This is an optimization exercise on Yosys and OpenROAD, whose aim is small area, not a production implementation.
At most, simulation tests tie the RTL to the original design; equivalence was not proved.
Not every run is shown, and edits may drop behaviour that the tests do not exercise.
Only the layout flow was run in run 7; the RTL was not checked for function there.
Power figures rest on the tool's default switching activity, not on a simulated workload.

<file path="flow/design.v">
module riscV(
    input wire clk,
    input wire reset,
    output wire [31:0] imem_addr,
    input wire [31:0] imem_rdata,
    output wire [31:0] dmem_addr,
    output wire [31:0] dmem_wdata,
    output wire [2:0] dmem_size,
    output wire dmem_we,
    output wire dmem_re,
    input wire [31:0] dmem_rdata,
    output wire [18:0] out
);
localparam [3:0] C_NOP   = 4'd0,
                 C_LUI   = 4'd1,
                 C_AUIPC = 4'd2,
                 C_JAL   = 4'd3,
                 C_IA    = 4'd4,
                 C_LD    = 4'd5,
                 C_JALR  = 4'd6,
                 C_R     = 4'd12,
                 C_ST    = 4'd13,
                 C_BR    = 4'd14;
reg [31:1] pc;                   
assign imem_addr = {pc, 1'b0};
reg [3:0] f_cls;
always @(*) begin
    case (imem_rdata[6:0])
    7'b0110011: f_cls = C_R;
    7'b0010011: f_cls = C_IA;
    7'b0000011: f_cls = C_LD;
    7'b0100011: f_cls = C_ST;
    7'b1100011: f_cls = C_BR;
    7'b1101111: f_cls = C_JAL;
    7'b1100111: f_cls = C_JALR;
    7'b0110111: f_cls = C_LUI;
    7'b0010111: f_cls = C_AUIPC;
    default:    f_cls = C_NOP;
    endcase
end
reg [3:0]  d_cls;
reg [31:7] d_ins;
reg [31:1] d_pc;
wire d_r    = d_cls == C_R;
wire d_ia   = d_cls == C_IA;
wire d_ld   = d_cls == C_LD;
wire d_st   = d_cls == C_ST;
wire d_br   = d_cls == C_BR;
wire d_jal  = d_cls == C_JAL;
wire d_jalr = d_cls == C_JALR;
wire d_lui  = d_cls == C_LUI;
wire d_aui  = d_cls == C_AUIPC;
wire d_rs1r = d_r | d_ia | d_ld | d_st | d_br | d_jalr;
wire d_rs2r = d_r | d_st | d_br;
wire d_rdEn = d_r | d_ia | d_ld | d_jal | d_jalr | d_lui | d_aui;
reg        e_wen, e_ld, e_st, e_br, e_jalr;
reg        e_rs1r, e_rs2r, e_pxsel, e_immsel, e_arith, e_pred;
reg [31:7] e_ins;
reg [31:1] e_px;
wire       e_redirect;
wire [31:1] e_target;
reg [1:0] bp;                    
wire pred = bp[1];
wire lu = e_ld & e_wen &
          ((d_rs1r & (d_ins[19:15] == e_ins[11:7])) |
           (d_rs2r & (d_ins[24:20] == e_ins[11:7])));
wire d_take = (d_br & pred) | d_jal;
reg [31:1] d_imm;
always @(*) begin
    if (d_jal)
        d_imm = {{12{d_ins[31]}}, d_ins[19:12], d_ins[20], d_ins[30:21]};
    else if (d_aui)
        d_imm = {d_ins[31:12], 11'd0};
    else
        d_imm = {{20{d_ins[31]}}, d_ins[7], d_ins[30:25], d_ins[11:8]};
end
wire [31:1] d_tgt = d_pc + d_imm;
wire [31:1] d_px = (d_aui | (d_br & ~pred)) ? d_tgt : pc;
wire stall   = lu & ~e_redirect;
wire f_flush = reset | e_redirect | (d_take & ~lu);
wire d_flush = reset | e_redirect | lu;
always @(posedge clk) begin
    if (reset)
        pc <= 31'd0;
    else if (e_redirect)
        pc <= e_target;
    else if (!lu) begin
        if (d_take) pc <= d_tgt;
        else        pc <= pc + 31'd2;
    end
end
always @(posedge clk) begin
    if (f_flush)
        d_cls <= C_NOP;
    else if (!stall)
        d_cls <= f_cls;
    if (!stall) begin
        d_ins <= imem_rdata[31:7];
        d_pc  <= pc;
    end
end
always @(posedge clk) begin
    if (d_flush) begin
        e_wen  <= 1'b0;
        e_ld   <= 1'b0;
        e_st   <= 1'b0;
        e_br   <= 1'b0;
        e_jalr <= 1'b0;
    end else begin
        e_wen  <= d_rdEn & (d_ins[11:7] != 5'd0);
        e_ld   <= d_ld;
        e_st   <= d_st;
        e_br   <= d_br;
        e_jalr <= d_jalr;
    end
    e_rs1r   <= d_rs1r;
    e_rs2r   <= d_rs2r;
    e_pxsel  <= d_aui | d_jal | d_jalr;
    e_immsel <= d_ia | d_ld | d_st | d_jalr;
    e_arith  <= d_r | d_ia;
    e_pred   <= pred;
    e_ins    <= d_ins;
    e_px     <= d_px;
end
reg  [31:0] m_res;
reg  [4:0]  m_rd;
reg         m_wen;
wire [4:0] e_rs1 = e_ins[19:15];
wire [4:0] e_rs2 = e_ins[24:20];
wire [2:0] e_f3  = e_ins[14:12];
wire [31:0] m_wd;
wire [31:0] rfq [0:31];
assign rfq[0] = 32'd0;
wire [31:0] m_wd_r = m_wd & {32{~reset}};
genvar gi;
generate
    for (gi = 1; gi < 32; gi = gi + 1) begin : rf
        reg [31:0] q;
        always @(posedge clk)
            if (reset | (m_wen & (m_rd == gi)))
                q <= m_wd_r;
        assign rfq[gi] = q;
    end
endgenerate
wire [4:0] ra1 = e_rs1r ? e_rs1 : 5'd0;
wire [4:0] ra2 = e_rs2r ? e_rs2 : 5'd0;
wire [31:0] rv1 = rfq[ra1];
wire [31:0] rv2 = rfq[ra2];
wire fwd1 = m_wen & e_rs1r & (m_rd == e_rs1);
wire fwd2 = m_wen & e_rs2r & (m_rd == e_rs2);
wire [31:0] opa = fwd1 ? m_res : rv1;
wire [31:0] opb = fwd2 ? m_res : rv2;
wire [31:0] e_imm = {{20{e_ins[31]}}, e_ins[31:25], e_st ? e_ins[11:7] : e_ins[24:20]};
wire [31:0] opb2 = e_immsel ? e_imm : opb;
wire [3:0] fn = e_arith ? {e_ins[30] & (e_rs2r | (e_f3 == 3'b101)), e_f3} : 4'b0000;
wire sub = e_br | (fn == 4'b1000) | (fn == 4'b0010) | (fn == 4'b0011);
wire [32:0] sum = {1'b0, opa} + {1'b0, opb2 ^ {32{sub}}} + {32'd0, sub};
wire ltu = ~sum[32];
wire lt  = (opa[31] ^ opb2[31]) ? opa[31] : sum[31];
wire eq  = sum[31:0] == 32'd0;
function [31:0] rev32(input [31:0] x);
    integer k;
    for (k = 0; k < 32; k = k + 1) rev32[k] = x[31 - k];
endfunction
wire shl = fn[2:0] == 3'b001;
wire [31:0] sh_in = shl ? rev32(opa) : opa;
wire sh_fill = fn[3] & opa[31];
wire [31:0] sh_1 = opb2[0] ? {{1{sh_fill}},  sh_in[31:1]}  : sh_in;
wire [31:0] sh_2 = opb2[1] ? {{2{sh_fill}},  sh_1[31:2]}   : sh_1;
wire [31:0] sh_4 = opb2[2] ? {{4{sh_fill}},  sh_2[31:4]}   : sh_2;
wire [31:0] sh_8 = opb2[3] ? {{8{sh_fill}},  sh_4[31:8]}   : sh_4;
wire [31:0] sh_r = opb2[4] ? {{16{sh_fill}}, sh_8[31:16]}  : sh_8;
reg [31:0] alu;
always @(*) begin
    case (fn)
    4'b0000, 4'b1000: alu = sum[31:0];
    4'b0100: alu = opa ^ opb2;
    4'b0110: alu = opa | opb2;
    4'b0111: alu = opa & opb2;
    4'b0001: alu = rev32(sh_r);
    4'b0101, 4'b1101: alu = sh_r;
    4'b0010: alu = {31'd0, lt};
    4'b0011: alu = {31'd0, ltu};
    default: alu = 32'd0;
    endcase
end
wire [31:0] e_res = e_pxsel ? {e_px, 1'b0} : alu;
reg taken;
always @(*) begin
    case (e_f3)
    3'b000: taken = eq;
    3'b001: taken = ~eq;
    3'b100: taken = lt;
    3'b101: taken = ~lt;
    3'b110: taken = ltu;
    3'b111: taken = ~ltu;
    default: taken = 1'b0;
    endcase
end
wire mispred = e_br & (taken != e_pred);
assign e_redirect = mispred | e_jalr;
assign e_target = e_jalr ? sum[31:1] : e_px;
always @(posedge clk) begin
    if (reset)
        bp <= 2'b01;
    else if (e_br)
        case (bp)
        2'b00: bp <= mispred ? 2'b01 : 2'b00;
        2'b01: bp <= mispred ? 2'b10 : 2'b00;
        2'b10: bp <= mispred ? 2'b01 : 2'b11;
        2'b11: bp <= mispred ? 2'b10 : 2'b11;
        endcase
end
reg [31:0] m_wdata;
reg [2:0]  m_f3;
reg        m_we, m_re;
always @(posedge clk) begin
    if (reset) begin
        m_wen <= 1'b0;
        m_we  <= 1'b0;
        m_re  <= 1'b0;
    end else begin
        m_wen <= e_wen;
        m_we  <= e_st;
        m_re  <= e_ld;
    end
    m_res   <= e_res;
    m_wdata <= opb;
    m_f3    <= e_f3;
    m_rd    <= e_ins[11:7];
end
assign dmem_addr  = m_res;
assign dmem_wdata = m_wdata;
assign dmem_size  = m_f3;
assign dmem_we    = m_we;
assign dmem_re    = m_re;
reg [31:0] ld;
always @(*) begin
    case (m_f3)
    3'b000: ld = {{24{dmem_rdata[7]}}, dmem_rdata[7:0]};
    3'b001: ld = {{16{dmem_rdata[15]}}, dmem_rdata[15:0]};
    3'b010: ld = dmem_rdata;
    3'b100: ld = {24'd0, dmem_rdata[7:0]};
    3'b101: ld = {16'd0, dmem_rdata[15:0]};
    default: ld = 32'd0;
    endcase
end
assign m_wd = m_re ? ld : m_res;
reg [18:0] out_q;
always @(posedge clk) begin
    if (reset) out_q <= 19'd0;
    else       out_q <= rfq[31][18:0];
end
assign out = out_q;
endmodule
</file>
<file path="flow/run.sh">
#!/bin/bash
# synth_recipe.tcl (not shown) runs the flow's synth.tcl, then flattens the netlist and writes it again
# the make line also repeats each setting of config.mk as NAME=value (left out here)
make -C /OpenROAD-flow-scripts/flow DESIGN_CONFIG=/design/flow/config.mk WORK_HOME=/design/flow/orfs CLKGATE_MAP_FILE= SYNTH_SCRIPT=/design/flow/synth_recipe.tcl finish
</file>
<file path="flow/config.mk">
export PLATFORM = sky130hd
export DESIGN_NAME = riscV
export DESIGN_NICKNAME = riscV
export VERILOG_FILES = /design/flow/design.v
export SDC_FILE = /design/flow/constraint.sdc
export NUM_CORES = 4
export LEC_CHECK = 0
export CAP_MARGIN = 20
export CORE_MARGIN = 2
export CORE_UTILIZATION = 40
export PLACE_DENSITY = 0.6
export SLEW_MARGIN = 20
</file>
<file path="flow/constraint.sdc">
create_clock -name core_clock -period 10.0 [get_ports {clk}]
set_input_delay 2.0000 -clock core_clock [delete_from_list [all_inputs] [get_ports {clk}]]
set_output_delay 2.0000 -clock core_clock [all_outputs]
set_load 0.01 [all_outputs]
</file>
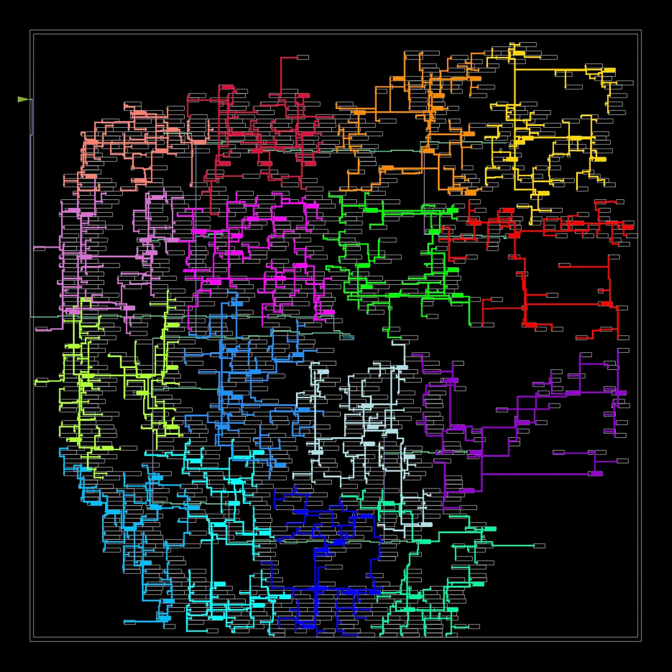
*Clock tree branches, run 1*
Root Buffer: clkbuf_16
CTS Buf Count: 139
Seq cells: 1,246

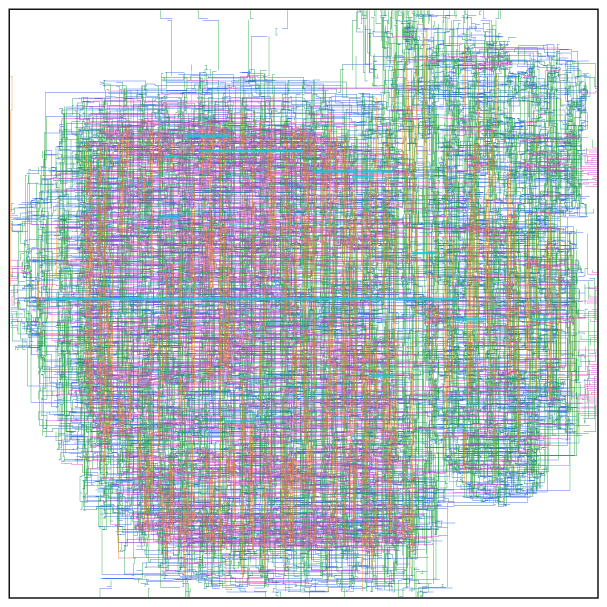
*Wiring by layer, run 1*
(1.5 px per um)
| layer | colour | wire length |
|---|---|---|
| M2 | green | 128 mm |
| M4 | orange | 26.8 mm |
| M5 | cyan | 531 um |
| M3 | magenta | 53.5 mm |
| M1 | blue | 106 mm |
Post-Route WL: 315,000 um
DR vias: 54,900
WL/cell: 41.4 um
GRT Util Overall: 39.9%

==> metrics.md, run 1 <==
| Metric | Value |
|---|---|
| Max reg flops | `about 990` |
| DRC | `0` |
| N_diodes | `15` |
| Clk pwr | `around 5.3 mW` |
| Distinct cells, synth | `94` |
| #FFs+latches synth | `1,246` |
| Die X-Extent | `roughly 390 um` |
| Top-count cell post-synth | `edfxtp_1` |
| Taps Inserted | `2,016` |
| Leak pwr | `around 27 nW` |
| Cell count after synthesis | `between 5,000 and 6,000` |
| ClkCell Share | `roughly 6.5%` |
| Comb group | `around 0.50 mW` |
| Antenna violations before repair | `17` |
| Max FO, Critical Path | `31` |
| Crit path top cell by count | `buf_4` |
| Top FF cell, synth | `edfxtp_1` |
| Crit path required time | `10,710 ps` |
| Clock skew | `36.5 ps` |
| Synth-to-Final Area Change | `17.8%` |
| Fin nets | `5,660` |
| Slowest CP cell | `nor4_1` |
| Critical R2R Capture | `pc[24]$_SDFFE_PP0P_` |
| CP Capture Type | `flop` |
| Non-clock inverter total of the final layout | `around 110` |
| Post-place setup slack | `just over 900 ps` |
| CTS Hold Bufs | `0` |
| Net Sw Power | `about 2.8 mW` |
| Leading cell type in the layout, fill and taps excluded | `edfxtp_1` |
| Clock buffer count | `about 170` |
| Run status | `timing/DRC/antenna clean` |
| Reg area | `~0.035 mm^2` |
| Top flop regs | `rf.q (992), m_res (32), m_wdata (32)` |
| Tmin final | `approximately 9500 ps` |
| Longest Clk Path Bufs | `3` |
| Filler cells | `between 10,000 and 15,000` |
| RD Place Congestion | `approximately 1.1` |
| Top cell category | `sequential cells` |
| Area post-placement | `roughly 0.066 mm^2` |
| Die ar. | `~0.15 mm^2` |
| H-tree lvl count | `4` |
| Clock-pin slew on the worst setup and hold paths | `~60 ps` |
| Cell area after synthesis | `~0.06 mm^2` |
| Reg2Reg Depth | `30` |
| Vias/cell | `between 7 and 8` |
| RSZ-0062 raised after global routing | `no` |
| Final hold violations | `0` |
| Hold depth | `0` |
| Largest reg by FF count | `rf.q` |
| Crit path kind | `reg -> reg` |
| Global Route met2 Usage | `a little under three fifths` |
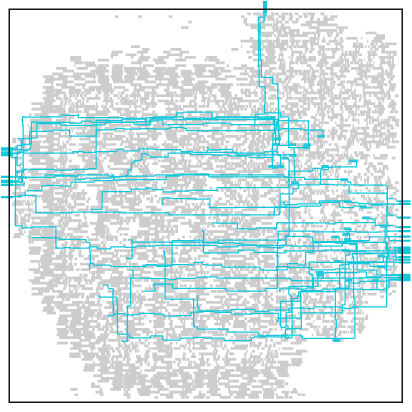
*Port wiring, run 1*
(1 px per um)
| port | colour | bits | direction | edge | end cells | buffers | wire |
|---|---|---|---|---|---|---|---|
| dmem_addr | cyan | 32 | output | 20 east, 10 west, 2 north | 32 | 32 | 10,400 um |

### Track usage over the die, run 1

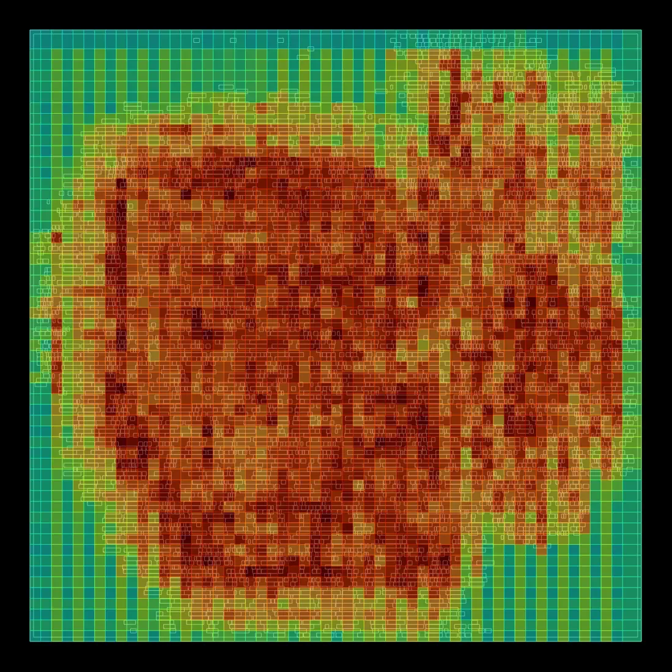

## Run 2: files that changed since run 1, shown whole
removed: flow/run.sh
==> flow/design.v <==
module bk_add #(parameter N = 32) (
    input  wire [N-1:0] a,
    input  wire [N-1:0] b,
    input  wire         ci,
    output reg  [N-1:0] s,
    output reg          co,
    output reg          pa
);
localparam integer H = (N - 1) / 2;
localparam integer DS = (H >= 64) ? 64 : (H >= 32) ? 32 : (H >= 16) ? 16 : (H >= 8) ? 8 : (H >= 4) ? 4 : (H >= 2) ? 2 : 1;
reg [N-1:0] p, G, P;
integer i, d;
always @(*) begin
    p = a ^ b;
    G = a & b;
    P = p;
    G[0] = G[0] | (p[0] & ci);
    for (d = 1; d < N; d = d * 2)
        for (i = 2 * d - 1; i < N; i = i + 2 * d) begin
            G[i] = G[i] | (P[i] & G[i - d]);
            P[i] = P[i] & P[i - d];
        end
    for (d = DS; d >= 1; d = d / 2)
        for (i = 3 * d - 1; i < N; i = i + 2 * d) begin
            G[i] = G[i] | (P[i] & G[i - d]);
            P[i] = P[i] & P[i - d];
        end
    s[0] = p[0] ^ ci;
    for (i = 1; i < N; i = i + 1)
        s[i] = p[i] ^ G[i - 1];
    co = G[N - 1];
    pa = P[N - 1];
end
endmodule
module rf_aoi222(input a0, input b0, input a1, input b1, input a2, input b2, output y);
assign y = ~((a0 & b0) | (a1 & b1) | (a2 & b2));
endmodule
module rf_nand2(input a, input b, output y);
assign y = ~(a & b);
endmodule
module rf_nand4(input a, input b, input c, input d, output y);
assign y = ~(a & b & c & d);
endmodule
module rf_nand3(input a, input b, input c, output y);
assign y = ~(a & b & c);
endmodule
module rf_ao2111(input a1, input a2, input b, input c, input d, output y);
assign y = (a1 & a2) | b | c | d;
endmodule
module rf_rdbit(input [31:1] d, input [31:1] s, input f, input fs, output y);
wire [10:0] l;
genvar k;
generate
    for (k = 0; k < 10; k = k + 1) begin : g
        rf_aoi222 u(.a0(d[3*k+1]), .b0(s[3*k+1]), .a1(d[3*k+2]), .b1(s[3*k+2]),
                    .a2(d[3*k+3]), .b2(s[3*k+3]), .y(l[k]));
    end
endgenerate
rf_nand2 u10(.a(d[31]), .b(s[31]), .y(l[10]));
wire n0, n1, n2;
rf_nand4 v0(.a(l[0]), .b(l[1]), .c(l[2]), .d(l[3]), .y(n0));
rf_nand4 v1(.a(l[4]), .b(l[5]), .c(l[6]), .d(l[7]), .y(n1));
rf_nand3 v2(.a(l[8]), .b(l[9]), .c(l[10]), .y(n2));
rf_ao2111 w(.a1(f), .a2(fs), .b(n0), .c(n1), .d(n2), .y(y));
endmodule
module sh_mux2i(input a, input b, input s, output y);
assign y = ~(s ? b : a);
endmodule
module shifter(input [31:0] x, input rev, input fill, input [4:0] n, output [31:0] y);
wire [31:0] l0, l1, l2, l3, l4, l5;
wire [63:0] e0 = {{32{~fill}}, l0};
wire [63:0] e1 = {{32{ fill}}, l1};
wire [63:0] e2 = {{32{~fill}}, l2};
wire [63:0] e3 = {{32{ fill}}, l3};
wire [63:0] e4 = {{32{~fill}}, l4};
genvar i;
generate
    for (i = 0; i < 32; i = i + 1) begin : b
        sh_mux2i m0(.a(x[i]),  .b(x[31 - i]),  .s(rev),  .y(l0[i]));
        sh_mux2i m1(.a(e0[i]), .b(e0[i + 1]),  .s(n[0]), .y(l1[i]));
        sh_mux2i m2(.a(e1[i]), .b(e1[i + 2]),  .s(n[1]), .y(l2[i]));
        sh_mux2i m3(.a(e2[i]), .b(e2[i + 4]),  .s(n[2]), .y(l3[i]));
        sh_mux2i m4(.a(e3[i]), .b(e3[i + 8]),  .s(n[3]), .y(l4[i]));
        sh_mux2i m5(.a(e4[i]), .b(e4[i + 16]), .s(n[4]), .y(l5[i]));
    end
endgenerate
assign y = l5;
endmodule
module rf_hold(input en, input d, input nen, input q, output y);
assign y = (en & d) | (nen & q);
endmodule
module riscV(
    input wire clk,
    input wire reset,
    output wire [31:0] imem_addr,
    input wire [31:0] imem_rdata,
    output wire [31:0] dmem_addr,
    output wire [31:0] dmem_wdata,
    output wire [2:0] dmem_size,
    output wire dmem_we,
    output wire dmem_re,
    input wire [31:0] dmem_rdata,
    output wire [18:0] out
);
localparam [3:0] C_NOP   = 4'd0,
                 C_LUI   = 4'd1,
                 C_AUIPC = 4'd2,
                 C_JAL   = 4'd3,
                 C_IA    = 4'd4,
                 C_LD    = 4'd5,
                 C_JALR  = 4'd6,
                 C_R     = 4'd12,
                 C_ST    = 4'd13,
                 C_BR    = 4'd14;
reg [31:1] pc;                   
assign imem_addr = {pc, 1'b0};
reg [3:0] f_cls;
always @(*) begin
    case (imem_rdata[6:0])
    7'b0110011: f_cls = C_R;
    7'b0010011: f_cls = C_IA;
    7'b0000011: f_cls = C_LD;
    7'b0100011: f_cls = C_ST;
    7'b1100011: f_cls = C_BR;
    7'b1101111: f_cls = C_JAL;
    7'b1100111: f_cls = C_JALR;
    7'b0110111: f_cls = C_LUI;
    7'b0010111: f_cls = C_AUIPC;
    default:    f_cls = C_NOP;
    endcase
end
reg [3:0]  d_cls;
reg [31:7] d_ins;
wire d_r    = d_cls == C_R;
wire d_ia   = d_cls == C_IA;
wire d_ld   = d_cls == C_LD;
wire d_st   = d_cls == C_ST;
wire d_br   = d_cls == C_BR;
wire d_jal  = d_cls == C_JAL;
wire d_jalr = d_cls == C_JALR;
wire d_lui  = d_cls == C_LUI;
wire d_aui  = d_cls == C_AUIPC;
wire d_rs1r = d_r | d_ia | d_ld | d_st | d_br | d_jalr;
wire d_rs2r = d_r | d_st | d_br;
wire d_rdEn = d_r | d_ia | d_ld | d_jal | d_jalr | d_lui | d_aui;
reg        e_wen, e_ld, e_st, e_br, e_jalr;
reg        e_rs1r, e_rs2r, e_pxsel, e_immsel, e_arith, e_pred;
reg [31:7] e_ins;
reg [31:1] e_px;
wire       e_redirect;
wire [31:1] e_target;
reg [1:0] bp;                    
wire pred = bp[1];
wire lu = e_ld & e_wen &
          ((d_rs1r & (d_ins[19:15] == e_ins[11:7])) |
           (d_rs2r & (d_ins[24:20] == e_ins[11:7])));
wire d_take = (d_br & pred) | d_jal;
reg [31:1] d_imm;
always @(*) begin
    if (d_jal)
        d_imm = {{12{d_ins[31]}}, d_ins[19:12], d_ins[20], d_ins[30:21]};
    else if (d_aui)
        d_imm = {d_ins[31:12], 11'd0};
    else
        d_imm = {{20{d_ins[31]}}, d_ins[7], d_ins[30:25], d_ins[11:8]};
end
reg [31:1] d_immm;
reg        d_bw;
integer bi;
always @(*) begin
    d_bw = 1'b1;
    d_immm[1] = d_imm[1];
    for (bi = 2; bi < 32; bi = bi + 1) begin
        d_immm[bi] = d_imm[bi] ^ d_bw;
        d_bw = d_bw & ~d_imm[bi];
    end
end
wire [31:1] d_tgt;
wire        d_tgt_co, d_tgt_pa;
bk_add #(31) tgt_add(.a(pc), .b(d_immm), .ci(1'b0), .s(d_tgt), .co(d_tgt_co), .pa(d_tgt_pa));
wire [31:1] d_px = (d_aui | (d_br & ~pred)) ? d_tgt : pc;
wire f_flush = reset | e_redirect | (d_take & ~lu);
wire d_flush = reset | e_redirect | lu;
always @(posedge clk) begin
    if (reset)
        pc <= 31'd0;
    else if (e_redirect)
        pc <= e_target;
    else if (!lu) begin
        if (d_take) pc <= d_tgt;
        else        pc <= pc + 31'd2;
    end
end
always @(posedge clk) begin
    if (f_flush)
        d_cls <= C_NOP;
    else if (!lu)
        d_cls <= f_cls;
    if (!lu)
        d_ins <= imem_rdata[31:7];
end
always @(posedge clk) begin
    if (d_flush) begin
        e_wen  <= 1'b0;
        e_ld   <= 1'b0;
        e_st   <= 1'b0;
        e_br   <= 1'b0;
        e_jalr <= 1'b0;
    end else begin
        e_wen  <= d_rdEn & (d_ins[11:7] != 5'd0);
        e_ld   <= d_ld;
        e_st   <= d_st;
        e_br   <= d_br;
        e_jalr <= d_jalr;
    end
    e_rs1r   <= d_rs1r;
    e_rs2r   <= d_rs2r;
    e_pxsel  <= d_aui | d_jal | d_jalr;
    e_immsel <= d_ia | d_ld | d_st | d_jalr;
    e_arith  <= d_r | d_ia;
    e_pred   <= pred;
    e_ins    <= d_ins;
    e_px     <= d_px;
end
reg  [31:0] m_res;
reg  [4:0]  m_rd;
reg         m_wen;
wire [4:0] e_rs1 = e_ins[19:15];
wire [4:0] e_rs2 = e_ins[24:20];
wire [2:0] e_f3  = e_ins[14:12];
wire [31:0] rfq [0:31];
assign rfq[0] = 32'd0;
wire [31:0] m_wd_r;
genvar gi;
generate
    for (gi = 1; gi < 32; gi = gi + 1) begin : rf
        reg [31:0] q;
        wire en = reset | (m_wen & (m_rd == gi));
        wire nen = ~en;
        wire [31:0] nx;
        genvar gj;
        for (gj = 0; gj < 32; gj = gj + 1) begin : b
            rf_hold h(.en(en), .d(m_wd_r[gj]), .nen(nen), .q(q[gj]), .y(nx[gj]));
        end
        always @(posedge clk)
            q <= nx;
        assign rfq[gi] = q;
    end
endgenerate
wire fwd1 = m_wen & e_rs1r & (m_rd == e_rs1);
wire fwd2 = m_wen & e_rs2r & (m_rd == e_rs2);
wire [31:1] sel1, sel2;
generate
    for (gi = 1; gi < 32; gi = gi + 1) begin : rs
        assign sel1[gi] = e_rs1r & ~fwd1 & (e_rs1 == gi);
        assign sel2[gi] = e_rs2r & ~fwd2 & (e_rs2 == gi);
    end
endgenerate
wire [31:0] opa, opb;
generate
    for (gi = 0; gi < 32; gi = gi + 1) begin : rp
        wire [31:1] col;
        genvar gj;
        for (gj = 1; gj < 32; gj = gj + 1) begin : c
            assign col[gj] = rfq[gj][gi];
        end
        rf_rdbit p1(.d(col), .s(sel1), .f(m_res[gi]), .fs(fwd1), .y(opa[gi]));
        rf_rdbit p2(.d(col), .s(sel2), .f(m_res[gi]), .fs(fwd2), .y(opb[gi]));
    end
endgenerate
wire [31:0] e_imm = {{20{e_ins[31]}}, e_ins[31:25], e_st ? e_ins[11:7] : e_ins[24:20]};
wire [31:0] opb2 = e_immsel ? e_imm : opb;
wire [3:0] fn = e_arith ? {e_ins[30] & (e_rs2r | (e_f3 == 3'b101)), e_f3} : 4'b0000;
wire sub = e_br | (fn == 4'b1000) | (fn == 4'b0010) | (fn == 4'b0011);
wire [32:0] sum;
wire        all_p;
bk_add #(32) alu_add(.a(opa), .b(opb2 ^ {32{sub}}), .ci(sub), .s(sum[31:0]), .co(sum[32]), .pa(all_p));
wire ltu = ~sum[32];
wire lt  = (opa[31] ^ opb2[31]) ? opa[31] : ltu;
wire eq  = all_p;
function [31:0] rev32(input [31:0] x);
    integer k;
    for (k = 0; k < 32; k = k + 1) rev32[k] = x[31 - k];
endfunction
wire shl = fn[2:0] == 3'b001;
wire sh_fill = fn[3] & opa[31];
wire [31:0] sh_r;
shifter sh(.x(opa), .rev(shl), .fill(sh_fill), .n(opb2[4:0]), .y(sh_r));
reg [31:0] alu;
always @(*) begin
    case (fn)
    4'b0000, 4'b1000: alu = sum[31:0];
    4'b0100: alu = opa ^ opb2;
    4'b0110: alu = opa | opb2;
    4'b0111: alu = opa & opb2;
    4'b0001: alu = rev32(sh_r);
    4'b0101, 4'b1101: alu = sh_r;
    4'b0010: alu = {31'd0, lt};
    4'b0011: alu = {31'd0, ltu};
    default: alu = 32'd0;
    endcase
end
wire [31:0] e_res = e_pxsel ? {e_px, 1'b0} : alu;
reg taken;
always @(*) begin
    case (e_f3)
    3'b000: taken = eq;
    3'b001: taken = ~eq;
    3'b100: taken = lt;
    3'b101: taken = ~lt;
    3'b110: taken = ltu;
    3'b111: taken = ~ltu;
    default: taken = 1'b0;
    endcase
end
wire mispred = e_br & (taken != e_pred);
assign e_redirect = mispred | e_jalr;
assign e_target = e_jalr ? sum[31:1] : e_px;
always @(posedge clk) begin
    if (reset)
        bp <= 2'b01;
    else if (e_br)
        case (bp)
        2'b00: bp <= mispred ? 2'b01 : 2'b00;
        2'b01: bp <= mispred ? 2'b10 : 2'b00;
        2'b10: bp <= mispred ? 2'b01 : 2'b11;
        2'b11: bp <= mispred ? 2'b10 : 2'b11;
        endcase
end
reg [31:0] m_wdata;
reg [2:0]  m_f3;
reg        m_we, m_re;
always @(posedge clk) begin
    if (reset) begin
        m_wen <= 1'b0;
        m_we  <= 1'b0;
        m_re  <= 1'b0;
    end else begin
        m_wen <= e_wen;
        m_we  <= e_st;
        m_re  <= e_ld;
    end
    m_res   <= e_res;
    m_wdata <= opb;
    m_f3    <= e_f3;
    m_rd    <= e_ins[11:7];
end
assign dmem_addr  = m_res;
assign dmem_wdata = m_wdata;
assign dmem_size  = m_f3;
assign dmem_we    = m_we;
assign dmem_re    = m_re;
reg [31:0] ld;
always @(*) begin
    case (m_f3)
    3'b000: ld = {{24{dmem_rdata[7]}}, dmem_rdata[7:0]};
    3'b001: ld = {{16{dmem_rdata[15]}}, dmem_rdata[15:0]};
    3'b010: ld = dmem_rdata;
    3'b100: ld = {24'd0, dmem_rdata[7:0]};
    3'b101: ld = {16'd0, dmem_rdata[15:0]};
    default: ld = 32'd0;
    endcase
end
wire m_sel_ld  = m_re & ~reset;
wire m_sel_res = ~m_re & ~reset;
assign m_wd_r = ({32{m_sel_ld}} & ld) | ({32{m_sel_res}} & m_res);
reg [18:0] out_q;
always @(posedge clk) begin
    if (reset) out_q <= 19'd0;
    else       out_q <= rfq[31][18:0];
end
assign out = out_q;
endmodule
==> flow/flow/run.sh <==
#!/bin/bash
# The standard layout (standard.sh, unchanged synthesis), with two changes:
# port buffers are the smallest buffer cell, and the clock tree uses mid-size
# buffers without dummy loads.
set -euo pipefail
export BUFFER_PORTS_ARGS="-buffer_cell sky130_fd_sc_hd__buf_1"
export CTS_ARGS="-sink_clustering_enable -repair_clock_nets -dont_use_dummy_load -buf_list sky130_fd_sc_hd__clkbuf_8"
bash standard.sh > standard.log 2>&1
==> flow/standard.sh <==
#!/bin/bash
# synth_recipe.tcl (not shown) runs the flow's synth.tcl, then flattens the netlist and writes it again
# the make line also repeats each setting of config.mk as NAME=value (left out here)
make -C /OpenROAD-flow-scripts/flow DESIGN_CONFIG=/design/flow/config.mk WORK_HOME=/design/flow/orfs CLKGATE_MAP_FILE= SYNTH_SCRIPT=/design/flow/synth_recipe.tcl "${@:-finish}"
==> flow/config.mk <==
export PLATFORM = sky130hd
export DESIGN_NAME = riscV
export DESIGN_NICKNAME = riscV
export VERILOG_FILES = /design/flow/design.v
export SDC_FILE = /design/flow/constraint.sdc
export NUM_CORES = 4
export LEC_CHECK = 0
export CAP_MARGIN = 20
export CORE_MARGIN = 2
export CORE_UTILIZATION = 50
export PLACE_DENSITY = 0.65
export SLEW_MARGIN = 20
export SYNTH_HIERARCHICAL = 1
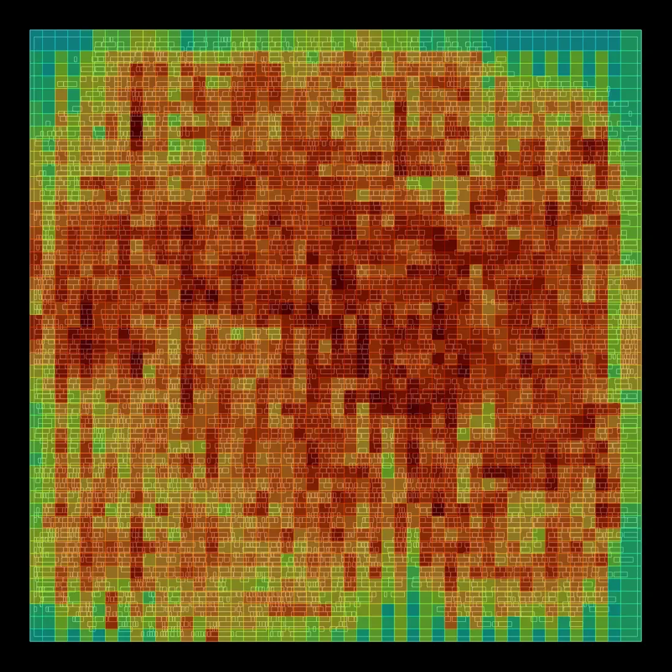
*Track usage over the die, run 2*
GRT Util Overall: 46.3%
met3 Usage GRT: 20.2%
WL/cell: 39.1 um
Final Util: 56.6%

==> run 2 against run 1 <==
Maximum frequency increased by 6.8%. Routed wire length fell by 13%. Via count rose by 1.5%. Critical path type unchanged. Sequential cell count down 31. Count of clock-buffer cells in the layout increased by 34. Still clean. First-iteration DRC count increased by 11%. Sequential share of layout area is 10 points lower.
==> metrics.md, run 2 <==
| Metric | Value |
|---|---|
| Clock-pin slew on the worst setup and hold paths | `60 ps (about the same)` |
| Filler cells | `9,625 (-28%)` |
| Die ar. | `0.113 mm^2 (-26%)` |
| Max reg flops | `992 (unchanged)` |
| Taps Inserted | `1,414 (-30%)` |
| Root Buffer | `clkbuf_8` |
| Cell area after synthesis | `0.0550 mm^2 (-8.4%)` |
| CP Capture Type | `flop` |
| Net Sw Power | `2.34 mW (-17%)` |
| Seq cells | `1,215 (-2.5%)` |
| Global Route met2 Usage | `63.2% (+6.7 points)` |
| Synth-to-Final Area Change | `12.2%` |
| Leak pwr | `23.5 nW (-13%)` |
| Reg area | `0.0246 mm^2 (-31%)` |
| Critical Path Source | `d_cls[1]$_SDFFE_PP0N_` |
| Tmin final | `8880 ps (-600 ps)` |
| FF-to-FF setup slack | `roughly 1100 ps` |
| Comb group | `0.502 mW (+0.8%)` |
| RD Place Congestion | `1.05 (-1.2%)` |
| Longest Clk Path Bufs | `3 (unchanged)` |
| Final hold violations | `0 (unchanged)` |
| Antenna violations before repair | `17 (unchanged)` |
| H-tree lvl count | `4 (unchanged)` |
| Run status | `timing/DRC/antenna clean` |
| CTS Buf Count | `199 (+43%)` |
| Io pins | `between 150 and 200` |
| RSZ-0062 raised after global routing | `no` |
| Clock buffer count | `199 (+21%)` |
| Clk pwr | `3.62 mW (-32%)` |
| Clock skew | `105 ps (+68.3 ps)` |
| DRC | `0 (unchanged)` |
| Vias/cell | `7.98 (+11%)` |
| Crit path required time | `10,800 ps (+90 ps)` |
| Reg2Reg Depth | `44 (+47%)` |
| Die X-Extent | `336 um (-14%)` |
| Leading cell type in the layout, fill and taps excluded | `dfxtp_1` |
| Area post-placement | `0.0590 mm^2 (-11%)` |
| Slowest CP cell | `dfxtp_1` |
| N_diodes | `16 (+1)` |
| Hold depth | `0 (unchanged)` |
| Fin nets | `5,803 (+2.5%)` |
| Post-place setup slack | `1170 ps (+243 ps)` |
| Final Instance Count excl. Fillers | `between 6,000 and 7,000` |
| ClkCell Share | `4.44% (-2.1 points)` |
| Crit path kind | `reg -> reg` |
| Crit path top cell by count | `ha_1` |
| Hold crit path type | `reg -> reg` |
| Top cell category | `multi-input combinational cells` |
| Non-clock inverter total of the final layout | `209 (+99%)` |
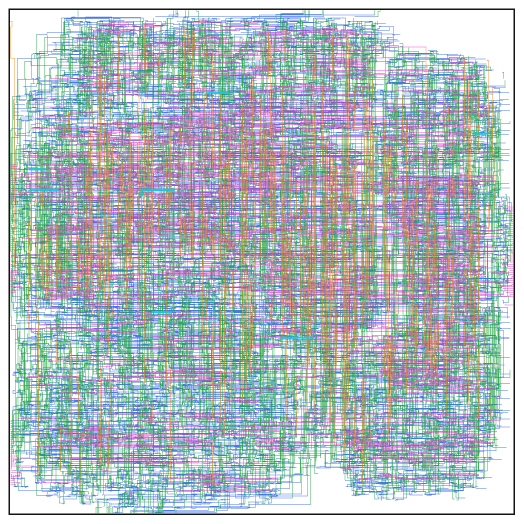
*Wiring by layer, run 2*
(1.5 px per um)
| layer | colour | wire length |
|---|---|---|
| M1 | blue | 101 mm |
| M4 | orange | 20.6 mm |
| M2 | green | 107 mm |
| M5 | cyan | 105 um |
| M3 | magenta | 45.1 mm |
DR vias: 55,700
Post-Route WL: 273,000 um

### Clock tree branches, run 2

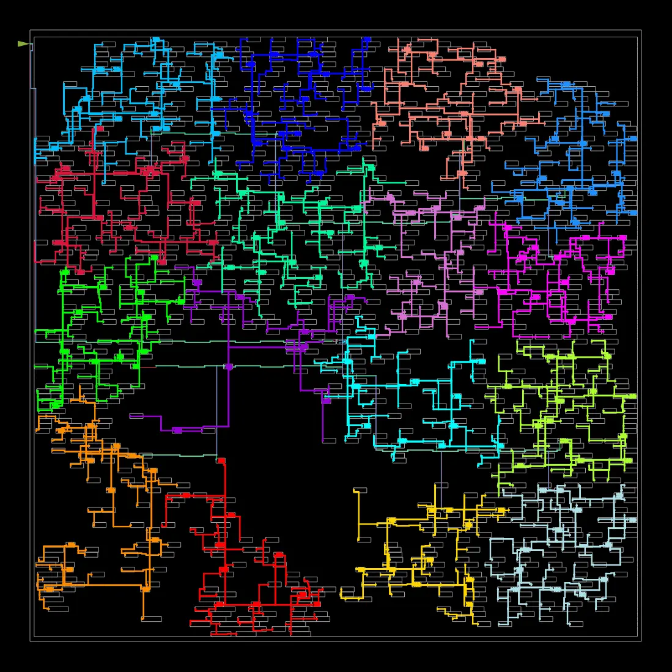

==> run 3, diff against run 2 <==
--- a/flow/design.v
+++ b/flow/design.v
@@ -34,2 +34,18 @@
 endmodule
+module alu_bit(
+    input a, input b, input sum, input shr, input shl, input px,
+    input S1, input S2, input ssum, input ssr, input ssl, input spx,
+    output y
+);
+wire t1, t2;
+alu_ha h(.a(a), .b(b), .c(t1), .s(t2));
+wire l0, l1;
+rf_aoi222 u0(.a0(t1), .b0(S1), .a1(t2), .b1(S2), .a2(sum), .b2(ssum), .y(l0));
+rf_aoi222 u1(.a0(shr), .b0(ssr), .a1(shl), .b1(ssl), .a2(px), .b2(spx), .y(l1));
+rf_nand2 n(.a(l0), .b(l1), .y(y));
+endmodule
+module alu_ha(input a, input b, output c, output s);
+assign c = a & b;
+assign s = a ^ b;
+endmodule
 module rf_aoi222(input a0, input b0, input a1, input b1, input a2, input b2, output y);
@@ -114,2 +130,3 @@
                  C_BR    = 4'd14;
+genvar gi;
 reg [31:1] pc;                   
@@ -193,2 +210,8 @@
 end
+wire [31:7] d_ins_nx;
+generate
+    for (gi = 7; gi < 32; gi = gi + 1) begin : dh
+        rf_hold h(.en(~lu), .d(imem_rdata[gi]), .nen(lu), .q(d_ins[gi]), .y(d_ins_nx[gi]));
+    end
+endgenerate
 always @(posedge clk) begin
@@ -198,4 +221,3 @@
         d_cls <= f_cls;
-    if (!lu)
-        d_ins <= imem_rdata[31:7];
+    d_ins <= d_ins_nx;
 end
@@ -233,3 +255,2 @@
 wire [31:0] m_wd_r;
-genvar gi;
 generate
@@ -280,6 +301,2 @@
 wire eq  = all_p;
-function [31:0] rev32(input [31:0] x);
-    integer k;
-    for (k = 0; k < 32; k = k + 1) rev32[k] = x[31 - k];
-endfunction
 wire shl = fn[2:0] == 3'b001;
@@ -288,17 +305,19 @@
 shifter sh(.x(opa), .rev(shl), .fill(sh_fill), .n(opb2[4:0]), .y(sh_r));
-reg [31:0] alu;
-always @(*) begin
-    case (fn)
-    4'b0000, 4'b1000: alu = sum[31:0];
-    4'b0100: alu = opa ^ opb2;
-    4'b0110: alu = opa | opb2;
-    4'b0111: alu = opa & opb2;
-    4'b0001: alu = rev32(sh_r);
-    4'b0101, 4'b1101: alu = sh_r;
-    4'b0010: alu = {31'd0, lt};
-    4'b0011: alu = {31'd0, ltu};
-    default: alu = 32'd0;
-    endcase
-end
-wire [31:0] e_res = e_pxsel ? {e_px, 1'b0} : alu;
+wire r_sum  = ~e_pxsel & ((fn == 4'b0000) | (fn == 4'b1000));
+wire r_s1   = ~e_pxsel & ((fn == 4'b0111) | (fn == 4'b0110));
+wire r_s2   = ~e_pxsel & ((fn == 4'b0110) | (fn == 4'b0100));
+wire r_sr   = ~e_pxsel & ((fn == 4'b0101) | (fn == 4'b1101));
+wire r_sl   = ~e_pxsel & (fn == 4'b0001);
+wire r_slt  = ~e_pxsel & (fn == 4'b0010);
+wire r_sltu = ~e_pxsel & (fn == 4'b0011);
+wire [31:0] e_px32 = {e_px, 1'b0};
+wire [31:0] e_res0;
+generate
+    for (gi = 0; gi < 32; gi = gi + 1) begin : rb
+        alu_bit u(.a(opa[gi]), .b(opb2[gi]), .sum(sum[gi]), .shr(sh_r[gi]), .shl(sh_r[31 - gi]),
+                  .px(e_px32[gi]), .S1(r_s1), .S2(r_s2), .ssum(r_sum), .ssr(r_sr), .ssl(r_sl),
+                  .spx(e_pxsel), .y(e_res0[gi]));
+    end
+endgenerate
+wire [31:0] e_res = {e_res0[31:1], e_res0[0] | (r_slt & lt) | (r_sltu & ltu)};
 reg taken;
@@ -352,16 +371,13 @@
 assign dmem_re    = m_re;
-reg [31:0] ld;
-always @(*) begin
-    case (m_f3)
-    3'b000: ld = {{24{dmem_rdata[7]}}, dmem_rdata[7:0]};
-    3'b001: ld = {{16{dmem_rdata[15]}}, dmem_rdata[15:0]};
-    3'b010: ld = dmem_rdata;
-    3'b100: ld = {24'd0, dmem_rdata[7:0]};
-    3'b101: ld = {16'd0, dmem_rdata[15:0]};
-    default: ld = 32'd0;
-    endcase
-end
-wire m_sel_ld  = m_re & ~reset;
-wire m_sel_res = ~m_re & ~reset;
-assign m_wd_r = ({32{m_sel_ld}} & ld) | ({32{m_sel_res}} & m_res);
+wire m_ld  = m_re & ~reset;
+wire w_res = ~m_re & ~reset;
+wire w_b0  = m_ld & ((m_f3 == 3'b000) | (m_f3 == 3'b001) | (m_f3 == 3'b010) |
+                     (m_f3 == 3'b100) | (m_f3 == 3'b101));      
+wire w_b1  = m_ld & ((m_f3 == 3'b001) | (m_f3 == 3'b010) | (m_f3 == 3'b101));  
+wire w_b2  = m_ld & (m_f3 == 3'b010);                           
+wire w_s7  = m_ld & (m_f3 == 3'b000) & dmem_rdata[7];           
+wire w_s15 = m_ld & (m_f3 == 3'b001) & dmem_rdata[15];          
+assign m_wd_r[7:0]   = ({8{w_b0}} & dmem_rdata[7:0]) | ({8{w_res}} & m_res[7:0]);
+assign m_wd_r[15:8]  = ({8{w_b1}} & dmem_rdata[15:8]) | {8{w_s7}} | ({8{w_res}} & m_res[15:8]);
+assign m_wd_r[31:16] = ({16{w_b2}} & dmem_rdata[31:16]) | {16{w_s7 | w_s15}} | ({16{w_res}} & m_res[31:16]);
 reg [18:0] out_q;
==> flow/flow/run.sh (replaced) <==
#!/bin/bash
# The standard layout (standard.sh, unchanged synthesis), with two changes:
# port buffers are the smallest buffer cell, and the clock tree uses clkbuf_8
# in clusters of at most 16 sinks within 60 um, without dummy loads.
set -euo pipefail
export BUFFER_PORTS_ARGS="-buffer_cell sky130_fd_sc_hd__buf_1"
export CTS_ARGS="-sink_clustering_enable -repair_clock_nets -dont_use_dummy_load -buf_list sky130_fd_sc_hd__clkbuf_8 -sink_clustering_size 16 -sink_clustering_max_diameter 60"
bash standard.sh > standard.log 2>&1
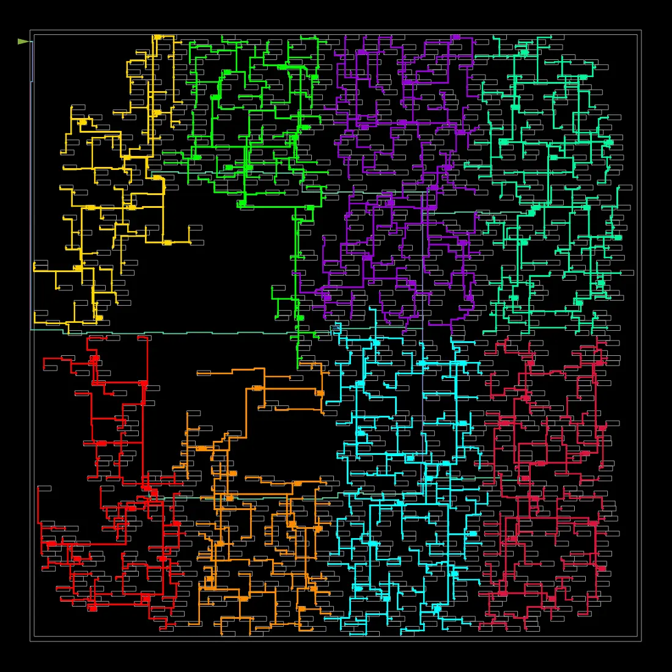
*Clock tree branches, run 3*
Root Buffer: clkbuf_8
Sink Count: 1,215
CTS Buf Count: 107
H-tree lvl count: 3
Seq cells: 1,215

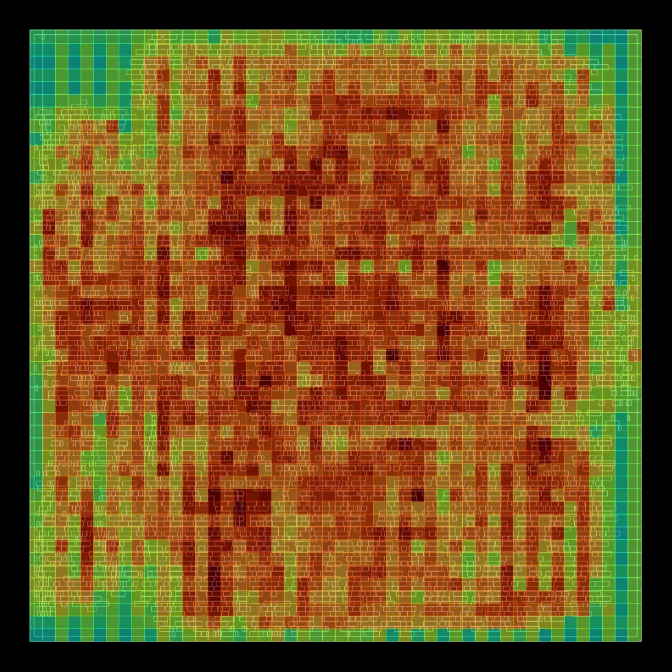
*Track usage over the die, run 3*
Most Used Layer, Global Route: met2
Final Util: 55.3%
Global Route met2 Usage: 60.0%
met3 Usage GRT: 11.5%

==> run 3 against run 2 <==
First-iteration DRC count is 12% lower. Largest cell class unchanged. Clock skew is 51 ps higher. Clock power is 28% lower. Synthesized area is 2.4% lower. Routed wire length is 11% lower.
==> metrics.md, run 3 <==
| Metric | Value |
|---|---|
| Run status | `timing/DRC/antenna clean` |
| Crit path required time | `10,700 ps (-100 ps)` |
| Crit path kind | `reg -> reg` |
| Reg2Reg Depth | `45 (+2.3%)` |
| Final Instance Count excl. Fillers | `6,612 (-5.2%)` |
| Clock buffer count | `107 (-46%)` |
| Area post-placement | `0.0575 mm^2 (-2.6%)` |
| RSZ-0062 raised after global routing | `no` |
| Taps Inserted | `1,403 (-0.78%)` |
| CP Capture Type | `flop` |
| Post-place setup slack | `1410 ps (+231 ps)` |
| ClkCell Share | `2.50% (-1.9 points)` |
| Io pins | `186 (unchanged)` |
| Die ar. | `0.110 mm^2 (-2.4%)` |
| Hold crit path type | `reg -> reg` |
| Leak pwr | `22.0 nW (-6.2%)` |
| Non-clock inverter total of the final layout | `160 (-23%)` |
| FF-to-FF setup slack | `1370 ps (+260 ps)` |
| Comb group | `0.458 mW (-8.8%)` |
| GRT Util Overall | `41.8% (-4.4 points)` |
| Max Freq | `116 MHz` |
| Post-Route WL | `244,000 um (-11%)` |
| Die X-Extent | `332 um (-1.2%)` |
| Top cell category | `multi-input combinational cells` |
| Clock-pin slew on the worst setup and hold paths | `100 ps (+40 ps)` |
| DR vias | `52,200 (-6.2%)` |
| DR WL met2 | `around 100,000 um` |
| RD Place Congestion | `0.993 (-5.4%)` |
| Fin nets | `5,430 (-6.4%)` |
| Synth-to-Final Area Change | `9.90%` |
| Net Sw Power | `2.08 mW (-11%)` |
| Clock skew | `156 ps (+51.0 ps)` |
| Max reg flops | `992 (unchanged)` |
| DRC | `0 (unchanged)` |
| Crit path top cell by count | `ha_1` |
| Antenna violations before repair | `13 (-4)` |
| Final hold violations | `0 (unchanged)` |
| Clk pwr | `2.60 mW (-28%)` |
| Hold depth | `0 (unchanged)` |
| Longest Clk Path Bufs | `3 (unchanged)` |
| # setup viols final | `0` |
| Leading cell type in the layout, fill and taps excluded | `dfxtp_1` |
### The metal 1 layer, run 3

(1 px per um) Supply wires on this layer in grey.
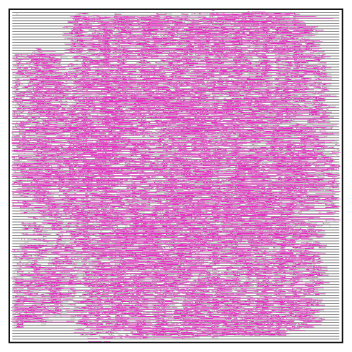

==> run 4, diff against run 3 <==
--- a/flow/config.mk
+++ b/flow/config.mk
@@ -7,7 +7,7 @@
 export LEC_CHECK = 0
-export CAP_MARGIN = 20
+export CAP_MARGIN = 10
 export CORE_MARGIN = 2
-export CORE_UTILIZATION = 50
-export PLACE_DENSITY = 0.65
-export SLEW_MARGIN = 20
+export CORE_UTILIZATION = 65
+export PLACE_DENSITY = 0.8
+export SLEW_MARGIN = 10
 export SYNTH_HIERARCHICAL = 1
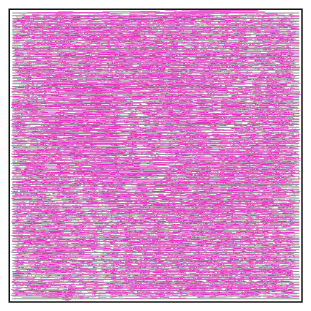
*The metal 1 layer, run 4*
(1 px per um) Supply wires on this layer in grey.
share of all routed wire: 34%
main direction: horizontal
nets with wire on the layer: 5,229
longest straight run: 97.1 um
Post-Route WL: 241,000 um
DR vias: 54,200
met1 Usage GRT: 67.2%

==> run 4 against run 3 <==
Synthesized cell count unchanged. Synthesized area stayed put. Sequential power about the same. Non-clock buffer count is 8 higher. Sequential share of layout area up 0.48 points. Clock power fell by 7%. Sequential cell count stayed put. Largest power group unchanged. Die area shrank 23%. Utilization up 16 points. Register-to-register slack lost 60 ps. Final area shrank 1.1%.
==> metrics.md, run 4 <==
| Metric | Value |
|---|---|
| Run status | `timing/DRC/antenna clean` |
| DRC | `0 (unchanged)` |
| Top flop regs | `rf.q (992), m_res (32), m_wdata (32)` |
| WL met1 | `just over 80,000 um` |
| Crit path required time | `10,640 ps (-60 ps)` |
| TritonRoute pass-1 iters | `22` |
| Die Y | `just under 300 um` |
| CTS Hold Bufs | `0` |
| Crit path kind | `reg -> reg` |
| RD Place Congestion | `1.06 (+7.0%)` |
| Root Buffer | `clkbuf_8` |
| Comb group | `0.453 mW (-1%)` |
| ClkCell Share | `2.22% (-0.28 points)` |
| Vias in the first global route | `around 49,000` |
| CTS Buf Count | `94 (-12%)` |
| Non-clock inverter total of the final layout | `160 (unchanged)` |
| Hold path startpoint | `d_ins[11]$_DFF_P_` |
| Net Sw Power | `2.00 mW (-3.5%)` |
| H-tree lvl count | `3 (unchanged)` |
| Relative slew slack | `between 15 and 20%` |
| Gr ovfl total | `0` |
| Signal buf overhead | `under 10%` |
| Die ar. | `0.0849 mm^2 (-23%)` |
| Critical path endpoint | `pc[31]$_SDFFE_PP0P_` |
| Leak pwr | `21.9 nW (-0.31%)` |
| Crit path top cell by count | `ha_1` |
| Post-place setup slack | `1410 ps (+0.140 ps)` |
| # setup viols final | `0 (unchanged)` |
| Synth-to-Final Area Change | `8.65%` |
| Clock skew | `119 ps (-36.8 ps)` |
| Vias/cell | `roughly 8.6` |
| Met3 Usage GRT | `23.3% (+12 points)` |
| CP Capture Type | `flop` |
| DR WL met2 | `93,400 um (-6.2%)` |
| WL/cell | `38.4 um` |
| Die X-Extent | `291 um (-12%)` |
| GRT Util Overall | `53.7% (+12 points)` |
| Clk pwr | `2.42 mW (-7%)` |
| Hold depth | `0 (unchanged)` |
| Setup Buffers After CTS | `0` |
| Worst slew pin tran | `around 1300 ps` |
| Max reg flops | `992 (unchanged)` |
| Filler cells | `just over 6,000` |
| Seq cells | `1,215 (unchanged)` |
| Final hold violations | `0 (unchanged)` |
| Fin nets | `5,425 (-0.092%)` |
| Clock buffer count | `94 (-12%)` |
| Area post-placement | `0.0570 mm^2 (-0.79%)` |
| Leading cell type in the layout, fill and taps excluded | `dfxtp_1` |
| Antenna violations before repair | `6 (-7)` |
| Slowest CP cell | `dfxtp_1` |
| FF-to-FF setup slack | `1310 ps (-60 ps)` |
| Final Instance Count excl. Fillers | `6,278 (-5.1%)` |
| Number of cell rows | `105` |
| Critical R2R Capture | `pc[31]$_SDFFE_PP0P_` |
| Max Freq | `115 MHz (-0.70%)` |
| Longest Clk Path Bufs | `3 (unchanged)` |
| Final Util | `71.1% (+16 points)` |
| RSZ-0062 raised after global routing | `no` |
| Min Hold Slack | `between 400 and 500 ps` |
| Reg area | `about 0.024 mm^2` |
| Reg2Reg Depth | `45 (unchanged)` |
| Top Metal Used | `met5` |
| Final Power | `around 7.9 mW` |
| Worst VDD drop | `roughly 0.00012 V` |
| Top cell category | `multi-input combinational cells` |
| Hold crit path type | `reg -> reg` |
| Setup TNS | `0 ps` |
| Global Route met2 Usage | `73.7% (+14 points)` |
| Taps Inserted | `1,070 (-24%)` |
| Most Used Layer, Global Route | `met2` |
| Clock-pin slew on the worst setup and hold paths | `100 ps (about the same)` |
| Sink Count | `1,215 (unchanged)` |
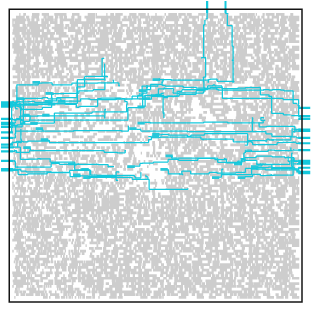
*Port wiring, run 4*
(1 px per um)
| port | colour | bits | direction | edge | end cells | buffers | wire |
|---|---|---|---|---|---|---|---|
| dmem_addr | cyan | 32 | output | 16 west, 14 east, 2 north | 32 | 32 | 5,040 um |
io pins: 186
# port buffers: 184

### Track usage over the die, run 4

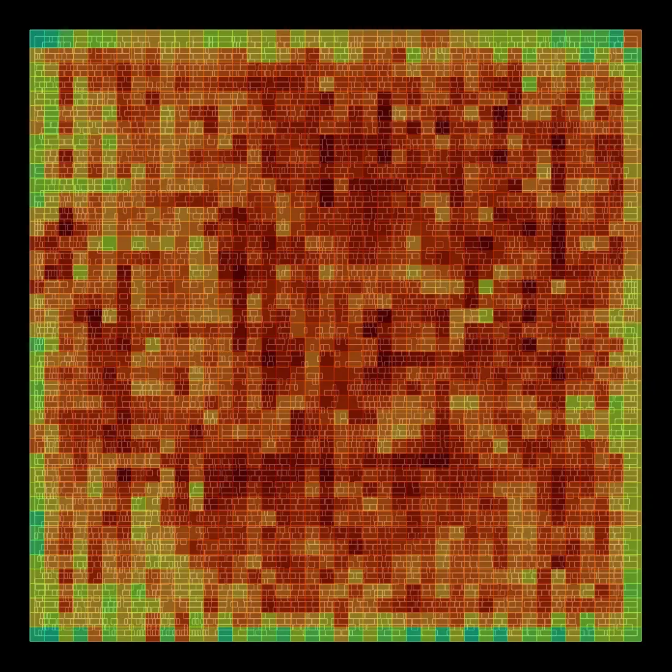

==> run 5, diff against run 4 <==
--- a/flow/config.mk
+++ b/flow/config.mk
@@ -9,4 +9,4 @@
 export CORE_MARGIN = 2
-export CORE_UTILIZATION = 65
-export PLACE_DENSITY = 0.8
+export CORE_UTILIZATION = 60
+export PLACE_DENSITY = 0.75
 export SLEW_MARGIN = 10
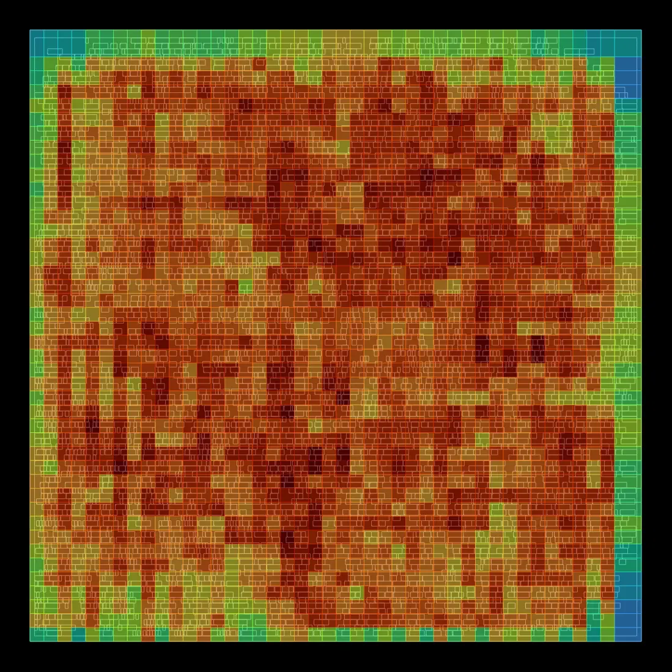
*Track usage over the die, run 5*
WL/cell: 38.0 um
met3 Usage GRT: 22.1%
GRT Util Overall: 50.3%
Global Route met2 Usage: 70.2%
Final Util: 66.0%

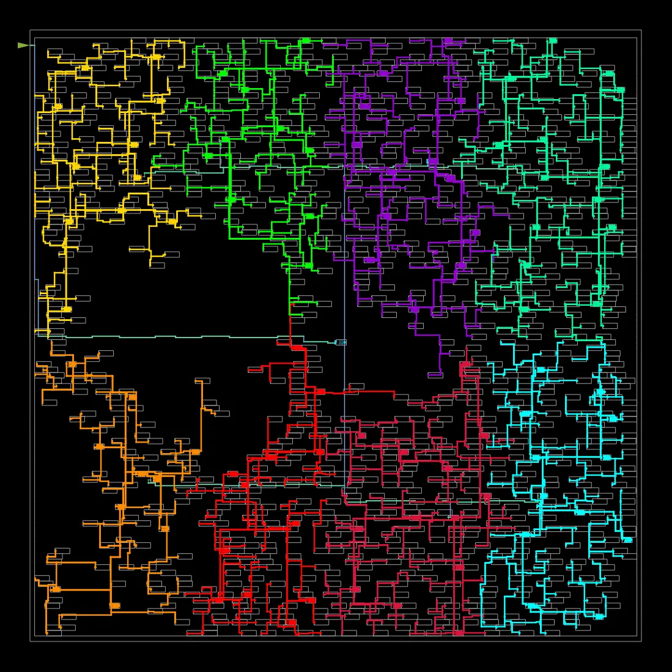
*Clock tree branches, run 5*
CTS Buf Count: 96

==> run 5 against run 4 <==
Still clean on timing, DRC and antenna. Power increased by 0.41%. Die area increased by 8.2%. Final area increased by 0.24%. First-iteration DRC count decreased by 8.2%. Combinational power decreased by 2%. Sequential cell count unchanged. Synthesized cell count unchanged. Critical path depth unchanged. Largest cell class unchanged.
==> metrics.md, run 5 <==
| Metric | Value |
|---|---|
| Reg area | `0.0243 mm^2 (unchanged)` |
| Clk pwr | `2.46 mW (+2%)` |
| Final Power | `7.88 mW (+0.41%)` |
| Post-place setup slack | `1340 ps (-64.2 ps)` |
| FF-to-FF setup slack | `1280 ps (-30 ps)` |
| Antenna violations before repair | `14 (+8)` |
| Clock buffer count | `96 (+2.1%)` |
| Run status | `timing/DRC/antenna clean` |
| Hold path startpoint | `d_ins[26]$_DFF_P_` |
| Crit path kind | `reg -> reg` |
| Met1 Usage GRT | `64.0% (-3.2 points)` |
| Signal buf overhead | `3.36% (-0.072 points)` |
| Gr ovfl total | `0 (unchanged)` |
| RSZ-0062 raised after global routing | `no` |
| Comb group | `0.445 mW (-2%)` |
| Vias in the first global route | `48,300 (-2.0%)` |
| Synth-to-Final Area Change | `8.91%` |
| Clock skew | `90.7 ps (-28.4 ps)` |
| Leading cell type in the layout, fill and taps excluded | `dfxtp_1` |
| Seq cells | `1,215 (unchanged)` |
| Root Buffer | `clkbuf_8` |
| # setup viols final | `0 (unchanged)` |
| ClkCell Share | `2.26% (+0.042 points)` |
| Max reg flops | `992 (unchanged)` |
| Sink Count | `1,215 (unchanged)` |
| Hold depth | `0 (unchanged)` |
| Final Instance Count excl. Fillers | `6,370 (+1.5%)` |
| CP Capture Type | `flop` |
| Reg2Reg Depth | `45 (unchanged)` |
| Die X-Extent | `303 um (+4.0%)` |
| Critical R2R Capture | `pc[31]$_SDFFE_PP0P_` |
| DR vias | `53,100 (-2.0%)` |
| Setup TNS | `0 ps (unchanged)` |
| # port buffers | `184 (unchanged)` |
| Die ar. | `0.0919 mm^2 (+8.2%)` |
| Filler cells | `7,104 (+16%)` |
| Top Metal Used | `met5` |
| DRC | `0 (unchanged)` |
| CTS Hold Bufs | `0 (unchanged)` |
| Worst VDD drop | `0.000104 V (-13%)` |
| Taps Inserted | `1,165 (+8.9%)` |
| Final hold violations | `0 (unchanged)` |
| Area post-placement | `0.0571 mm^2 (+0.19%)` |
| WL met1 | `85,500 um (+4.5%)` |
| Crit path top cell by count | `ha_1` |
| RD Place Congestion | `1.09 (+2.3%)` |
| Hold crit path type | `reg -> reg` |
| Min Hold Slack | `416 ps (-3.69 ps)` |
| Number of cell rows | `109 (+3.8%)` |
| Non-clock inverter total of the final layout | `160 (unchanged)` |
| Worst slew pin tran | `1340 ps (+74.9 ps)` |
| Net Sw Power | `2.02 mW (+0.76%)` |
| H-tree lvl count | `3 (unchanged)` |
### Wiring by layer, run 5

(2 px per um)
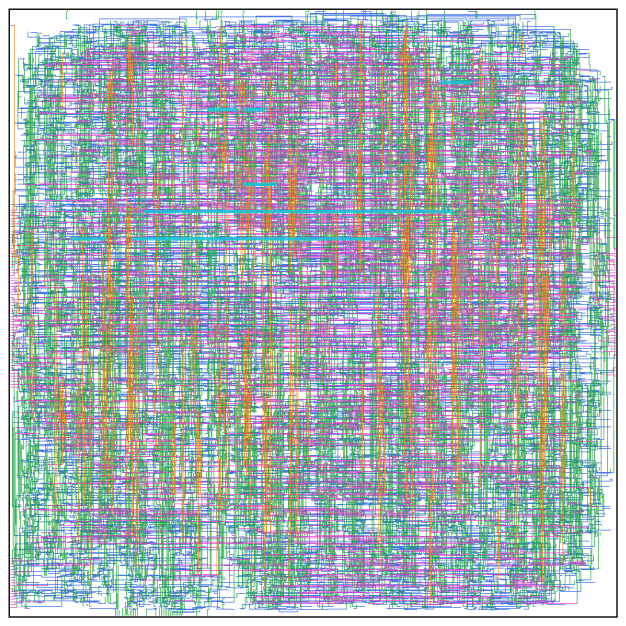

==> run 6, diff against run 5 <==
==> flow/flow/run.sh (replaced) <==
#!/bin/bash
# The standard layout (standard.sh, unchanged synthesis), with two changes:
# port buffers are the smallest buffer cell, and the clock tree uses clkbuf_8
# in clusters of at most 18 sinks within 60 um, without dummy loads.
set -euo pipefail
export BUFFER_PORTS_ARGS="-buffer_cell sky130_fd_sc_hd__buf_1"
export CTS_ARGS="-sink_clustering_enable -repair_clock_nets -dont_use_dummy_load -buf_list sky130_fd_sc_hd__clkbuf_8 -sink_clustering_size 18 -sink_clustering_max_diameter 60"
bash standard.sh > standard.log 2>&1
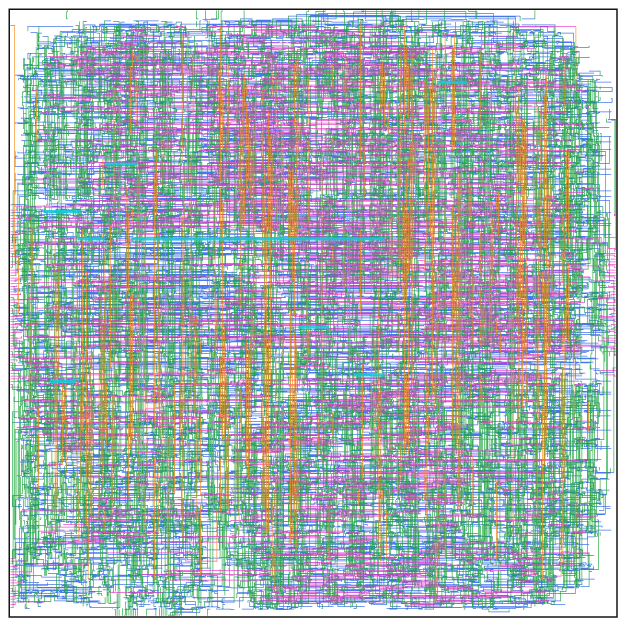
*Wiring by layer, run 6*
(2 px per um)
| layer | colour | wire length |
|---|---|---|
| M1 | blue | 84.9 mm |
| M4 | orange | 18,200 um |
| M3 | magenta | 42.9 mm |
| M2 | green | 96.0 mm |
| M5 | cyan | 219 um |

==> run 6 against run 5 <==
Largest cell class unchanged. Synthesized cell count unchanged. Via count grew 0.28%. Synthesized area unchanged. Cell count about the same. Global-route usage about the same. Critical path type unchanged. Power is 0.54% lower. Largest power group unchanged. Count of clock-buffer cells in the layout down 5. Clock skew is 34 ps higher. Combinational power is essentially flat. Hold slack gained 1.1 ps. Routed wire length about the same. Utilization shrank 0.072 points.
==> metrics.md, run 6 <==
| Metric | Value |
|---|---|
| Final Cycle Share | `87.1%` |
| Run status | `timing/DRC/antenna clean` |
| Vias in the first global route | `48,200 (-0.17%)` |
| Max FO, Critical Path | `13` |
| CTS Buf Count | `91 (-5.2%)` |
| Worst-skew pair later-pin latency | `840 ps` |
| First-pass GRT wire length | `between 300,000 and 400,000 um` |
| Final Instance Count excl. Fillers | `6,367 (-0.047%)` |
| Most frequent cells in the layout | `dfxtp_1 (1,213), a22o_1 (1,023), a222oi_1 (704)` |
| Comb group | `0.447 mW (about the same)` |
| RD Place Congestion | `1.09 (unchanged)` |
| Reg2Reg Depth | `45 (unchanged)` |
| ClkCell Share | `2.14% (-0.12 points)` |
| DR WL met3 | `roughly 43,000 um` |
| Relative slew slack | `a little over a tenth` |
| Area post-placement | `0.0571 mm^2 (unchanged)` |
| Post-place setup slack | `1340 ps (unchanged)` |
| Filler cells | `7,130 (+0.37%)` |
| Comb_multi_in | `approximately 3,400` |
| Tmin final | `8710 ps` |
| Die X-Extent | `303 um (unchanged)` |
| Sw frac | `between 20% and 30%` |
| Worst path bufs/invs | `4` |
| Post-CTS Resized | `0` |
| Worst setup margin | `roughly 1300 ps` |
| Hold path startpoint | `d_ins[25]$_DFF_P_` |
| Final instance area | `0.0584 mm^2` |
| Seq cells | `1,215 (unchanged)` |
| Buffers excl. clock | `approximately 350` |
| Initial DRC count | `13,300` |
| Setup TNS | `0 ps (unchanged)` |
| Min Hold Slack | `417 ps (+1.09 ps)` |
| Top Metal Used | `met5` |
| Vias/cell | `around 8.4` |
| Gr ovfl total | `0 (unchanged)` |
| Pint | `around 5.8 mW` |
| # port buffers | `184 (unchanged)` |
| Worst stage delay on the critical path | `580 ps` |
| CTS tree | `done` |
| Startpoint Class | `flop` |
| Taps Inserted | `1,165 (unchanged)` |
| Hold crit path type | `reg -> reg` |
| Number of cell rows | `109 (unchanged)` |
| Max Slew Vio Count | `0` |
| Critical R2R Capture | `pc[31]$_SDFFE_PP0P_` |
| Worst VDD drop | `0.000105 V (+1.5%)` |
| Reg area | `0.0243 mm^2 (unchanged)` |
| Met3 Usage GRT | `23.2% (+1.1 points)` |
| CTS Hold Bufs | `0 (unchanged)` |
| Fin nets | `roughly 5,400` |
| Root Buffer | `clkbuf_8` |
| Longest Clk Path Bufs | `3` |
| Top cell category | `multi-input combinational cells` |
| Crit path kind | `reg -> reg` |
| Hold Path Sink | `e_ins[25]$_DFF_P_` |
| Clock buffer count | `91 (-5.2%)` |
| Final Power | `7.84 mW (-0.54%)` |
| WL met1 | `84,900 um (-0.81%)` |
| Hold depth | `0 (unchanged)` |
| Final hold violations | `0 (unchanged)` |
| DRC | `0 (unchanged)` |
| FF-to-FF setup slack | `1290 ps (about the same)` |
| Signal buf overhead | `3.36% (+0.0037 points)` |
| Clock share of power | `approximately 31%` |
| Final Util | `66.0% (-0.072 points)` |
| Die Y | `between 300 and 400 um` |
| Worst EP arrival | `between 9000 and 10,000 ps` |
| CP Capture Type | `flop` |
| # setup viols final | `0 (unchanged)` |
| Leading cell type in the layout, fill and taps excluded | `dfxtp_1` |
| DPL Wire Length | `~160,000 um` |
| Max reg flops | `992 (unchanged)` |
| Starting density of the core | `approximately 61%` |
| Die ar. | `0.0919 mm^2 (unchanged)` |
| Antenna violations before repair | `16 (+2)` |
| Synth-to-Final Area Change | `8.79%` |
| Clk pwr | `2.42 mW (-2%)` |
| Setup Buffers After CTS | `0` |
| H-tree lvl count | `3 (unchanged)` |
| Pwr/cell area | `between 100 and 150 mW/mm^2` |
| Core ar. | `0.0885 mm^2` |
| Non-clock inverter total of the final layout | `160 (unchanged)` |
| Most Used Layer, Global Route | `met2` |
| Sequential share of power | `63.5%` |
| Io pins | `~190` |
| Multi-input logic area | `between 0.02 and 0.03 mm^2` |
| Cell count after synthesis | `4,832` |
| Crit path top cell by count | `ha_1` |
| RSZ-0062 raised after global routing | `no` |
| Max-cap violations | `0` |
| DR vias | `53,300 (+0.28%)` |
| Post-Route WL | `242,000 um` |
| Top flop regs | `rf.q (992), m_res (32), m_wdata (32)` |
| Worst slew pin tran | `1340 ps (+1.41 ps)` |
| Largest reg by FF count | `rf.q` |
| Sink Count | `1,215 (unchanged)` |
| Routed Antenna Nets | `0` |
| Net Sw Power | `2.02 mW (about the same)` |
| Dpl cells | `approximately 6,300` |
| Clock skew | `124 ps (+33.6 ps)` |
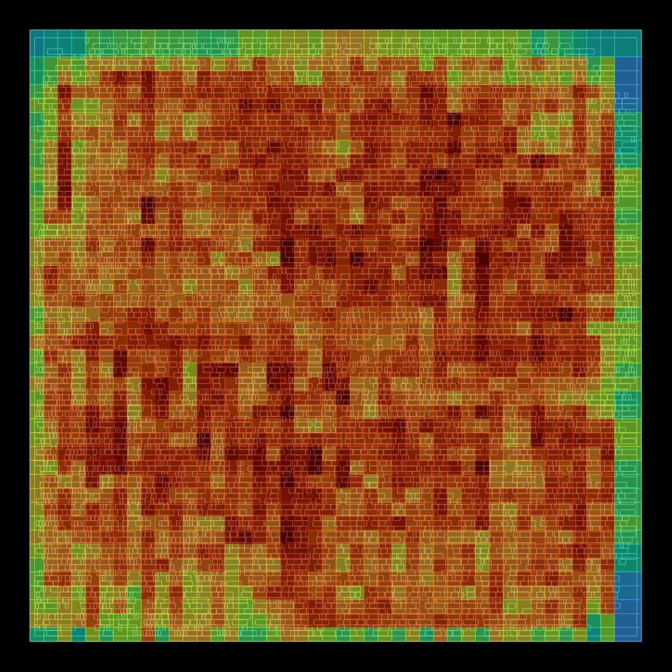
*Track usage over the die, run 6*
Global Route met2 Usage: 70.5%
WL/cell: 38.0 um
GRT Util Overall: 50.4%
met1 Usage GRT: 63.3%

### Clock tree branches, run 6

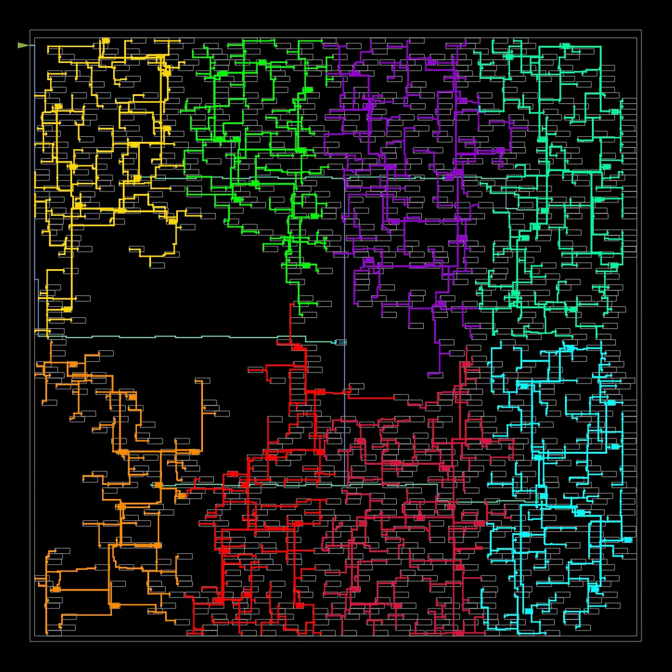

--- run 7 (changed files replaced; the others as in run 6) ---
removed: flow/flow/run.sh
removed: flow/standard.sh
==> flow/design.v <==
module alu(
    input wire signed [31:0] A1,
    input wire signed [31:0] A2,
    input wire[3:0] aluCont,
    output reg[31:0] aluOut
);
wire [31:0] X;
wire [31:0] Y;
assign X = A1;
assign Y = A2;
always@(*) begin
    case(aluCont)
    4'b0000: aluOut = A1 + A2;       
    4'b1000: aluOut = A1 - A2;       
    4'b0100: aluOut = A1 ^ A2;       
    4'b0110: aluOut = A1 | A2;       
    4'b0111: aluOut = A1 & A2;       
    4'b0001: aluOut = A1 << A2[4:0];      
    4'b0101: aluOut = X >> A2[4:0];       
    4'b1101: aluOut = A1 >>> A2[4:0];     
    4'b0010: aluOut = A1 < A2 ? 32'd1 : 32'd0;   
    4'b0011: aluOut = X < Y ? 32'd1 : 32'd0;       
    default: aluOut = 32'd0;
    endcase
end
endmodule
module branch (
    input branch_comm,               
    input prediction,                
    input jump,                      
    input [31:0] PC,                 
    input [31:0] imm,                
    input prev_mispredicted,         
    input ex_pred_taken,             
    input [31:0] ex_PC,
    input [31:0] ex_imm,
    input ex_jalr,                   
    input [31:0] ex_jalr_target,
    output id_takebranch,
    output ex_takebranch,
    output reg [31:0] next_add
);
assign id_takebranch = (branch_comm && prediction) || jump;
assign ex_takebranch = prev_mispredicted || ex_jalr;
always @(*) begin
    if (ex_jalr)
        next_add = {ex_jalr_target[31:1], 1'b0};
    else if (prev_mispredicted)
        next_add = ex_pred_taken ? ex_PC + 4 : ex_PC + ex_imm;
    else
        next_add = PC + imm;
end
endmodule
module branchpredictor (
    input wire clk,
    input wire rst,
    input wire mispredicted,       
    input wire update_en,          
    output wire prediction         
);
    parameter STRONGLY_NOT_TAKEN = 2'b00;
    parameter WEAKLY_NOT_TAKEN   = 2'b01;
    parameter WEAKLY_TAKEN       = 2'b10;
    parameter STRONGLY_TAKEN     = 2'b11;
    reg [1:0] state;
    assign prediction = state[1];
    always @(posedge clk) begin
        if (rst) begin
            state <= WEAKLY_NOT_TAKEN;   
        end
        else if (update_en) begin
            case (state)
                STRONGLY_NOT_TAKEN: 
                    state <= mispredicted ? WEAKLY_NOT_TAKEN : STRONGLY_NOT_TAKEN;
                WEAKLY_NOT_TAKEN:   
                    state <= mispredicted ? WEAKLY_TAKEN : STRONGLY_NOT_TAKEN;
                WEAKLY_TAKEN:       
                    state <= mispredicted ? WEAKLY_NOT_TAKEN : STRONGLY_TAKEN;
                STRONGLY_TAKEN:     
                    state <= mispredicted ? WEAKLY_TAKEN : STRONGLY_TAKEN;
            endcase
        end
    end
endmodule
module branchresolve(
    input wire [2:0] func3,
    input wire signed [31:0] A,
    input wire signed [31:0] B,
    input wire branch_taken,     
    input wire branch_comm,      
    output reg brnchOut,         
    output reg misprediction);
wire [31:0] X;   
wire [31:0] Y;  
assign X = A;
assign Y = B;
always @(*) begin
    case(func3)
        3'b000: brnchOut = A == B ? 1:0;
        3'b001: brnchOut = A != B ? 1:0;
        3'b100: brnchOut = A <  B ? 1:0;
        3'b101: brnchOut = A >= B ? 1:0;
        3'b110: brnchOut = X <  Y ? 1:0;
        3'b111: brnchOut = X >= Y ? 1:0;
        default: brnchOut = 0;
    endcase
end
always @(*) begin
    if (branch_comm && branch_taken && brnchOut) misprediction = 0;
    else if (branch_comm && !branch_taken && !brnchOut) misprediction = 0;
    else if (branch_comm) misprediction = 1;
    else misprediction = 0;
end
endmodule
module controlUnit(
    input wire[6:0]opcode,
    input wire[2:0]func3,
    input wire func7,
    output reg[3:0] aluCont,
    output reg rdEn,
    output reg rs1_read,
    output reg rs2_read,
    output reg DMwriteEn,
    output reg DMread,
    output reg rdmuxSel,
    output reg alumux1sel,
    output reg alumux2sel,
    output reg[2:0]imm,
    output reg branch,
    output reg jump   
    );
always@(*) begin
    case(opcode)
    7'b0110011: begin          
        aluCont = {func7, func3};
        rdEn = 1;
        rs1_read = 1;
        rs2_read = 1;
        DMwriteEn = 0;
        DMread = 0;
        imm = 3'b000; 
        rdmuxSel = 0;  
        alumux1sel  = 0;
        alumux2sel = 0;
        branch = 0;
        jump = 0;
    end
    7'b0010011: begin     
        aluCont = {func7 & (func3 == 3'b101), func3};
        rdEn = 1;
        rs1_read = 1;
        rs2_read = 0;
        DMwriteEn = 0;
        DMread = 0;
        if(func3==3'b101)
            imm = 3'b101; 
        else imm = 3'b000;
        rdmuxSel = 0;  
        alumux1sel  = 0;
        alumux2sel = 1;
        branch = 0;
        jump = 0;
    end
    7'b0000011: begin     
        aluCont = 4'b0000;
        rdEn = 1;
        rs1_read = 1;
        rs2_read = 0;
        DMwriteEn = 0;
        DMread = 1;
        imm = 3'b000;
        rdmuxSel = 1;   
        alumux1sel  = 0;
        alumux2sel = 1;
        branch = 0;
        jump = 0;
    end
    7'b0100011: begin     
        aluCont = 4'b0000;
        rdEn = 0;
        rs1_read = 1;
        rs2_read = 1;
        DMwriteEn = 1;
        DMread = 0;
        imm = 3'b001;
        rdmuxSel = 0;   
        alumux1sel  = 0;
        alumux2sel = 1;
        branch = 0;
        jump = 0;
    end
    7'b1100011: begin     
        aluCont = 4'b0000;
        rdEn = 0;
        rs1_read = 1;
        rs2_read = 1;
        DMwriteEn = 0;
        DMread = 0;
        imm = 3'b010;
        rdmuxSel = 0;   
        alumux1sel  = 1;
        alumux2sel = 1;
        branch = 1;
        jump = 0;
    end
    7'b1101111: begin     
        aluCont = 4'b0000;
        rdEn = 1;
        rs1_read = 0;
        rs2_read = 0;
        DMwriteEn = 0;
        DMread = 0;
        imm = 3'b011; 
        rdmuxSel = 0;   
        alumux1sel  = 1;
        alumux2sel = 1;
        branch = 0;
        jump = 1;
    end
    7'b1100111: begin     
        aluCont = 4'b0000;
        rdEn = 1;
        rs1_read = 1;
        rs2_read = 0;
        DMwriteEn = 0;
        DMread = 0;
        imm = 3'b000; 
        rdmuxSel = 0;   
        alumux1sel  = 0;
        alumux2sel = 1;
        branch = 0;
        jump = 1;
    end
    7'b0110111: begin     
        aluCont = 4'b0000;
        rdEn = 1;
        rs1_read = 0;
        rs2_read = 0;
        DMwriteEn = 0;
        DMread = 0;
        imm = 3'b100; 
        rdmuxSel = 0;   
        alumux1sel  = 0;
        alumux2sel = 0;
        branch = 0;
        jump = 0;
    end
    7'b0010111: begin     
        aluCont = 4'b0000;
        rdEn = 1;
        rs1_read = 0;
        rs2_read = 0;
        DMwriteEn = 0;
        DMread = 0;
        imm = 3'b100; 
        rdmuxSel = 0;   
        alumux1sel  = 1;
        alumux2sel = 1;
        branch = 0;
        jump = 0;
    end
    default: begin     
        aluCont = 4'b0000;
        rdEn = 0;
        rs1_read = 0;
        rs2_read = 0;
        DMwriteEn = 0;
        DMread = 0;
        imm = 3'b0; 
        rdmuxSel = 0;
        alumux1sel  = 0;
        alumux2sel = 0;
        branch = 0;
        jump = 0;
    end
    endcase
end
endmodule
module datamem(
    input wire[2:0]func3,
    input wire[31:0] rdata,
    output reg[31:0] loadVal
);
always @(*) begin
    case(func3)
    3'b000: loadVal = {{24{rdata[7]}}, rdata[7:0]};     
    3'b001: loadVal = {{16{rdata[15]}}, rdata[15:0]};     
    3'b010: loadVal = rdata;    
    3'b100: loadVal = {24'd0, rdata[7:0]};     
    3'b101: loadVal = {16'd0, rdata[15:0]};     
    default: loadVal = 32'd0;
    endcase   
end
endmodule
module forwardingUnit (
    input wire [4:0] dec_ex_rs1_ad,
    input wire [4:0] dec_ex_rs2_ad,
    input wire [4:0] ex_mem_rd_ad,
    input wire [4:0] mem_wb_rd_ad,
    input wire ex_mem_rdEn,
    input wire mem_wb_rdEn,
    output reg [1:0] ForwardA,
    output reg [1:0] ForwardB
);
always @(*) begin
    if (ex_mem_rdEn && (ex_mem_rd_ad != 5'b00000) && (ex_mem_rd_ad == dec_ex_rs1_ad))
        ForwardA = 2'b10;
    else if (mem_wb_rdEn && (mem_wb_rd_ad != 5'b00000) && (mem_wb_rd_ad == dec_ex_rs1_ad))
        ForwardA = 2'b01;
    else
        ForwardA = 2'b00;
end
always @(*) begin
    if (ex_mem_rdEn && (ex_mem_rd_ad != 5'b00000) && (ex_mem_rd_ad == dec_ex_rs2_ad))
        ForwardB = 2'b10;
    else if (mem_wb_rdEn && (mem_wb_rd_ad != 5'b00000) && (mem_wb_rd_ad == dec_ex_rs2_ad))
        ForwardB = 2'b01;
    else
        ForwardB = 2'b00;
end
endmodule
module imm(
    input wire[31:0] ins,
    input wire[2:0] cont,
    output reg [31:0] imm
);
always@(*) begin
    case(cont)
    3'b000: imm = {{20{ins[31]}}, ins[31:20]};  
    3'b001: imm = {{20{ins[31]}}, ins[31:25], ins[11:7]};    
    3'b010: imm = {{20{ins[31]}}, ins[7], ins[30:25], ins[11:8], 1'b0};  
    3'b011: imm = {{11{ins[31]}}, ins[31], ins[19:12], ins[20], ins[30:21], 1'b0};      
    3'b100: imm = {ins[31:12], 12'd0};   
    3'b101: imm = {27'd0, ins[24:20]};  
    default: imm = 32'd0;
    endcase
end
endmodule
module mux2to1 (
    input wire sel,
    input wire[31:0] A,
    input wire[31:0] B,
    output reg[31:0] Out
);
always @(*) begin
    case(sel)
        1'b0: Out = A;
        1'b1: Out = B;
    endcase
end
endmodule
module mux4to1 (
    input [1:0] sel,
    input [31:0] A,
    input [31:0] B,
    input [31:0] C,
    input [31:0] D,
    output reg [31:0] out
);
always @(*)begin
    case (sel)
        0: out = A;
        1: out = B;
        2: out = C;
        3: out = D;
        default: out = A;
    endcase
end
endmodule
module pc(
    input clk,
    input reset,
    input stall,
    input enl,
    input wire[31:0] load,     
    output reg[31:0] count
);
always @(posedge clk ) begin
    if(reset) count <= 0;
    else if(enl) count <= load;
    else if(!stall) count <= count + 4;
end
endmodule
module pipeline_control (
    input wire reset,
    input wire branch_taken,         
    input wire branch_mispredicted,  
    input wire load_use_hazard,
    output reg stall_fetch_dec,
    output reg flush_fetch_dec,
    output reg flush_dec_ex
);
always @(*) begin
    flush_fetch_dec = 1'b0;
    flush_dec_ex = 1'b0;
    stall_fetch_dec = 1'b0;
    if (reset) begin
        flush_fetch_dec = 1'b1;
        flush_dec_ex = 1'b1;
    end else if (branch_mispredicted) begin
        flush_fetch_dec = 1'b1;
        flush_dec_ex = 1'b1;
    end else if (load_use_hazard) begin
        stall_fetch_dec = 1'b1;
        flush_dec_ex = 1'b1;
    end else if (branch_taken) begin
        flush_fetch_dec = 1'b1;
    end
end
endmodule
module pip_dec_ex (
    input clk,
    input discard,
    input [4:0] rs1_ad,
    input [4:0] rs2_ad,
    input [4:0] rd_ad,
    input [31:0] rs1,
    input [31:0] rs2,
    input [31:0] imm,
    input [31:0] pc,
    input [3:0] aluCont,
    input rdmuxSel,
    input alumux1sel,
    input alumux2sel,  
    input DMwriteEn,
    input DMread,
    input [2:0] DM_ctrl,
    input rdEn,
    input branch_comm,
    input branch_taken,
    input jump,
    input jalr,
    output reg [4:0] rs1_ad_p,
    output reg [4:0] rs2_ad_p,
    output reg [4:0] rd_ad_p,
    output reg [31:0] rs1_p,
    output reg [31:0] rs2_p,
    output reg [31:0] imm_p,
    output reg [31:0] pc_p,
    output reg [3:0] aluCont_p,
    output reg rdmuxSel_p,
    output reg alumux1sel_p,
    output reg alumux2sel_p,  
    output reg DMwriteEn_p,
    output reg DMread_p,
    output reg [2:0] DM_ctrl_p,
    output reg rdEn_p,
    output reg branch_comm_p,
    output reg branch_taken_p,
    output reg jump_p,
    output reg jalr_p
);
always @(posedge clk) begin
    if (discard) begin
        rs1_ad_p <= 0;
        rs2_ad_p <= 0;
        rd_ad_p <= 0;
        rs1_p <= 0;
        rs2_p <= 0;
        imm_p <= 0;
        pc_p <= 0;
        aluCont_p <= 0;
        rdmuxSel_p <= 0;
        alumux1sel_p <= 0;
        alumux2sel_p <= 0;
        DMwriteEn_p <= 0;
        DMread_p <= 0;
        DM_ctrl_p <= 0; 
        rdEn_p <= 0;
        branch_taken_p <= 0;
        branch_comm_p <= 0;
        jump_p <= 0;
        jalr_p <= 0;
    end
    else begin
        rs1_ad_p <= rs1_ad;
        rs2_ad_p <= rs2_ad;
        rd_ad_p <= rd_ad;
        rs1_p <= rs1;
        rs2_p <= rs2;
        imm_p <= imm;
        pc_p <= pc;
        aluCont_p <= aluCont;
        rdmuxSel_p <= rdmuxSel;
        alumux1sel_p <= alumux1sel;
        alumux2sel_p <= alumux2sel;
        DMwriteEn_p <= DMwriteEn;
        DMread_p <= DMread;
        DM_ctrl_p <= DM_ctrl; 
        rdEn_p <= rdEn;
        branch_taken_p <= branch_taken;
        branch_comm_p <= branch_comm;
        jump_p <= jump;
        jalr_p <= jalr;
    end
end
endmodule
module pip_ex_mem (
    input clk,
    input discard,
    input [31:0] alu_out,
    input [31:0] rs2,
    input [4:0] rd_ad,
    input DMwriteEn,
    input DMread,
    input [2:0] DM_ctrl,
    input rdEn,
    input rdmuxSel,
    output reg [31:0] alu_out_p,
    output reg [31:0] rs2_p,
    output reg [4:0] rd_ad_p,
    output reg DMwriteEn_p,
    output reg DMread_p,
    output reg [2:0] DM_ctrl_p,
    output reg rdEn_p,
    output reg rdmuxSel_p
);
always @(posedge clk ) begin
    if(discard) begin
        rd_ad_p <= 0;
        DMwriteEn_p <= 0;
        DMread_p <= 0;
        rdEn_p <= 0;
        alu_out_p <= 0;
        rs2_p <= 0;
        DM_ctrl_p <= 0;
        rdmuxSel_p <= 0;
    end
    else begin
        rd_ad_p <= rd_ad;
        DMwriteEn_p <= DMwriteEn;
        DMread_p <= DMread;
        rdEn_p <= rdEn;
        alu_out_p <= alu_out;
        rs2_p <= rs2;
        DM_ctrl_p <= DM_ctrl;
        rdmuxSel_p <= rdmuxSel;
    end
end
endmodule
module pip_fetch_dec (
    input clk,
    input pip_en,
    input discard,
    input [31:0] instr,
    input [31:0] pc,
    output reg [31:0] instr_p,
    output reg [31:0] pc_p
);
always @(posedge clk) begin
    if(discard)
        instr_p <= 0;
    else if(pip_en) begin
        instr_p <= instr;
        pc_p <= pc;
    end
end
endmodule
module pip_mem_wb (
    input clk,
    input discard,
    input [31:0] rd,
    input [4:0] rd_ad,
    input rdEn,
    output reg [31:0] rd_p,
    output reg [4:0] rd_ad_p,
    output reg rdEn_p
);
always @(posedge clk) begin
    if(discard) begin
        rd_p <= 0;
        rd_ad_p <= 0;
        rdEn_p <= 0;
    end
    else begin
        rd_p <= rd;
        rd_ad_p <= rd_ad;
        rdEn_p <= rdEn;
    end
end
endmodule
module regFile(
    input clk,
    input enrd,
    input reset,
    input wire [4:0] rdsel,
    input wire [31:0] rd,
    input wire [4:0] rs1sel,
    input wire [4:0] rs2sel,
    output wire[31:0] rs1,
    output wire[31:0] rs2,
    output wire[31:0] out
);
integer i;
reg [31:0] registers[0:31];
always @(posedge clk) begin
    if(reset) begin
        for (i = 0; i < 32; i = i + 1) begin
            registers[i] <= 0;
        end
    end
    else if(enrd && (rdsel != 5'd0)) begin 
        registers[rdsel] <= rd;
    end
end
assign rs1 = (enrd && (rdsel != 5'd0) && (rdsel == rs1sel)) ? rd : registers[rs1sel];
assign rs2 = (enrd && (rdsel != 5'd0) && (rdsel == rs2sel)) ? rd : registers[rs2sel];
assign out = registers[31];
endmodule
module riscV(
    input wire clk,
    input wire reset,
    output wire [31:0] imem_addr,
    input wire [31:0] imem_rdata,
    output wire [31:0] dmem_addr,
    output wire [31:0] dmem_wdata,
    output wire [2:0] dmem_size,
    output wire dmem_we,
    output wire dmem_re,
    input wire [31:0] dmem_rdata,
    output wire [18:0] out
);
wire[31:0] instr;
wire[31:0] rd, rs1, rs2, imm;
wire[31:0] aluOut, count, dmLoad;
wire[31:0] A1, A2, A1s;
wire [31:0] pcload;
wire[2:0] immsel;
wire[3:0] alucont;
wire aluMux1Sel;
wire aluMux2sel;
wire rdmuxSel;
wire rdEn, DMwriteEn, DMread, branch, rs1_read, rs2_read, jump;
wire[31:0] t6;
wire stall;
wire [31:0] instr_p, pc_p;
wire[31:0] rs1_p, rs2_p, imm_p, rs2_p2, pc_p2;
wire [4:0] rs1_ad, rs2_ad;
wire [4:0] rs1_ad_p, rs2_ad_p, rd_ad_p;
wire [4:0] rd_ad_p2;
wire [4:0] rd_ad_p3;
wire rdEn_p, rdEn_p2, rdEn_p3;
wire DMwriteEn_p, DMwriteEn_p2;
wire DMread_p, DMread_p2;
wire [3:0] aluCont_p;
wire [2:0] DM_ctrl_p, DM_ctrl_p2;
wire aluMux1Sel_p, aluMux2sel_p;
wire jump_p, jalr_p;
wire rdmuxSel_p, rdmuxSel_p2;
wire [31:0] alu_out_p;
wire [31:0] rd_p;
wire [31:0] ex_result;
wire branch_comm_p;
wire branch_taken_p;
wire brnchOut;
wire p1flush, p2flush;
wire id_redirect, ex_redirect, id_take;
wire load_use;
wire [1:0] ForwardA, ForwardB;
wire [31:0] A2F;
wire prediction;
wire mispredicted;
assign imem_addr = count;
assign instr = imem_rdata;
pc counter(
    .clk(clk),
    .reset(reset),
    .stall(stall),
    .enl(ex_redirect | id_redirect),
    .load(pcload),
    .count(count)
);
pip_fetch_dec p1(
    .clk(clk),
    .pip_en(!stall),
    .discard(p1flush),
    .instr(instr),
    .pc(count),
    .instr_p(instr_p),
    .pc_p(pc_p)
);
controlUnit CU1(
    .opcode(instr_p[6:0]),
    .func3(instr_p[14:12]),
    .func7(instr_p[30]),
    .branch(branch),
    .jump(jump),
    .aluCont(alucont),
    .rdEn(rdEn),
    .rs1_read(rs1_read),
    .rs2_read(rs2_read),
    .DMwriteEn(DMwriteEn),
    .DMread(DMread),
    .rdmuxSel(rdmuxSel),
    .alumux1sel(aluMux1Sel),
    .alumux2sel(aluMux2sel),
    .imm(immsel)
);
imm imm1(
    .ins(instr_p),
    .cont(immsel),
    .imm(imm)
);
assign rs1_ad = rs1_read ? instr_p[19:15] : 5'd0;
assign rs2_ad = rs2_read ? instr_p[24:20] : 5'd0;
regFile regfile(
    .clk(clk),
    .enrd(rdEn_p3),
    .reset(reset),
    .rdsel(rd_ad_p3),
    .rs1sel(rs1_ad),
    .rs2sel(rs2_ad),
    .rd(rd_p),
    .rs1(rs1),
    .rs2(rs2),
    .out(t6)
);
branchpredictor bp(      
    .clk(clk),
    .rst(reset),
    .mispredicted(mispredicted),     
    .update_en(branch_comm_p),        
    .prediction(prediction)          
);
assign load_use = DMread_p && (rd_ad_p != 5'd0) &&
                  ((rs1_ad == rd_ad_p) || (rs2_ad == rd_ad_p));
branch b1(
    .branch_comm(branch),
    .prediction(prediction),
    .jump(jump & !rs1_read),         
    .PC(pc_p),
    .imm(imm),
    .prev_mispredicted(mispredicted),
    .ex_pred_taken(branch_taken_p),
    .ex_PC(pc_p2),
    .ex_imm(imm_p),
    .ex_jalr(jalr_p),
    .ex_jalr_target(aluOut),
    .id_takebranch(id_take),
    .ex_takebranch(ex_redirect),
    .next_add(pcload)
);
assign id_redirect = id_take & !stall;
pipeline_control pctrl(
    .reset(reset),
    .branch_taken(id_take),
    .branch_mispredicted(ex_redirect),
    .load_use_hazard(load_use),
    .stall_fetch_dec(stall),
    .flush_fetch_dec(p1flush),
    .flush_dec_ex(p2flush)
);
pip_dec_ex p2 (
    .clk(clk),                 
    .discard(p2flush),
    .rs1_ad(rs1_ad), 
    .rs2_ad(rs2_ad),  
    .rd_ad(instr_p[11:7]), 
    .rs1(rs1), 
    .rs2(rs2), 
    .imm(imm),
    .pc(pc_p),
    .aluCont(alucont),     
    .rdmuxSel(rdmuxSel),
    .alumux1sel(aluMux1Sel),
    .alumux2sel(aluMux2sel),
    .DMwriteEn(DMwriteEn),
    .DMread(DMread),
    .DM_ctrl(instr_p[14:12]),
    .rdEn(rdEn),
    .branch_comm(branch),
    .branch_taken(prediction),
    .jump(jump),
    .jalr(jump & rs1_read),
    .rs1_ad_p(rs1_ad_p),
    .rs2_ad_p(rs2_ad_p),
    .rd_ad_p(rd_ad_p),
    .rs1_p(rs1_p),
    .rs2_p(rs2_p), 
    .imm_p(imm_p),
    .pc_p(pc_p2),
    .aluCont_p(aluCont_p),
    .rdmuxSel_p(rdmuxSel_p),
    .alumux1sel_p(aluMux1Sel_p),
    .alumux2sel_p(aluMux2sel_p),
    .DMwriteEn_p(DMwriteEn_p),
    .DMread_p(DMread_p),
    .DM_ctrl_p(DM_ctrl_p),
    .rdEn_p(rdEn_p),
    .branch_comm_p(branch_comm_p),
    .branch_taken_p(branch_taken_p),
    .jump_p(jump_p),
    .jalr_p(jalr_p)
);
forwardingUnit fu1(
    .dec_ex_rs1_ad(rs1_ad_p),
    .dec_ex_rs2_ad(rs2_ad_p),
    .ex_mem_rd_ad(rd_ad_p2),
    .mem_wb_rd_ad(rd_ad_p3),
    .ex_mem_rdEn(rdEn_p2),
    .mem_wb_rdEn(rdEn_p3),
    .ForwardA(ForwardA),
    .ForwardB(ForwardB)
);
mux4to1 f1(
    .sel(ForwardA),
    .A(rs1_p),
    .B(rd_p),
    .C(alu_out_p),
    .D(rs1_p),
    .out(A1)
);
mux4to1 f2(
    .sel(ForwardB),
    .A(rs2_p),
    .B(rd_p),
    .C(alu_out_p),
    .D(rs2_p),
    .out(A2F)
);
mux2to1 Alumux1(     
    .sel(aluMux1Sel_p),
    .A(A1),
    .B(pc_p2),
    .Out(A1s)
);
mux2to1 Alumux2(
    .sel(aluMux2sel_p),
    .A(A2F),
    .B(imm_p),
    .Out(A2)
);
alu Alu(
    .A1(A1s),
    .A2(A2),
    .aluCont(aluCont_p),
    .aluOut(aluOut)
);
branchresolve brnch1(    
    .func3(DM_ctrl_p), 
    .A(A1),
    .B(A2F),
    .branch_taken(branch_taken_p),
    .branch_comm(branch_comm_p),    
    .brnchOut(brnchOut),
    .misprediction(mispredicted)         
);
assign ex_result = jump_p ? pc_p2 + 32'd4 : aluOut;
pip_ex_mem p3(
    .clk(clk),         
    .discard(reset),
    .alu_out(ex_result),
    .rs2(A2F),
    .DM_ctrl(DM_ctrl_p),
    .rd_ad(rd_ad_p),  
    .DMwriteEn(DMwriteEn_p), 
    .DMread(DMread_p),  
    .rdEn(rdEn_p),
    .rdmuxSel(rdmuxSel_p), 
    .alu_out_p(alu_out_p), 
    .rs2_p(rs2_p2), 
    .DM_ctrl_p(DM_ctrl_p2), 
    .rd_ad_p(rd_ad_p2),        
    .DMwriteEn_p(DMwriteEn_p2), 
    .DMread_p(DMread_p2),   
    .rdEn_p(rdEn_p2),
    .rdmuxSel_p(rdmuxSel_p2)   
);
assign dmem_addr = alu_out_p;
assign dmem_wdata = rs2_p2;
assign dmem_size = DM_ctrl_p2;
assign dmem_we = DMwriteEn_p2;
assign dmem_re = DMread_p2;
datamem DataMem(
    .func3(DM_ctrl_p2),
    .rdata(dmem_rdata),
    .loadVal(dmLoad)
);
mux2to1 rdMux(
    .sel(rdmuxSel_p2),
    .A(alu_out_p),
    .B(dmLoad),
    .Out(rd)
);
pip_mem_wb p4 (
    .clk(clk),
    .discard(reset),
    .rd(rd),
    .rd_ad(rd_ad_p2),
    .rdEn(rdEn_p2),
    .rd_p(rd_p),
    .rd_ad_p(rd_ad_p3),
    .rdEn_p(rdEn_p3)
);
assign out = t6[18:0];
endmodule
==> flow/run.sh <==
#!/bin/bash
# synth_recipe.tcl (not shown) runs the flow's synth.tcl, then flattens the netlist and writes it again
# the make line also repeats each setting of config.mk as NAME=value (left out here)
make -C /OpenROAD-flow-scripts/flow DESIGN_CONFIG=/design/flow/config.mk WORK_HOME=/design/flow/orfs CLKGATE_MAP_FILE= SYNTH_SCRIPT=/design/flow/synth_recipe.tcl finish
==> flow/config.mk <==
export PLATFORM = sky130hd
export DESIGN_NAME = riscV
export DESIGN_NICKNAME = riscV
export VERILOG_FILES = /design/flow/design.v
export SDC_FILE = /design/flow/constraint.sdc
export NUM_CORES = 4
export LEC_CHECK = 0
export CAP_MARGIN = 20
export CORE_MARGIN = 2
export CORE_UTILIZATION = 40
export PLACE_DENSITY = 0.6
export SLEW_MARGIN = 20
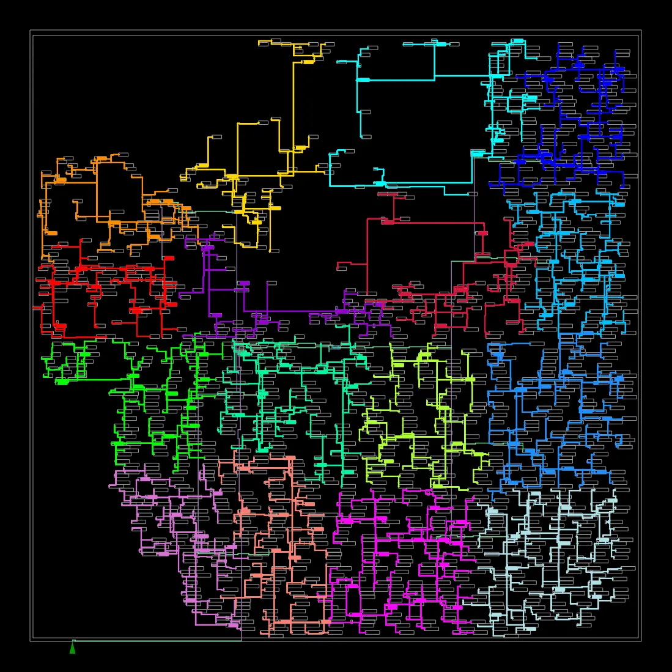
*Clock tree branches, run 7*
CTS Buf Count: 164
Seq cells: 1,394
Sink Count: 1,394

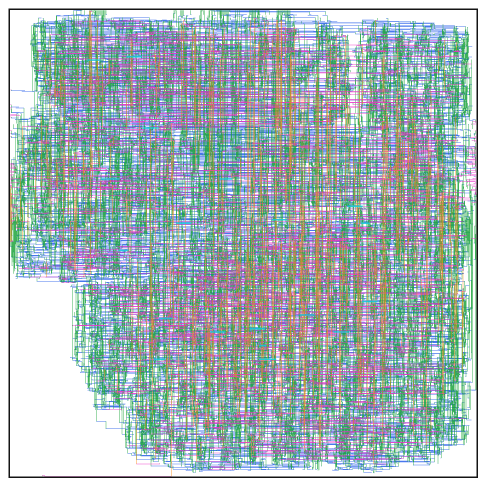
*Wiring by layer, run 7*
(1 px per um)
| layer | colour | wire length |
|---|---|---|
| M2 | green | 183 mm |
| M5 | cyan | 237 um |
| M4 | orange | 28.7 mm |
| M1 | blue | 175 mm |
| M3 | magenta | 63.7 mm |
GRT Util Overall: 40.0%
Post-Route WL: 450,000 um
WL/cell: 36.7 um
DR vias: 80,500

==> run 7 against run 6 <==
Maximum frequency increased by 6.3%. Register-to-register slack improved by 520 ps. Via count increased by 51%. Sequential share of layout area decreased by 1.6 points. Hold slack improved by 43 ps. Final area increased by 65%. Critical endpoint is now p1.pc_p[0]$_DFFE_PP_.
==> metrics.md, run 7 <==
| Metric | Value |
|---|---|
| Run status | `timing/DRC/antenna clean` |
| Hold crit path type | `reg -> reg` |
| DPL Wire Length | `310,000 um (+97%)` |
| Comb group | `2.20 mW (+390%)` |
| Pint | `10.4 mW (+79%)` |
| Multi-input logic area | `0.0440 mm^2 (+53%)` |
| Setup Buffers After CTS | `0 (unchanged)` |
| H-tree lvl count | `4 (+1)` |
| CTS tree | `done` |
| Tmin final | `8200 ps (-516 ps)` |
| Comb_multi_in | `7,103 (+110%)` |
| # setup viols final | `0 (unchanged)` |
| Sw frac | `30.1% (+4.4 points)` |
| Crit path kind | `reg -> reg` |
| CP Capture Type | `flop` |
| Final Power | `14.9 mW (+90%)` |
| Worst VDD drop | `0.000187 V (+78%)` |
| Root Buffer | `clkbuf_16` |
| Dpl cells | `11,900 (+90%)` |
| Leading cell type in the layout, fill and taps excluded | `nand2_1` |
| Worst path bufs/invs | `4 (unchanged)` |
| Hold depth | `1 (+1)` |
| Net Sw Power | `4.49 mW (+120%)` |
| Longest Clk Path Bufs | `3 (unchanged)` |
| Largest reg by FF count | `regfile.registers` |
| Hold Path Sink | `p3.rdEn_p$_SDFF_PP0_` |
| Most frequent cells in the layout | `nand2_1 (1,535), and2_1 (1,079), edfxtp_1 (1,056)` |
| Max-cap violations | `0 (unchanged)` |
| Signal buf overhead | `4.43% (+1.1 points)` |
| Final Cycle Share | `82.0% (-5.2 points)` |
| Worst-skew pair later-pin latency | `860 ps (+20 ps)` |
| Crit path top cell by count | `buf_4` |
| Cell count after synthesis | `9,468 (+96%)` |
| RSZ-0062 raised after global routing | `no` |
| Vias/cell | `6.57 (-22%)` |
| Filler cells | `20,300 (+180%)` |
| Worst setup margin | `1800 ps (+516 ps)` |
| Gr ovfl total | `0 (unchanged)` |
| Final Instance Count excl. Fillers | `12,300 (+93%)` |
| Met3 Usage GRT | `14.4% (-8.7 points)` |
| Starting density of the core | `40.3% (-20 points)` |
| Fin nets | `9,541 (+76%)` |
| Max FO, Critical Path | `31 (+18)` |
| Top Metal Used | `met5` |
| Routed Antenna Nets | `0 (unchanged)` |
| Synth-to-Final Area Change | `12.5%` |
| Core ar. | `0.212 mm^2 (+140%)` |
| Worst EP arrival | `8700 ps (-720 ps)` |
| Relative slew slack | `6.50% (-4.0 points)` |
| Setup TNS | `0 ps (unchanged)` |
| Die ar. | `0.218 mm^2 (+140%)` |
| Area post-placement | `0.0908 mm^2 (+59%)` |
| Reg area | `0.0385 mm^2 (+58%)` |
| Met1 Usage GRT | `53.3% (-10 points)` |

## port drivers added, routing unchanged
How much do the figures lean on ideal ports? The routed layouts below were timed once more, with nothing changed but the port constraints.
Step 1, drivers: a clkbuf_16 drives clk and a buf_2 each remaining input, both assumed.
Step 2, shift: input delay + t, output delay - t, t = (earliest + latest rising clock arrival at the registers) / 2. This alone moves slack from input paths to output paths.
Three values: ideal, step 1, step 2; two values: the first two.
| run | shift t [ns] | setup WS [ns] | cell pins on the clock port's net |
|---|---|---|---|
| run 1 | 0.887 | 0.517 / 0.517 / 0.517 | 1 |
| run 2 | 0.966 | 1.117 / 1.117 / 1.117 | 1 |
| run 3 | 0.890 | 1.374 / 1.374 / 1.374 | 1 |
| run 4 | 0.824 | 1.314 / 1.314 / 1.314 | 1 |
| run 5 | 0.867 | 1.281 / 1.281 / 1.281 | 1 |
| run 6 | 0.854 | 1.286 / 1.286 / 1.286 | 1 |
| run 7 | 0.918 | 1.802 / 1.802 / 1.802 | 1 |
After both steps setup and hold are still met in every run listed.
